Background: an optimization exercise with open tools, aiming at small area. Do not read the settings as production practice. RTL that was checked went through simulation tests only; none was proved equivalent to the original. Some runs may be left out. An edit can pass the tests and still lose a function that they never use. The RTL of run 2 was laid out without a check of its function. No activity file was given, so power comes from the tool's default toggle rates.

--- run.sh ---
#!/bin/bash
# synth_recipe.tcl (not shown) runs the flow's synth.tcl, then flattens the netlist and writes it again
# the make line also repeats each setting of config.mk as NAME=value (left out here)
make -C /OpenROAD-flow-scripts/flow DESIGN_CONFIG=/design/flow/config.mk WORK_HOME=/design/flow/orfs CLKGATE_MAP_FILE= SYNTH_SCRIPT=/design/flow/synth_recipe.tcl finish
--- config.mk ---
export PLATFORM = sky130hd
export DESIGN_NAME = tiny_gpu_core
export DESIGN_NICKNAME = tiny_gpu_core
export VERILOG_FILES = /design/flow/design.v
export SDC_FILE = /design/flow/constraint.sdc
export NUM_CORES = 4
export LEC_CHECK = 0
export CAP_MARGIN = 20
export CORE_MARGIN = 2
export CORE_UTILIZATION = 35
export SETUP_SLACK_MARGIN = 0.2
export SLEW_MARGIN = 20
export SYNTH_HIERARCHICAL = 1
--- constraint.sdc ---
create_clock -name core_clock -period 7.0 [get_ports {clk}]
set_input_delay 1.4000 -clock core_clock [delete_from_list [all_inputs] [get_ports {clk}]]
set_output_delay 1.4000 -clock core_clock [all_outputs]
set_load 0.01 [all_outputs]
--- design.v ---
package gpu_isa_pkg;
    typedef enum logic [3:0] {
        NOP   = 4'b0000,
        ADD   = 4'b0001,  
        SUB   = 4'b0010,  
        MOV   = 4'b0011,  
        LDR   = 4'b0100,  
        STR   = 4'b0101,  
        BEQ   = 4'b0110,  
        JMP   = 4'b0111   
    } opcode_t;
    typedef struct packed {
        opcode_t        opcode;
        logic [3:0]     rd;
        logic [3:0]     rs1;
        logic [3:0]     rs2;
        logic [15:0]    imm;  
    } instruction_t;
endpackage
`default_nettype none
import gpu_isa_pkg::*;
module tgc_wsel16 (
    input  wire logic [15:0] q,
    input  wire logic [15:0] wd,
    input  wire logic        we,
    input  wire logic        nwe,
    output logic      [15:0] d
);
    assign d = (q & {16{nwe}}) | (wd & {16{we}});
endmodule
module tgc_rmux16 (
    input  wire logic [255:0] data,
    input  wire logic [15:0]  sel,
    output logic      [15:0]  y
);
    always_comb begin
        y = '0;
        for (int r = 0; r < 16; r++) y = y | (data[r*16 +: 16] & {16{sel[r]}});
    end
endmodule
module tiny_gpu_core
#(
    parameter int NUM_THREADS = 4,  
    parameter int DATA_WIDTH = 16
) (
    input  wire logic                               clk,
    input  wire logic                               rst_n,
    input  wire logic [31:0]                        instr_in,   
    input  wire logic [NUM_THREADS*DATA_WIDTH-1:0]  mem_rdata,  
    output logic      [NUM_THREADS*DATA_WIDTH-1:0]  mem_addr,   
    output logic      [NUM_THREADS*DATA_WIDTH-1:0]  mem_wdata,  
    output logic      [NUM_THREADS-1:0]             mem_we,     
    output logic      [15:0]                        pc_out      
);
    gpu_isa_pkg::instruction_t instr;
    assign instr = instr_in;
    wire op_add = (instr.opcode == ADD);
    wire op_sub = (instr.opcode == SUB);
    wire op_mov = (instr.opcode == MOV);
    wire op_ldr = (instr.opcode == LDR);
    wire op_str = (instr.opcode == STR);
    wire op_beq = (instr.opcode == BEQ);
    wire op_jmp = (instr.opcode == JMP);
    wire op_wr  = op_add | op_sub | op_mov | op_ldr;
    wire op_mem = op_ldr | op_str;
    logic [DATA_WIDTH-1:0] rf_data [NUM_THREADS][16];
    logic [15:0]           rf_valid [NUM_THREADS];
    logic [NUM_THREADS-1:0] exec_mask;
    logic [15:0] pc;
    logic [15:0] rd_onehot, rs1_onehot, rs2_onehot;
    always_comb begin
        rd_onehot = '0;
        rd_onehot[instr.rd] = 1'b1;
        rs1_onehot = '0;
        rs1_onehot[instr.rs1] = 1'b1;
        rs2_onehot = '0;
        rs2_onehot[instr.rs2] = 1'b1;
    end
    for (genvar t = 0; t < NUM_THREADS; t++) begin : g_thr
        logic [DATA_WIDTH-1:0] a, b, wd, sum;
        logic [255:0] rf_flat;
        wire we = exec_mask[t] & op_wr;
        wire [15:0] wr = rd_onehot & {16{we}};
        for (genvar r = 0; r < 16; r++) begin : g_flat
            assign rf_flat[r*16 +: 16] = rf_data[t][r];
        end
        tgc_rmux16 u_rda (.data(rf_flat), .sel(rs1_onehot & rf_valid[t]), .y(a));
        tgc_rmux16 u_rdb (.data(rf_flat), .sel(rs2_onehot & rf_valid[t]), .y(b));
        assign sum = a + (b ^ {DATA_WIDTH{op_sub}}) + {15'd0, op_sub};
        always_comb begin
            if (op_mov)      wd = instr.imm;
            else if (op_ldr) wd = mem_rdata[t*DATA_WIDTH +: DATA_WIDTH];
            else             wd = sum;
        end
        for (genvar r = 0; r < 16; r++) begin : g_reg
            logic [DATA_WIDTH-1:0] d;
            tgc_wsel16 u_ws (.q(rf_data[t][r]), .wd(wd), .we(wr[r]), .nwe(~wr[r]), .d(d));
            always_ff @(posedge clk) rf_data[t][r] <= d;
        end
        logic [DATA_WIDTH-1:0] addr_d, wdata_d;
        wire addr_en  = exec_mask[t] & op_mem;
        wire wdata_en = exec_mask[t] & op_str;
        tgc_wsel16 u_wa (.q(mem_addr[t*DATA_WIDTH +: DATA_WIDTH]), .wd(a), .we(addr_en), .nwe(~addr_en), .d(addr_d));
        tgc_wsel16 u_ww (.q(mem_wdata[t*DATA_WIDTH +: DATA_WIDTH]), .wd(b), .we(wdata_en), .nwe(~wdata_en), .d(wdata_d));
        always_ff @(posedge clk or negedge rst_n) begin
            if (!rst_n) begin
                rf_valid[t] <= '0;
                exec_mask[t] <= 1'b1;
                mem_we[t] <= 1'b0;
                mem_addr[t*DATA_WIDTH +: DATA_WIDTH]  <= '0;
                mem_wdata[t*DATA_WIDTH +: DATA_WIDTH] <= '0;
            end else begin
                rf_valid[t] <= rf_valid[t] | wr;
                mem_we[t] <= wdata_en;
                mem_addr[t*DATA_WIDTH +: DATA_WIDTH]  <= addr_d;
                mem_wdata[t*DATA_WIDTH +: DATA_WIDTH] <= wdata_d;
                if (op_jmp) exec_mask[t] <= 1'b1;
                else if (op_beq & (a != b)) exec_mask[t] <= 1'b0;
            end
        end
    end
    always_ff @(posedge clk or negedge rst_n) begin
        if (!rst_n) pc <= '0;
        else if (op_beq | op_jmp) pc <= instr.imm;
        else pc <= pc + 16'd1;
    end
    assign pc_out = pc;
endmodule
==> results.json, run 1 <==
{
  "status": "complete, no violations",
  "largest_class": "multi-input gates",
  "clock-sinks": 1240,
  "clock_latency_ns": 0.80,
  "synth_xor_area_share_pct": 2.75,
  "antenna_found_initial": 8,
  "crit_path_frequent_cell": "o21ai_0",
  "fillCellCount": 16300,
  "port_buffers": 245,
  "synth_common_cells": "a22o_1, dfxtp_1, a221oi_1",
  "rsz0062_at_grt": "no",
  "ys.flop_type": "dfxtp_1",
  "fin_skew_ns": 0.0287,
  "syn_area_um2": 59800,
  "core_um2": 170000,
  "hold_path_class": "reg2reg",
  "inverters_excl_clock": 101,
  "ys.warnings.count": 12,
  "setup-tns-final_ns": 0,
  "hold_end": "rf_valid[1][1]$_DFF_PN0_",
  "r2r_cells": 16,
  "rr_endpoint": "rf_data[62][6]$_DFF_P_",
  "slowest_delay_ns": 0.82,
  "dr_wl_met3_um": 20000,
  "synthSimpleGateAreaFrac_pct": 6.21,
  "synth_top_family_by_area": "compound AO/OA/AOI/OAI gates",
  "crit_fanout": 16,
  "worst_slack_ns": 0.296,
  "hold_start": "rf_valid[1][1]$_DFF_PN0_",
  "yosysUniqueCellTypes": 70,
  "leakage_uw": 0.0284,
  "worstReg2RegStart": "rf_valid[3][5]$_DFF_PN0_",
  "place.gp.congestion": 0.973,
  "nets": 5901,
  "n_antenna_cell": 7,
  "rows": 151,
  "seq_area_um2": 25900,
  "layout.nonclk_buf_share_pct": 10.2,
  "seq_share_pct": 37.6,
  "post_cts_buffers": 0,
  "path_clk_slew_ns": 0.06,
  "grt_util_met1_pct": 35.5,
  "first_iter_violations": 6014,
  "endpoint": "rf_data[62][6]$_DFF_P_",
  "synth_adder_area_share_pct": 1.74,
  "grt_pass1_wl_um": 351000,
  "synth-compound-area-share_pct": 35.7,
  "power_density_nw_per_um2": 307,
  "synthMuxAreaShare_pct": 0.153,
  "netlist_instances": 5369,
  "fin_cells": 8056,
  "synth_top_cell_by_area": "dfxtp_1",
  "clock_area_share_pct": 6.78,
  "path_buf_inv": 4,
  "routedWlPerCell_um": 30.1,
  "ios": 246,
  "drt-met1-wl_um": 100000,
  "ant_nets": 0,
  "via_per_inst": 6.39,
  "drt-total-wl_um": 243000,
  "drive_gt1_share_pct": 22.6,
  "start_util_pct": 35.3,
  "synth_top_cell_area_share_pct": 34.3,
  "cts_max_level": 4,
  "n_tap_cell": 2218,
  "cap_violations": 0,
  "gr-usage-all-layers_pct": 26.8,
  "finalSetupViolCount": 0,
  "synthArstFlopShare_pct": 17.4,
  "drcViolationCount": 0,
  "area_growth_pct": 15.3,
  "synth-seq-area-share_pct": 43.3,
  "r2r_setup_slack_ns": 2.15,
  "cp-end-kind": "flop",
  "place_ws_ns": -0.294,
  "cts_buffer_depth": 3,
  "grt.busiest_layer": "met2",
  "cts-resized-gates": 0,
  "period_needed_ns": 6.70,
  "grtUsageMet3_pct": 5.43,
  "ys_seq_elements": 1240,
  "cp.depth": 23,
  "grt_pass1_vias": 49400,
  "power_frac_comb_pct": 20.8,
  "cp_top_family": "compound AO/OA/AOI/OAI gates",
  "dp_cells": 7799,
  "cts_buffers": 139,
  "cts_tree": "yes",
  "synth_edf_count": 0,
  "hold_buffers": 0,
  "multi_input_area_share_pct": 40.9,
  "crit_type": "in2reg",
  "grt_max_degree": 114,
  "drv_slew": 0,
  "yosysMostFrequentCell": "a22o_1",
  "cp-start-kind": "input pin",
  "finalCritPeriodShare_pct": 95.8,
  "drt_pass1_iterations": 6,
  "dr_wl_met2_um": 106000,
  "slew_headroom_pct": 17.2,
  "gr-total-overflow": 0,
  "nNonClkBuffers": 804,
  "max_freq_mhz": 149,
  "root_buffer": "clkbuf_16",
  "clock_power_share_pct": 35.6,
  "cp_data_arrival_time_ns": 7.42,
  "nFlopsAndLatches": 1240,
  "multi_input_area_um2": 28200,
  "multi_input_cells": 3436,
  "grt.met2_usage_pct": 40.2,
  "synth_area_leaders": "dfxtp_1, a22o_1, dfrtp_1",
  "whs_path_depth": 2,
  "hold_violations": 0,
  "top_layer": "met5",
  "critPathLaunch": "instr_in[16]",
  "place_hpwl_um": 175000,
  "required_ns": 7.71,
  "worstMarginPinSlew_ns": 1.23,
  "clkbuf_count": 212,
  "p_seq_share_pct": 43.7,
  "die-area_um2": 174000,
  "syn_nets": 5548,
  "slowest_stage": "a21oi_2",
  "avgSynthCellArea_um2": 11.1,
  "netSwitchingFraction_pct": 30.0,
  "cp_cell_sequence": "clkdlybuf4s50_1 -> inv_1 -> ha_1 -> nor3b_1 -> a21oi_1 -> nor2b_1 -> buf_4 -> and2_1 -> a22o_1 -> a221oi_1 -> nand4_1 -> nand2_1 -> o21ai_0 -> fa_1 -> a21o_1 -> a21oi_1 -> buf_4 -> o21ai_0 -> xnor2_1 -> nand2_1 -> o21ai_0 -> a21oi_2 -> a22o_1",
  "vias": 51500
}
-- run 1: registers in the layout, summed over array words and instances, names as in the netlist --
signal	flops
mem_wdata	64
pc	16
mem_we	4
exec_mask	4
rf_data	1024
rf_valid	64
mem_addr	64
-- run 1: worst register-to-register path, stage by stage (launching register included) --
cell and delay, ns:
dfrtp_1 0.41, and2_1 0.36, a22o_1 0.31, a221oi_1 0.58
nand4_1 0.41, nand2_1 0.17, o21ai_0 0.13, fa_1 0.45
a21o_1 0.18, a21oi_1 0.15, buf_4 0.14, o21ai_0 0.10
xnor2_1 0.15, nand2_1 0.06, o21ai_0 0.11, a21oi_2 0.82
a22o_1 0.24
-- run 1: power by group through the flow --
stage | Clock (uW) | Combinational [uW] | Sequential, uW
after detailed placement | 0 | 4290 | 9340
final | 7530 | 4400 | 9250
after floorplan | 0 | 2540 | 9130
after global routing | 7900 | 4620 | 9390
after global placement | 0 | 4220 | 9300
after CTS | 7590 | 4310 | 9210
-- run 1: stage by stage --
| step | utilization (%) | power, uW | hold WS (ns) | cell area (um2) |
|---|---|---|---|---|
| after global placement | 37.8 | 13500 | 0.437 | 64200 |
| after floorplan | - | 11700 | 0.426 | 59800 |
| final | 40.6 | 21200 | 0.456 | 69000 |
| after CTS | 40.6 | 21100 | 0.457 | 68900 |
| after detailed placement | 37.9 | 13600 | 0.443 | 64200 |
| after global routing | 40.6 | 21900 | 0.477 | 69000 |
-- run 1: layout by cell type, fill, tap and decap left out, drive strengths merged, types with 21 or more instances in the layout --
| master | n |
|---|---|
| or2 | 22 |
| a22o | 1664 |
| a21o | 26 |
| a221oi | 514 |
| inv | 108 |
| nand4 | 145 |
| a21oi | 102 |
| and2 | 51 |
| and3 | 74 |
| dfrtp | 212 |
| nand2 | 162 |
| clkdlybuf4s50 | 244 |
| buf | 560 |
| nor2 | 119 |
| ha | 77 |
| xnor2 | 125 |
| nand3 | 31 |
| clkinv | 25 |
| clkbuf | 212 |
| xor2 | 63 |
| o21ai | 54 |
| o22ai | 21 |
| dfxtp | 1024 |
| a31oi | 28 |
| nand2b | 40 |
-- run 1: modules after synthesis, one instance, submodules excluded --
module / cell area [um2] / flip-flops and latches / cells
tgc_rmux16: 1480 / 0 / 176
tgc_wsel16: 196 / 0 / 20
tiny_gpu_core: 33900 / 1240 / 2521
**Run 1: floorplan with the power grid**

Pins as bars on the die edge. Tap cells in gray.
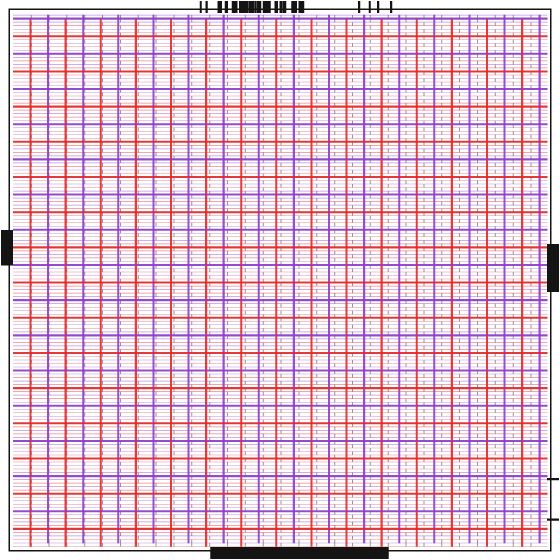
legend:
  red:
    net: VSS
  purple:
    net: VDD
met4 straps: 30
met1 rails: 152
rows: 151
Die Y: 417 um
Die Wd: 417 um
VDD IR max: 0.196 mV

**Run 1: supply voltage drop heat map**

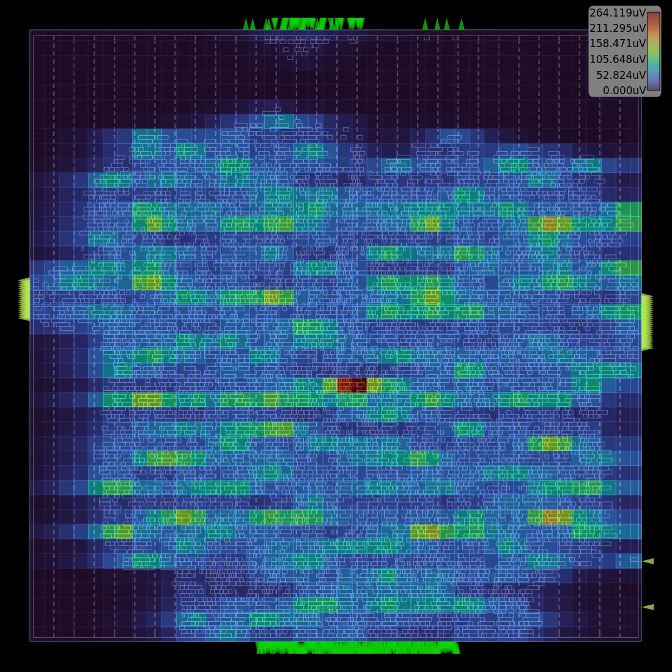
switching power: 6350 uW
Int Power: 14800 uW

**Run 1: cell area per tile**

The die is cut into 21 by 21 equal tiles; dark purple is low, yellow is high, 0 to 100% covered.
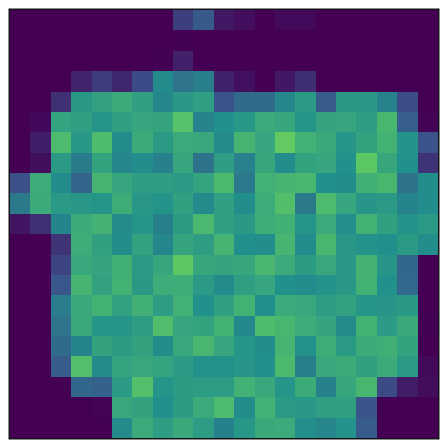
nearly empty tiles: 25%
mean over tiles: 38%
tiles over 75% full: 0.20%
fullest tile: 76%

**Run 1: clock network drawn from the DEF**

Bar = 100 um.
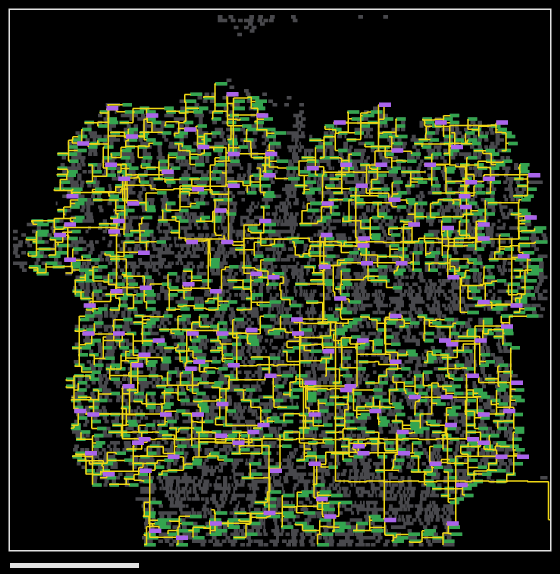
legend:
  green:
    item: flip-flops
    count: 1240
  purple:
    item: cells driving clock nets
    count: 139
  yellow:
    item: clock wires
    length: 16400 um
routed clock nets: 140

**Run 1: signal wires on met2**

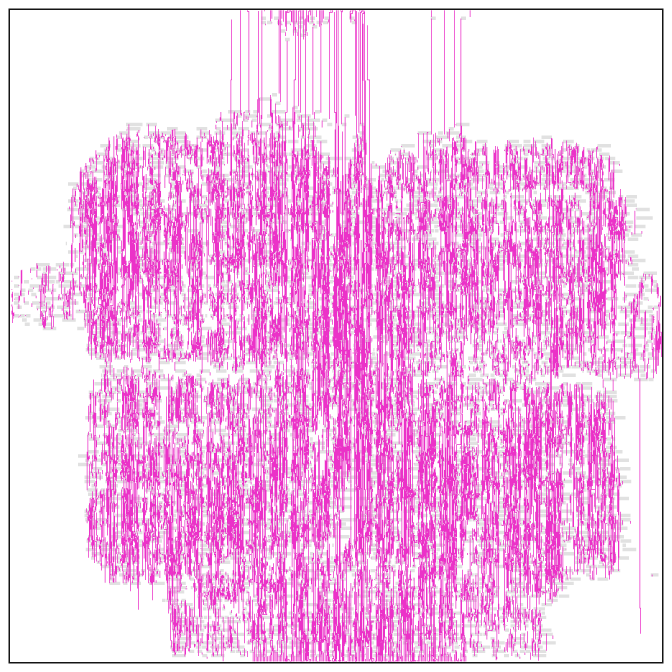

==> run 2, diff against run 1 <==
--- a/design.v
+++ b/design.v
@@ -29,4 +29,22 @@
     assign d = (q & {16{nwe}}) | (wd & {16{we}});
 endmodule
+module tgc_ao222n (
+    input  wire logic [2:0] d,
+    input  wire logic [2:0] s,
+    output logic            y_n
+);
+    assign y_n = ~|(d & s);
+endmodule
+module tgc_rbit (
+    input  wire logic [15:0] d,
+    input  wire logic [15:0] s,
+    output logic             y
+);
+    logic [4:0] n;
+    for (genvar i = 0; i < 5; i++) begin : g_grp
+        tgc_ao222n u_g (.d(d[3*i +: 3]), .s(s[3*i +: 3]), .y_n(n[i]));
+    end
+    assign y = ~(n[0] & n[1] & n[2]) | ~(n[3] & n[4]) | (d[15] & s[15]);
+endmodule
 module tgc_rmux16 (
     input  wire logic [255:0] data,
@@ -34,7 +52,10 @@
     output logic      [15:0]  y
 );
-    always_comb begin
-        y = '0;
-        for (int r = 0; r < 16; r++) y = y | (data[r*16 +: 16] & {16{sel[r]}});
+    for (genvar i = 0; i < 16; i++) begin : g_bit
+        logic [15:0] col;
+        for (genvar r = 0; r < 16; r++) begin : g_col
+            assign col[r] = data[r*16 + i];
+        end
+        tgc_rbit u_b (.d(col), .s(sel), .y(y[i]));
     end
 endmodule
@@ -64,4 +85,6 @@
     wire op_wr  = op_add | op_sub | op_mov | op_ldr;
     wire op_mem = op_ldr | op_str;
+    wire op_neg = op_sub | op_beq;   
+    wire op_alu = op_add | op_sub;
     logic [DATA_WIDTH-1:0] rf_data [NUM_THREADS][16];
     logic [15:0]           rf_valid [NUM_THREADS];
@@ -87,10 +110,8 @@
         tgc_rmux16 u_rda (.data(rf_flat), .sel(rs1_onehot & rf_valid[t]), .y(a));
         tgc_rmux16 u_rdb (.data(rf_flat), .sel(rs2_onehot & rf_valid[t]), .y(b));
-        assign sum = a + (b ^ {DATA_WIDTH{op_sub}}) + {15'd0, op_sub};
-        always_comb begin
-            if (op_mov)      wd = instr.imm;
-            else if (op_ldr) wd = mem_rdata[t*DATA_WIDTH +: DATA_WIDTH];
-            else             wd = sum;
-        end
+        assign sum = a + (b ^ {DATA_WIDTH{op_neg}}) + {15'd0, op_neg};
+        assign wd = (instr.imm & {16{op_mov}})
+                  | (mem_rdata[t*DATA_WIDTH +: DATA_WIDTH] & {16{op_ldr}})
+                  | (sum & {16{op_alu}});
         for (genvar r = 0; r < 16; r++) begin : g_reg
             logic [DATA_WIDTH-1:0] d;
@@ -116,5 +137,5 @@
                 mem_wdata[t*DATA_WIDTH +: DATA_WIDTH] <= wdata_d;
                 if (op_jmp) exec_mask[t] <= 1'b1;
-                else if (op_beq & (a != b)) exec_mask[t] <= 1'b0;
+                else if (op_beq & (|sum)) exec_mask[t] <= 1'b0;
             end
         end
**Run 2: signal wires on met2**

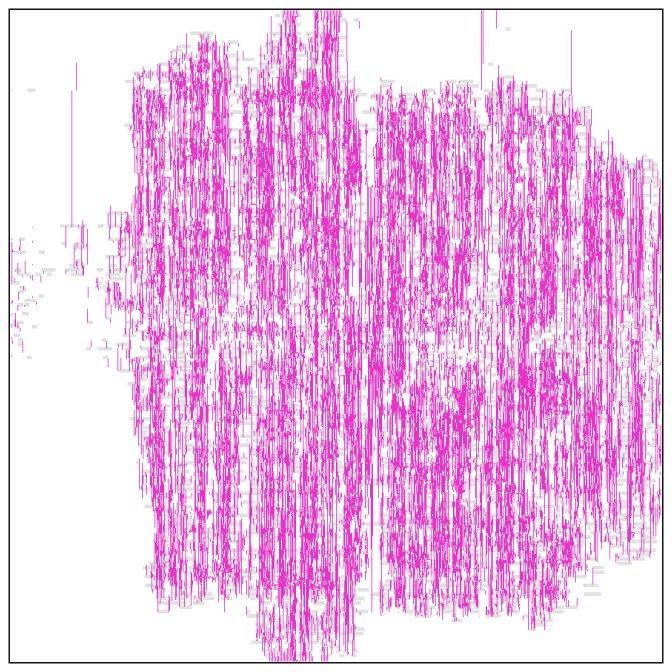
nets with wire on the layer: 4893
wire length on this layer: 97.6 mm
longest straight run: 147 um
met2 Use GR: 40.2%
final WL: 224000 um
total number of vias: 49.9k

**Run 2: clock network drawn from the DEF**

Bar = 100 um.
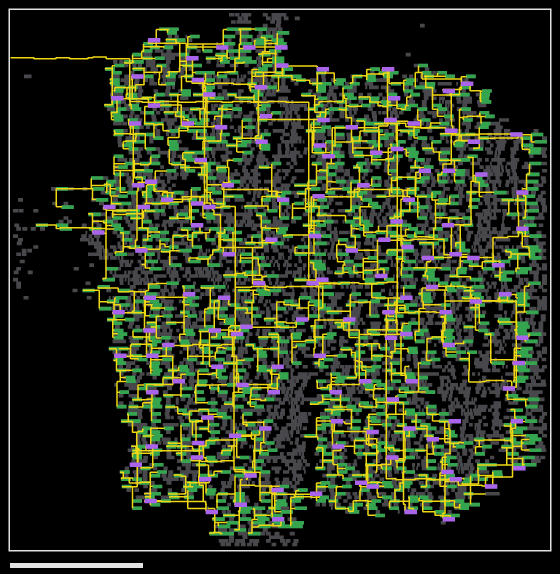
legend:
  purple:
    item: cells driving clock nets
    count: 137
  yellow:
    item: clock wires
    length: 15900 um
  green:
    item: flip-flops
    count: 1240
routed clock nets: 138
Clock Latency Late Sink: 0.80 ns
Clock Skew: 0.0318 ns

**Run 2: supply voltage drop heat map**

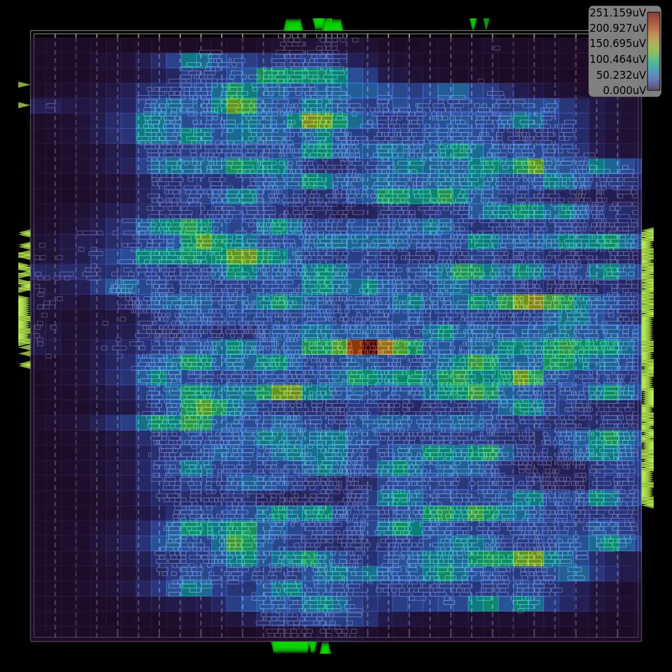
Power Total: 17200 uW
switching power: 4370 uW
Int Power: 12800 uW
Cell Pwr Density: 258 nW/um2

==> run 2 against run 1 <==
Still clean; clock skew increased by 0.0032 ns; core utilization increased by 0.97 points; wire length decreased by 7.6%; non-clock buffer count decreased by 68; hold slack improved by 0.016 ns; power decreased by 19%; via count decreased by 3.1%; clock power about the same; global-route usage decreased by 0.64 points; worst setup slack improved by 0.056 ns; synthesized area decreased by 6.0%; critical endpoint is now exec_mask[0]$_DFFE_PN1P_.
==> results.json, run 2 <==
{
  "hold_buffers": 0,
  "ant_nets": 0,
  "avgSynthCellArea_um2": 11.5,
  "cts_buffers": 137,
  "cp_data_arrival_time_ns": 7.37,
  "synthArstFlopShare_pct": 17.4,
  "seq_area_um2": 25900,
  "setup-tns-final_ns": 0,
  "fp.dieH_um": 405,
  "fin_hold_ws_ns": 0.473,
  "netSwitchingFraction_pct": 25.4,
  "gr-total-overflow": 0,
  "drive_gt1_share_pct": 21.8,
  "synth_top_cell_by_area": "dfxtp_1",
  "hold_violations": 0,
  "via_per_inst": 6.56,
  "root_buffer": "clkbuf_16",
  "routedWlPerCell_um": 29.5,
  "synth_area_leaders": "dfxtp_1, a222oi_1, a22o_1",
  "cts-resized-gates": 0,
  "status": "complete, no violations",
  "final_util_pct": 41.6,
  "synth_xor_area_share_pct": 2.03,
  "hold_path_class": "reg2reg",
  "p_seq_share_pct": 46.2,
  "synth_adder_area_share_pct": 1.95,
  "multi_input_area_um2": 26300,
  "antenna_found_initial": 19,
  "cp-end-kind": "flop",
  "core_um2": 160000,
  "place.gp.congestion": 0.974,
  "synth_common_cells": "dfxtp_1, a22o_1, a222oi_1",
  "powerComb_uw": 1720,
  "area_growth_pct": 18.5,
  "synth-compound-area-share_pct": 33.7,
  "first_iter_violations": 9174,
  "max_freq_mhz": 150,
  "drt_pass1_iterations": 12,
  "port_buffers": 245,
  "crit_type": "in2reg",
  "synth_top_family_by_area": "compound AO/OA/AOI/OAI gates",
  "power_clock_uw": 7540,
  "cts_max_level": 4,
  "synth_top_cell_area_share_pct": 36.5,
  "dp_cells": 7353,
  "place_hpwl_um": 163000,
  "ys_seq_elements": 1240,
  "fillCellCount": 15200,
  "place_ws_ns": -0.542,
  "crit_fanout": 11,
  "syn_area_um2": 56200,
  "drcViolationCount": 0,
  "gr-usage-all-layers_pct": 26.2,
  "netlist_instances": 4867,
  "worstMarginPinSlew_ns": 1.19,
  "cp-start-kind": "input pin",
  "finalCritPeriodShare_pct": 95.0,
  "place_area_um2": 61900,
  "drv_slew": 0,
  "cts_buffer_depth": 3,
  "cap_violations": 0,
  "synth_edf_count": 0,
  "path_clk_slew_ns": 0.06,
  "die-area_um2": 164000,
  "worst_slack_ns": 0.352,
  "max_flop_register": "rf_data",
  "nets": 5589,
  "slew_headroom_pct": 20.2,
  "finalSetupViolCount": 0
}
[run 2: changes by cell type after synthesis, sizes merged, moves of 54 or more]
cell    before   now
a221oi     514     2
a222oi       0   640
a22o      1664  1152
and2        51   105
and3        74   187
buf        486   299
clkbuf     106    37
nand2      162   241
[run 2: kinds of logic (layout without fill, tap and decap cells)]
logic type / Yosys count / after routing
flip-flops: 1240 / 1240
buffers and inverters: 430 / 1081
AND/OR/NAND/NOR: 929 / 929
other: 0 / 4
AO/OA/AOI/OAI: 2047 / 2047
adder cells (fa/ha/maj): 85 / 85
XOR/XNOR: 130 / 130
multiplexers: 6 / 6
[run 2: worst paths after layout]
| path | startpoint | to | slack [ns] | cells after the start |
|---|---|---|---|---|
| worst max register to register | rf_valid[0][11]$_DFF_PN0_ | exec_mask[0]$_DFFE_PN1P_ | 2.17 | 18 |
| worst max-delay path | instr_in[20] | exec_mask[0]$_DFFE_PN1P_ | 0.35 | 23 |
| min in group asynchronous | rst_n | mem_wdata[25]$_DFF_PN0_ | 0.57 | 1 |
| worst min register to register | rf_valid[3][4]$_DFF_PN0_ | rf_valid[3][4]$_DFF_PN0_ | 0.47 | 1 |
| max in group asynchronous | rst_n | mem_wdata[56]$_DFF_PN0_ | 5.29 | 2 |
| worst min-delay path | rf_valid[3][4]$_DFF_PN0_ | rf_valid[3][4]$_DFF_PN0_ | 0.47 | 1 |
[run 2: worst max-delay path: stages]
cell and delay, ns:
clkdlybuf4s50_1 0.49, inv_1 0.12, ha_1 0.33, nor3_1 0.12, a31oi_2 0.38, nor2b_1 0.23, buf_4 0.23, and2_1 0.27
buf_4 0.23, a222oi_1 0.42, nand4_1 0.35, nand2_1 0.13, nand2_1 0.08, fa_1 0.43, a211oi_1 0.26, o21a_1 0.26
xnor2_1 0.14, nor4_2 0.55, buf_4 0.20, o211ai_1 0.14, nor4_1 0.26, and4b_1 0.23, a21bo_1 0.11
[run 2: cell type report]
type	instances	area share [%]
Antenna cell	4	0.0150
Clock buffer	198	6.09
Clock inverter	53	0.940
Inverter	94	0.530
Multi-Input combinational cell	3197	39.5
Sequential cell	1240	38.9
Tap cell	2086	3.92
Timing Repair Buffer	736	10.1
[run 2: layer usage]
layer  part of all wire [%]  GRT usage (%)  vias up
li1                       -              -    21500
met5                  0.071              0        -
met2                     44           40.2     3128
met4                    4.2           10.5       26
met1                     40           33.7    24700
met3                     12           8.71      559
**Run 2: cell area per tile**

The die is cut into 20 by 20 equal tiles; dark purple is low, yellow is high, 0 to 100% covered.
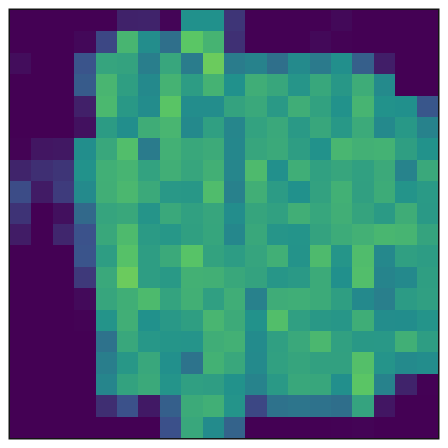

==> run 3, diff against run 2 <==
--- a/design.v
+++ b/design.v
@@ -60,4 +60,20 @@
     end
 endmodule
+module tgc_dec2 (
+    input  wire logic [1:0] a,
+    output logic      [3:0] y
+);
+    assign y = {a[1] & a[0], a[1] & ~a[0], ~a[1] & a[0], ~a[1] & ~a[0]};
+endmodule
+module tgc_rsel16 (
+    input  wire logic [3:0]  lo,
+    input  wire logic [3:0]  hi,
+    input  wire logic [15:0] valid,
+    output logic      [15:0] sel
+);
+    for (genvar r = 0; r < 16; r++) begin : g_r
+        assign sel[r] = lo[r % 4] & hi[r / 4] & valid[r];
+    end
+endmodule
 module tiny_gpu_core
 #(
@@ -91,12 +107,14 @@
     logic [NUM_THREADS-1:0] exec_mask;
     logic [15:0] pc;
-    logic [15:0] rd_onehot, rs1_onehot, rs2_onehot;
-    always_comb begin
-        rd_onehot = '0;
-        rd_onehot[instr.rd] = 1'b1;
-        rs1_onehot = '0;
-        rs1_onehot[instr.rs1] = 1'b1;
-        rs2_onehot = '0;
-        rs2_onehot[instr.rs2] = 1'b1;
+    logic [15:0] rd_onehot;
+    logic [3:0] rd_lo, rd_hi, rs1_lo, rs1_hi, rs2_lo, rs2_hi;
+    tgc_dec2 u_drd_lo (.a(instr.rd[1:0]),  .y(rd_lo));
+    tgc_dec2 u_drd_hi (.a(instr.rd[3:2]),  .y(rd_hi));
+    tgc_dec2 u_ds1_lo (.a(instr.rs1[1:0]), .y(rs1_lo));
+    tgc_dec2 u_ds1_hi (.a(instr.rs1[3:2]), .y(rs1_hi));
+    tgc_dec2 u_ds2_lo (.a(instr.rs2[1:0]), .y(rs2_lo));
+    tgc_dec2 u_ds2_hi (.a(instr.rs2[3:2]), .y(rs2_hi));
+    for (genvar r = 0; r < 16; r++) begin : g_rd
+        assign rd_onehot[r] = rd_lo[r % 4] & rd_hi[r / 4];
     end
     for (genvar t = 0; t < NUM_THREADS; t++) begin : g_thr
@@ -108,6 +126,9 @@
             assign rf_flat[r*16 +: 16] = rf_data[t][r];
         end
-        tgc_rmux16 u_rda (.data(rf_flat), .sel(rs1_onehot & rf_valid[t]), .y(a));
-        tgc_rmux16 u_rdb (.data(rf_flat), .sel(rs2_onehot & rf_valid[t]), .y(b));
+        logic [15:0] sel_a, sel_b;
+        tgc_rsel16 u_sa (.lo(rs1_lo), .hi(rs1_hi), .valid(rf_valid[t]), .sel(sel_a));
+        tgc_rsel16 u_sb (.lo(rs2_lo), .hi(rs2_hi), .valid(rf_valid[t]), .sel(sel_b));
+        tgc_rmux16 u_rda (.data(rf_flat), .sel(sel_a), .y(a));
+        tgc_rmux16 u_rdb (.data(rf_flat), .sel(sel_b), .y(b));
         assign sum = a + (b ^ {DATA_WIDTH{op_neg}}) + {15'd0, op_neg};
         assign wd = (instr.imm & {16{op_mov}})
--- a/config.mk
+++ b/config.mk
@@ -8,5 +8,8 @@
 export CAP_MARGIN = 20
 export CORE_MARGIN = 2
-export CORE_UTILIZATION = 35
+export CORE_UTILIZATION = 60
+export CTS_BUF_LIST = sky130_fd_sc_hd__clkbuf_8
+export CTS_CLUSTER_DIAMETER = 50
+export CTS_CLUSTER_SIZE = 20
 export SETUP_SLACK_MARGIN = 0.2
 export SLEW_MARGIN = 20
**Run 3: cell area per tile**

The die is cut into 31 by 31 equal tiles; dark purple is low, yellow is high, 0 to 100% covered.
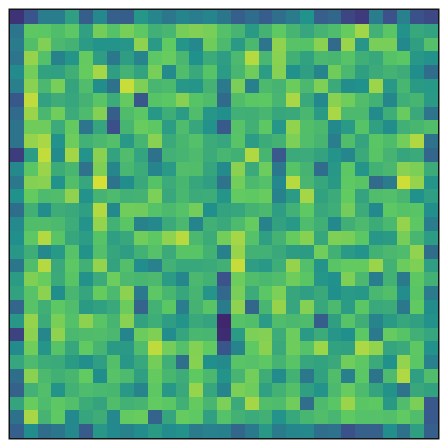
mean over tiles: 62%
fullest tile: 94%
tiles over 75% full: 19%
final core occ: 65.8%
Core Area: 91800 um2
initial core utilization: 60.6%

**Run 3: clock network drawn from the DEF**

Bar = 100 um.
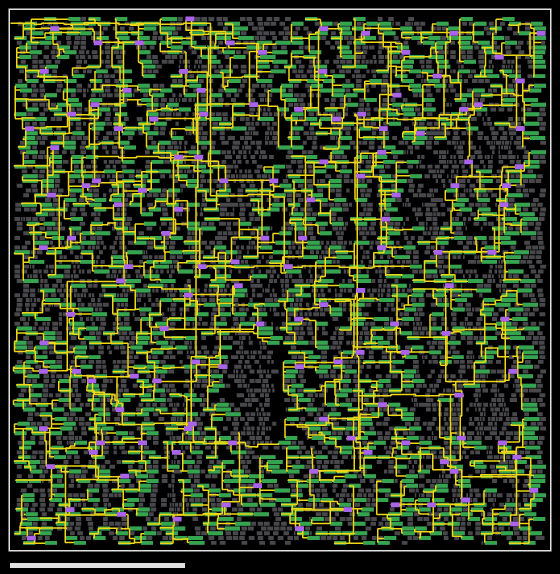
legend:
  yellow:
    item: clock wires
    length: 14400 um
  purple:
    item: cells driving clock nets
    count: 131
  green:
    item: flip-flops
    count: 1240
routed clock nets: 132

**Run 3: floorplan with the power grid**

Pins as bars on the die edge. Tap cells in gray.
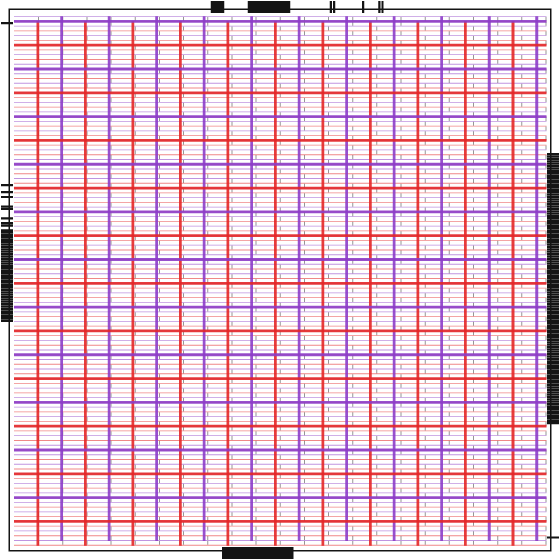
Die Y: 308 um
Die Wd: 308 um
VDD IR max: 0.200 mV

==> run 3 against run 2 <==
Register-to-register slack worse by 0.23 ns; synthesized cell count down 2.3%; power is 14% lower; critical endpoint is now rf_data[36][14]$_DFF_P_; maximum frequency is 3.5% higher; still clean; cell count fell by 17%; clock power decreased by about 30%; global-route usage grew 15 points; critical path depth down 5.
==> results.json, run 3 <==
{
  "drt-total-wl_um": 204000,
  "cap_violations": 0,
  "synth_top_cell_area_share_pct": 36.9,
  "drt_pass1_iterations": 14,
  "dp_cells": 6098,
  "cp_top_family": "compound AO/OA/AOI/OAI gates",
  "antenna_found_initial": 13,
  "clock_power_share_pct": 35.8,
  "synth-seq-area-share_pct": 46.6,
  "cp_data_arrival_time_ns": 7.16,
  "cts_buffer_depth": 3,
  "place_ws_ns": -0.0461,
  "area_growth_pct": 8.69,
  "dr_wl_met2_um": 86400,
  "worst_slack_ns": 0.575,
  "period_needed_ns": 6.42,
  "power_density_nw_per_um2": 244,
  "largestPowerGroup": "registers",
  "r2r_cells": 15,
  "leakage_uw": 0.0240,
  "synthArstFlopShare_pct": 17.4,
  "cts_buffers": 131,
  "cts_tree": "yes",
  "power_frac_comb_pct": 10.4,
  "netSwitchingFraction_pct": 28.7,
  "clock_latency_ns": 0.87,
  "port_buffers": 245,
  "finalCritPeriodShare_pct": 91.8,
  "crit_type": "in2reg",
  "whs_path_depth": 1,
  "gr-usage-all-layers_pct": 41.4,
  "cts_max_level": 4,
  "synth_top_cell_by_area": "dfxtp_1",
  "status": "complete, no violations",
  "ys.flop_type": "dfxtp_1",
  "drive_gt1_share_pct": 17.7,
  "ant_nets": 0,
  "cp-end-kind": "flop",
  "nets": 5159,
  "cts-resized-gates": 0,
  "worstReg2RegStart": "rf_valid[2][9]$_DFF_PN0_",
  "cp-start-kind": "input pin",
  "yosysUniqueCellTypes": 69,
  "max_freq_mhz": 156,
  "root_buffer": "clkbuf_8",
  "die-area_um2": 95100,
  "power_clock_uw": 5280,
  "max_flop_register": "rf_data",
  "p_switching_uw": 4230,
  "vias": 48900,
  "path_buf_inv": 1,
  "p_seq_uw": 7930,
  "hold_start": "rf_valid[1][2]$_DFF_PN0_",
  "largest_reg_flops": 1024,
  "syn_nets": 4927,
  "path_clk_slew_ns": 0.08,
  "worstMarginPinSlew_ns": 1.29,
  "syn_area_um2": 55600,
  "final_common_cell": "dfxtp_1",
  "fin_hold_ws_ns": 0.487,
  "ys_seq_elements": 1240,
  "place_hpwl_um": 143000,
  "p_seq_share_pct": 53.8,
  "first_iter_violations": 10300,
  "hold_end": "rf_valid[1][2]$_DFF_PN0_",
  "fin_cells": 6344,
  "dr_wl_met3_um": 28800,
  "gr-total-overflow": 0,
  "drv_slew": 0,
  "avgSynthCellArea_um2": 11.7,
  "slowest_stage": "nor2_1",
  "grt_pass1_vias": 45400,
  "cp_cell_sequence": "clkdlybuf4s50_1 -> nor2_1 -> and3_1 -> a222oi_1 -> and3_1 -> nand4_1 -> nor4b_1 -> a21o_1 -> fa_1 -> a211oi_1 -> o211ai_1 -> o211a_1 -> o21a_1 -> o211ai_1 -> a21oi_1 -> xor2_1 -> a221o_1 -> a22o_1",
  "hold_path_class": "reg2reg",
  "synth_common_cells": "dfxtp_1, a22o_1, a222oi_1",
  "yosysMostFrequentCell": "dfxtp_1",
  "netlist_instances": 4756,
  "clock-sinks": 1240,
  "required_ns": 7.73,
  "drcViolationCount": 0,
  "place.gp.congestion": 0.978,
  "internal_power_uw": 10500,
  "synth_area_leaders": "dfxtp_1, a222oi_1, a22o_1",
  "finalSetupViolCount": 0,
  "via_per_inst": 7.70,
  "fin_skew_ns": 0.0444,
  "hold_violations": 0,
  "post_cts_buffers": 0,
  "drt-met1-wl_um": 79100,
  "rows": 111,
  "hold_buffers": 0,
  "grt_max_degree": 120,
  "r2r_setup_slack_ns": 1.94,
  "rsz0062_at_grt": "no",
  "final_cell_mix": "dfxtp_1, a22o_1, a222oi_1, a22o_2, and3_1",
  "slew_headroom_pct": 13.8,
  "top_layer": "met5",
  "crit_fanout": 16,
  "synth_edf_count": 0,
  "rr_endpoint": "rf_data[36][14]$_DFF_P_",
  "powerComb_uw": 1530,
  "slowest_delay_ns": 0.98,
  "routedWlPerCell_um": 32.2,
  "ios": 246,
  "ys.warnings.count": 11,
  "fillCellCount": 7366,
  "grt_pass1_wl_um": 300000
}
==> run 3: cell count changes after synthesis, moves of 15 or more <==
cell,change
and2_1,-89
a221o_1,+15
nand3_1,+40
nand2_1,-62
nand2b_1,+16
or2_2,-19
nor2_1,-37
and3_1,+76
==> run 3: modules after synthesis (local to each module, per instance), a selection <==
module | flip-flops and latches | times used
tgc_wsel16 | 0 | 72
tgc_dec2 | 0 | 6
tiny_gpu_core | 1240 | 1
tgc_rbit | 0 | 128
tgc_ao222n | 0 | 640
tgc_rsel16 | 0 | 8
==> run 3: logic make-up after synthesis <==
| family | synth area share, % |
|---|---|
| DFF | 46.6 |
| adders and majority gates | 1.70 |
| muxes | 0.0203 |
| AOI/OAI and AO/OA | 33.7 |
| xor gates and xnor gates | 2.16 |
| and+or+nand+nor | 8.58 |
| buffers and inverters | 7.27 |
==> run 3: worst max path at each step <==
stage	from	endpoint	slack, ns	cells after the start
6_report	instr_in[19]	rf_data[36][14]$_DFF_P_	0.58	18
5_1_grt	instr_in[19]	rf_data[47][12]$_DFF_P_	0.37	18
4_1_cts	instr_in[19]	rf_data[36][14]$_DFF_P_	0.84	18
3_5_place_dp	instr_in[19]	rf_data[46][14]$_DFF_P_	-0.05	18
3_3_place_gp	instr_in[19]	exec_mask[1]$_DFFE_PN1P_	0.02	17
2_1_floorplan	instr_in[28]	rf_data[16][15]$_DFF_P_	1.33	15
==> run 3: cell type report <==
type | count | area (um2) | area share [%]
Antenna cell | 8 | 20.0 | 0.0331
Clock buffer | 148 | 2040 | 3.37
Clock inverter | 90 | 925 | 1.53
Inverter | 85 | 319 | 0.528
Multi-Input combinational cell | 3089 | 25700 | 42.5
Sequential cell | 1240 | 25900 | 42.9
Tap cell | 1243 | 1560 | 2.57
Timing Repair Buffer | 441 | 3970 | 6.56
==> run 3: through the flow <==
step           setup TNS (ns)  power (uW)  utilization, %  cell area (um2)
2_1_floorplan               0        8890               -            55600
3_3_place_gp                0        9500            62.6            57400
3_5_place_dp           -0.876        9530            62.6            57400
4_1_cts                     0       14700            65.8            60400
5_1_grt                     0       15200            65.8            60400
6_report                    0       14700            65.8            60400
==> run 3: layer usage <==
layer | vias up | global-route usage [%]
met5 | - | 0
met4 | 14 | 18.3
met3 | 652 | 14.1
met2 | 3587 | 60.7
met1 | 24000 | 55.1
li1 | 20600 | -
**Run 3: signal wires on met2**

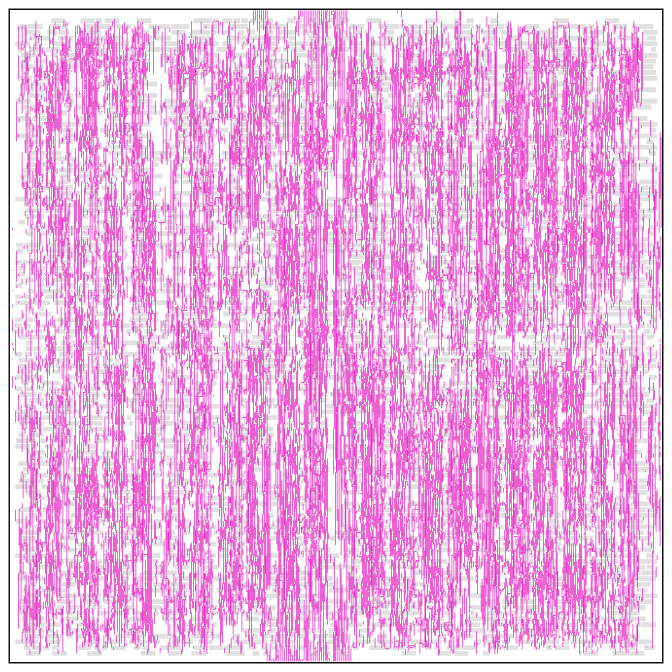

==> run 4, diff against run 3 <==
--- a/design.v
+++ b/design.v
@@ -20,4 +20,13 @@
 `default_nettype none
 import gpu_isa_pkg::*;
+module tgc_wsel (
+    input  wire logic q,
+    input  wire logic wd,
+    input  wire logic we,
+    input  wire logic nwe,
+    output logic      d
+);
+    assign d = (q & nwe) | (wd & we);
+endmodule
 module tgc_wsel16 (
     input  wire logic [15:0] q,
@@ -27,5 +36,7 @@
     output logic      [15:0] d
 );
-    assign d = (q & {16{nwe}}) | (wd & {16{we}});
+    for (genvar i = 0; i < 16; i++) begin : g_bit
+        tgc_wsel u_s (.q(q[i]), .wd(wd[i]), .we(we), .nwe(nwe), .d(d[i]));
+    end
 endmodule
 module tgc_ao222n (
**Run 4: signal wires on met2**

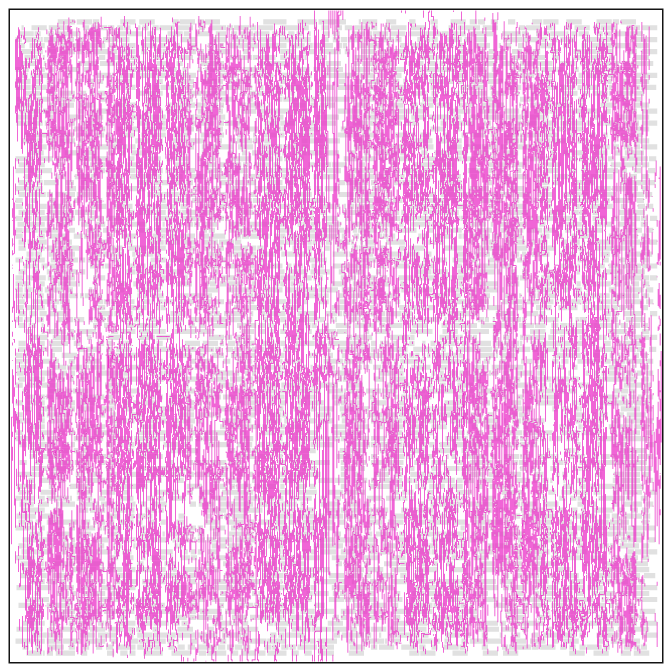
final WL: 214000 um
met2 Use GR: 66.6%

**Run 4: floorplan with the power grid**

Pins as bars on the die edge. Tap cells in gray.
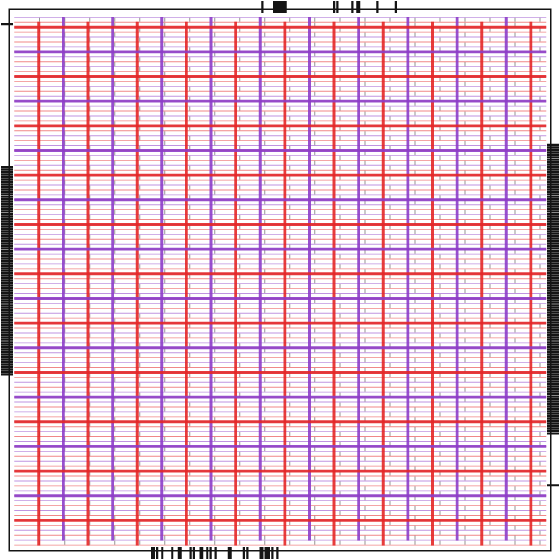
legend:
  purple:
    net: VDD
  red:
    net: VSS
met4 straps: 21
met5 straps: 21
rows: 107
Die Wd: 298 um
Core Area: 85400 um2

**Run 4: cell area per tile**

The die is cut into 30 by 30 equal tiles; dark purple is low, yellow is high, 0 to 100% covered.
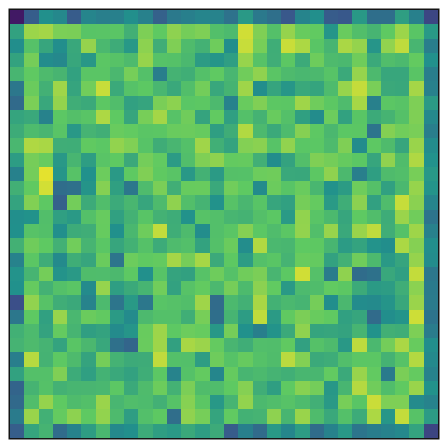
initial core utilization: 60.6%
final core occ: 70.2%

==> run 4 against run 3 <==
Core utilization is 4.3 points higher; critical path depth fell by 2; combinational power down 3%; critical endpoint is now rf_data[51][13]$_DFF_P_; first-iteration DRC count increased by 6.6%; critical path type unchanged; highest routed layer unchanged; hold slack got worse by 0.051 ns.
==> results.json, run 4 <==
{
  "top_layer": "met5",
  "cp_data_arrival_time_ns": 7.16,
  "ys.warnings.count": 11,
  "required_ns": 7.79,
  "avgSynthCellArea_um2": 11.5,
  "rows": 107,
  "via_per_inst": 8.05,
  "grt_pass1_vias": 46600,
  "synth_top_cell_by_area": "dfxtp_1",
  "area_growth_pct": 15.7,
  "cts-resized-gates": 0,
  "grt_pass1_wl_um": 311000,
  "ant_nets": 0,
  "multi_input_area_um2": 25400,
  "cp-start-kind": "input pin",
  "ys_seq_elements": 1240,
  "crit_fanout": 16,
  "final_common_cell": "a22o_1",
  "gr-total-overflow": 0,
  "worstMarginPinSlew_ns": 1.09,
  "dp_cells": 6047,
  "syn_nets": 4677,
  "cts_buffers": 117,
  "first_iter_violations": 10900,
  "fin_cells": 6276,
  "synth_edf_count": 0,
  "max_freq_mhz": 157,
  "ys.flop_type": "dfxtp_1",
  "vias": 50600,
  "drt_pass1_iterations": 17,
  "post_cts_buffers": 0,
  "syn_area_um2": 51800,
  "port_buffers": 245,
  "grtUsageMet3_pct": 16.5,
  "dr_wl_met2_um": 88200,
  "slowest_delay_ns": 0.82,
  "die-area_um2": 88700,
  "ir_drop_mv": 0.227,
  "place_area_um2": 57100,
  "place.gp.congestion": 0.996,
  "synth_top_cell_area_share_pct": 39.6,
  "design_power_total_uw": 14500,
  "grt.busiest_layer": "met2",
  "drive_gt1_share_pct": 9.17,
  "place_hpwl_um": 144000,
  "rsz0062_at_grt": "no",
  "drv_slew": 0,
  "cp_cell_sequence": "clkdlybuf4s50_1 -> nor2_1 -> buf_4 -> and3_1 -> a222oi_1 -> and3_1 -> nand4_1 -> ha_1 -> a31o_2 -> a221o_1 -> a31oi_2 -> o31ai_1 -> o41ai_2 -> xnor2_1 -> a221o_1 -> a22o_1",
  "final_cell_mix": "a22o_1, dfxtp_1, a222oi_1, and3_1, clkdlybuf4s50_1",
  "grt_util_met1_pct": 60.0,
  "nets": 5193,
  "grt_max_degree": 156,
  "cp-end-kind": "flop",
  "fin_skew_ns": 0.0638,
  "slowest_stage": "nor2_1",
  "gr-usage-all-layers_pct": 45.9,
  "fin_area_um2": 59900,
  "seq_area_um2": 25900,
  "synth-seq-area-share_pct": 50.0,
  "crit_type": "in2reg",
  "synthArstFlopShare_pct": 17.4,
  "synth_common_cells": "a22o_1, dfxtp_1, a222oi_1",
  "yosysUniqueCellTypes": 81,
  "hold_violations": 0,
  "period_needed_ns": 6.37,
  "drcViolationCount": 0,
  "path_clk_slew_ns": 0.11,
  "status": "complete, no violations",
  "routedWlPerCell_um": 34.1,
  "hold_path_class": "in2async",
  "netlist_instances": 4506,
  "clock_latency_ns": 0.87,
  "yosysMostFrequentCell": "a22o_1",
  "setup-tns-final_ns": 0,
  "cap_violations": 0,
  "cts_tree": "yes",
  "slew_headroom_pct": 27.3,
  "largest_reg_flops": 1024,
  "leakage_uw": 0.0242,
  "power_density_nw_per_um2": 243,
  "synth_area_leaders": "dfxtp_1, a22o_1, a222oi_1",
  "antenna_found_initial": 14,
  "cts_max_level": 3,
  "fillCellCount": 6580,
  "root_buffer": "clkbuf_8",
  "hold_buffers": 0,
  "ios": 246,
  "finalSetupViolCount": 0,
  "clock-sinks": 1240,
  "max_flop_register": "rf_data",
  "finalCritPeriodShare_pct": 91.0,
  "cts_buffer_depth": 3,
  "dr_wl_met3_um": 33700,
  "drt-met1-wl_um": 77400
}
run 4: changes by cell type after synthesis, moves of 9 or more:
cell	previous run	this run
a221o_1	46	37
a22o_1	720	1153
a22o_2	432	0
buf_6	217	1
buf_8	72	0
nand4_1	141	132
nor2_1	42	57
xnor2_1	104	40
xor2_1	33	89
run 4: final cells by class:
cell class | count | share of cell area, %
Sequential cell | 1240 | 43.2
Multi-Input combinational cell | 3127 | 42.4
Timing Repair Buffer | 451 | 6.81
Clock buffer | 122 | 2.80
Tap cell | 1144 | 2.39
Clock inverter | 100 | 1.86
Inverter | 85 | 0.532
Antenna cell | 7 | 0.0292
run 4: cells by family (layout without fill, tap and decap cells):
kind of cell    Yosys count  count (layout)  synth area share, %
compound gates         2040            2040                 35.4
xor+xnor                129             129                 2.18
other cells               0               7                    0
fa+ha+maj                73              73                 1.82
mux                       3               3               0.0604
simple gates            882             882                 9.45
flops                  1240            1240                 50.0
buf+inv                 139             758                 1.03
run 4: worst max-delay path: cells and delay by family:
kind                     cells  cell delay, ns
AO/OA/AOI/OAI                8            2.51
AND/OR/NAND/NOR              4            1.92
buffers and inverters        2            0.79
adder cells (fa/ha/maj)      1            0.29
XOR/XNOR                     1            0.19
run 4: stage by stage:
stage | hold slack [ns] | worst slack, ns | util (%)
finish | 0.436 | 0.632 | 70.2
floorplan | 0.443 | 1.33 | -
global route | 0.469 | 0.556 | 70.1
detailed placement | 0.464 | 0.0859 | 66.9
CTS | 0.437 | 0.944 | 70.1
global placement | 0.458 | 0.125 | 66.9
run 4: final timing paths:
kind | from | end | slack (ns) | cells after the start
worst max-delay path | instr_in[23] | rf_data[51][13]$_DFF_P_ | 0.63 | 16
min in group core_clock | rf_valid[1][11]$_DFF_PN0_ | rf_valid[1][11]$_DFF_PN0_ | 0.49 | 1
max in group asynchronous | rst_n | mem_wdata[6]$_DFF_PN0_ | 5.14 | 2
worst min register to register | rf_valid[1][11]$_DFF_PN0_ | rf_valid[1][11]$_DFF_PN0_ | 0.49 | 1
worst min-delay path | rst_n | mem_addr[43]$_DFF_PN0_ | 0.44 | 1
worst max register to register | rf_valid[1][12]$_DFF_PN0_ | rf_data[29][12]$_DFF_P_ | 1.82 | 15
run 4: power breakdown:
part	total (uW)	switching [uW]	internal [uW]
registers	7910	394	7520
clock network	5130	3060	2070
logic	1490	872	622
total	14500	4330	10200
**Run 4: clock network drawn from the DEF**

Bar = 100 um.
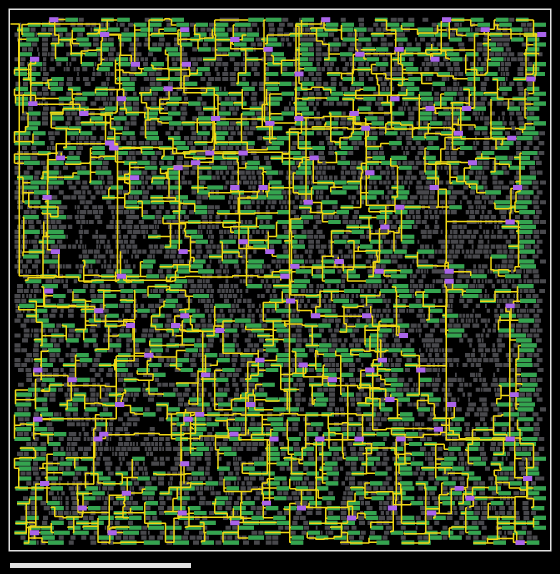

==> run 5, diff against run 4 <==
==> flow/run.sh (new file) <==
#!/bin/bash
# Own layout flow: the standard layout (standard.sh, unchanged synthesis,
# floorplan, power grid and tap cells), with two changes:
#  - port buffers use the smallest buffer cell instead of a delay cell;
#  - clock tree synthesis inserts no dummy loads.
# Each tool's full output goes to standard.log in the work folder.
set -euo pipefail
export BUFFER_PORTS_ARGS="-buffer_cell sky130_fd_sc_hd__buf_1"
export CTS_ARGS="-sink_clustering_enable -repair_clock_nets -dont_use_dummy_load -buf_list sky130_fd_sc_hd__clkbuf_4 -sink_clustering_size 10 -sink_clustering_max_diameter 30"
bash standard.sh \
  "BUFFER_PORTS_ARGS=$BUFFER_PORTS_ARGS" \
  "CTS_ARGS=$CTS_ARGS" \
  finish > standard.log 2>&1
test -f out/final.def
==> standard.sh (new file) <==
#!/bin/bash
# synth_recipe.tcl (not shown) runs the flow's synth.tcl, then flattens the netlist and writes it again
# the make line also repeats each setting of config.mk as NAME=value (left out here)
make -C /OpenROAD-flow-scripts/flow DESIGN_CONFIG=/design/flow/config.mk WORK_HOME=/design/flow/orfs CLKGATE_MAP_FILE= SYNTH_SCRIPT=/design/flow/synth_recipe.tcl "${@:-finish}"
--- a/config.mk
+++ b/config.mk
@@ -8,8 +8,9 @@
 export CAP_MARGIN = 20
 export CORE_MARGIN = 2
-export CORE_UTILIZATION = 60
-export CTS_BUF_LIST = sky130_fd_sc_hd__clkbuf_8
-export CTS_CLUSTER_DIAMETER = 50
-export CTS_CLUSTER_SIZE = 20
+export CORE_UTILIZATION = 70
+export CTS_BUF_LIST = sky130_fd_sc_hd__clkbuf_4
+export CTS_CLUSTER_DIAMETER = 30
+export CTS_CLUSTER_SIZE = 10
+export GPL_TIMING_DRIVEN = 0
 export SETUP_SLACK_MARGIN = 0.2
 export SLEW_MARGIN = 20
removed: run.sh
**Run 5: clock network drawn from the DEF**

Bar = 100 um.
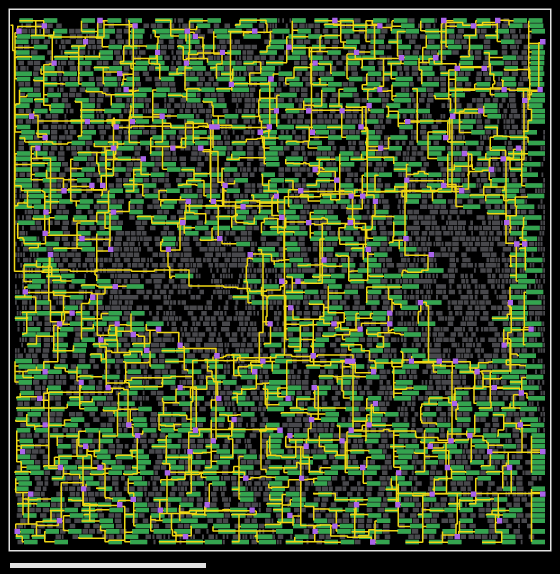
legend:
  purple:
    item: cells driving clock nets
    count: 198
  green:
    item: flip-flops
    count: 1240
  yellow:
    item: clock wires
    length: 13300 um
routed clock nets: 199
flops lie: widely spread
Clk network pwr share: 28.2%
clock network power: 3680 uW
Clock Skew: 0.177 ns
Clock Latency Late Sink: 1.19 ns

**Run 5: supply voltage drop heat map**

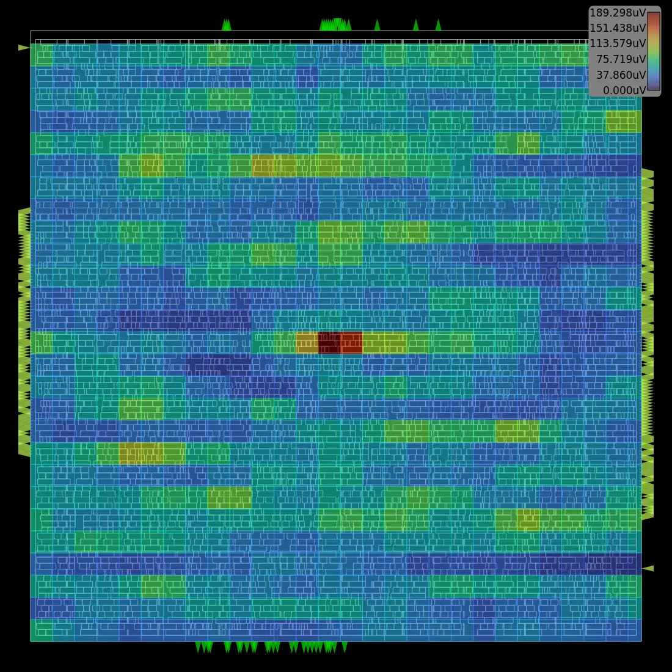
Cell Pwr Density: 233 nW/um2
switching power: 3720 uW

**Run 5: cell area per tile**

The die is cut into 28 by 28 equal tiles; dark purple is low, yellow is high, 0 to 100% covered.
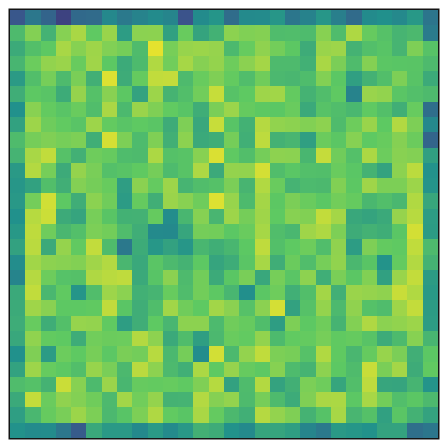
tiles over 75% full: 48%
fullest tile: 96%
mean over tiles: 72%
Core Area: 73100 um2
final core occ: 76.7%
initial core utilization: 70.9%

==> run 5 against run 4 <==
Wire length rose by 0.18%; still clean; cell count fell by 4.7%; worst setup slack got worse by 0.24 ns; global-route usage rose by 7.6 points; power fell by 10%; die area fell by 14%; first-iteration DRC count rose by 12%; largest cell class unchanged.
==> results.json, run 5 <==
{
  "status": "complete, no violations",
  "dp_cells": 5742,
  "netlist_instances": 4506,
  "gr-total-overflow": 0,
  "grt_pass1_vias": 47500,
  "fin_hold_ws_ns": 0.278,
  "grt_util_met1_pct": 67.3,
  "place.gp.congestion": 1.07,
  "rsz0062_at_grt": "no",
  "crit_fanout": 17,
  "drcViolationCount": 0,
  "ys.warnings.count": 11,
  "clock-sinks": 1240,
  "worstMarginPinSlew_ns": 1.18,
  "required_ns": 8.02,
  "grt.met2_usage_pct": 73.6,
  "synth_common_cells": "a22o_1, dfxtp_1, a222oi_1",
  "cts_tree": "yes",
  "finalCritPeriodShare_pct": 94.4,
  "finalSetupViolCount": 0,
  "hold_path_class": "in2async",
  "grt_pass1_wl_um": 308000,
  "port_buffers": 243,
  "cp_data_arrival_time_ns": 7.63,
  "grt.busiest_layer": "met2",
  "gr-usage-all-layers_pct": 53.5,
  "fillCellCount": 5214,
  "largest_reg_flops": 1024,
  "die-area_um2": 76200,
  "first_iter_violations": 12200,
  "dr_wl_met2_um": 84100,
  "rows": 99,
  "ys.flop_type": "dfxtp_1",
  "routedWlPerCell_um": 35.8,
  "yosysMostFrequentCell": "a22o_1",
  "dr_wl_met3_um": 39800,
  "ant_nets": 0,
  "cp-end-kind": "flop",
  "leakage_uw": 0.0224,
  "crit_type": "in2reg",
  "avgSynthCellArea_um2": 11.5,
  "max_freq_mhz": 151,
  "synthArstFlopShare_pct": 17.4,
  "nets": 5156,
  "cts_buffer_depth": 3,
  "cts-resized-gates": 0,
  "area_growth_pct": 8.22,
  "yosysUniqueCellTypes": 81,
  "fp.dieH_um": 276,
  "synth_edf_count": 0,
  "drt-met1-wl_um": 71700,
  "final_common_cell": "a22o_1",
  "setup-tns-final_ns": 0,
  "fin_area_um2": 56000,
  "syn_nets": 4677,
  "period_needed_ns": 6.61,
  "top_layer": "met5",
  "cts_max_level": 4,
  "drive_gt1_share_pct": 5.92,
  "place_ws_ns": -0.163,
  "slew_headroom_pct": 21.6,
  "vias": 52100,
  "drt_pass1_iterations": 32,
  "hold_buffers": 0,
  "synth_top_cell_by_area": "dfxtp_1",
  "cts_buffers": 198,
  "syn_area_um2": 51800,
  "place_hpwl_um": 140000,
  "hold_violations": 0,
  "grtUsageMet3_pct": 24.9,
  "place_area_um2": 54400,
  "design_power_total_uw": 13000,
  "path_clk_slew_ns": 0.07,
  "drv_slew": 0,
  "ir_drop_mv": 0.183,
  "post_cts_buffers": 0,
  "root_buffer": "clkbuf_4",
  "ios": 246,
  "antenna_found_initial": 15,
  "synth-seq-area-share_pct": 50.0,
  "max_flop_register": "rf_data",
  "cp-start-kind": "input pin",
  "grt_max_degree": 36,
  "worst_slack_ns": 0.393,
  "ys_seq_elements": 1240,
  "via_per_inst": 8.72,
  "cap_violations": 0,
  "fin_cells": 5978,
  "final_cell_mix": "a22o_1, dfxtp_1, a222oi_1, and3_1, buf_1",
  "drt-total-wl_um": 214000,
  "synth_area_leaders": "dfxtp_1, a22o_1, a222oi_1",
  "dieWidth_um": 276,
  "synth_top_cell_area_share_pct": 39.6
}
==> run 5: cell types whose count changed in the layout (fill, tap and decap cells not counted), sizes merged <==
cell           change
clkinv            -27
bufinv             -6
buf               +83
clkinvlp          -11
diode             +29
inv               -56
clkbuf           +119
clkdlybuf4s50    -244
==> run 5: worst paths after layout <==
path	startpoint	to	slack, ns	cells after the start
worst max-delay path	instr_in[16]	rf_data[34][15]$_DFF_P_	0.39	17
worst min-delay path	rst_n	mem_addr[43]$_DFF_PN0_	0.28	1
worst max register to register	rf_valid[2][12]$_DFF_PN0_	rf_data[34][15]$_DFF_P_	1.12	15
worst min register to register	rf_valid[0][10]$_DFF_PN0_	rf_valid[0][10]$_DFF_PN0_	0.49	1
max in group asynchronous	rst_n	mem_addr[11]$_DFF_PN0_	5.21	6
min in group core_clock	rf_valid[0][10]$_DFF_PN0_	rf_valid[0][10]$_DFF_PN0_	0.49	1
==> run 5: modules after synthesis, one instance, submodules excluded, a selection <==
module         cells  cell area [um2]
tgc_rsel16        16              100
tgc_ao222n         1             10.0
tgc_dec2           4             26.3
tgc_wsel           1             8.76
tgc_rbit           3             16.3
tiny_gpu_core   2178            32300
==> run 5: cell type report <==
cell class                 instances  area, um2  share of cell area (%)
clock buffer                     198       1490                    2.65
sequential                      1240      25900                    46.2
inverter                          85        319                   0.569
timing repair buffer             279       1380                    2.46
buffer                            54        218                   0.388
tap                              959       1200                    2.14
antenna                           36       90.1                   0.161
multi-input combinational       3127      25400                    45.4
==> run 5: cells by family after synthesis <==
kind of cell | Yosys count | synth area share [%]
compound gates | 2040 | 35.4
flops | 1240 | 50.0
simple gates | 882 | 9.45
buf+inv | 139 | 1.03
xor+xnor | 129 | 2.18
fa+ha+maj | 73 | 1.82
mux | 3 | 0.0604
==> run 5: critical path: stages <==
cell	delay, ns
buf_1	0.32
and2b_2	0.72
and3_1	0.83
a222oi_1	0.28
and3_1	0.32
nand4_1	0.35
xor2_1	0.28
ha_1	0.30
nor3_1	0.43
a2111oi_4	0.14
o2111ai_2	0.28
a21oi_2	0.10
or2_1	0.24
a41oi_1	0.35
xnor2_1	0.20
a221o_1	0.79
a22o_1	0.25
==> run 5: where the power goes <==
part | switching [uW] | leakage [uW] | internal [uW]
clock | 2390 | 0.000911 | 1280
sequential | 371 | 0.0112 | 7520
combinational | 955 | 0.0104 | 522
total | 3720 | 0.0224 | 9330

-- re-timing with driven ports --
No port has a modelled driver above. Below, the same layouts with a new extraction and two added sets of constraints.
Step 1 sets driving cells, clkbuf_16 on the clock port and buf_2 on the other inputs (assumed; they add their load-dependent delay and slew).
Step 2 times the ports against the registers' clock, not the clock port: input delays grow and output delays shrink by t, the midpoint of the rising clock arrivals with the driver on.
Three values: ideal, step 1, step 2; two values: the first two.
run | t, ns | setup slack, ns | worst register clock-pin slew, ns
run 1 | 0.869 | 0.296 / 0.359 / -0.510 | 0.07 / 0.07
run 2 | 0.868 | 0.352 / 0.395 / -0.473 | 0.07 / 0.07
run 3 | 0.924 | 0.575 / 0.624 / -0.300 | 0.12 / 0.12
run 4 | 0.917 | 0.632 / 0.679 / -0.238 | 0.12 / 0.12
run 5 | 1.171 | 0.393 / 0.388 / -0.783 | 0.11 / 0.11
Met with ideal ports but missed after step 2: setup timing in every run listed. For run 5, which loses most, drivers alone change the setup slack by -0.005 ns; drivers and shift together by -1.176 ns.
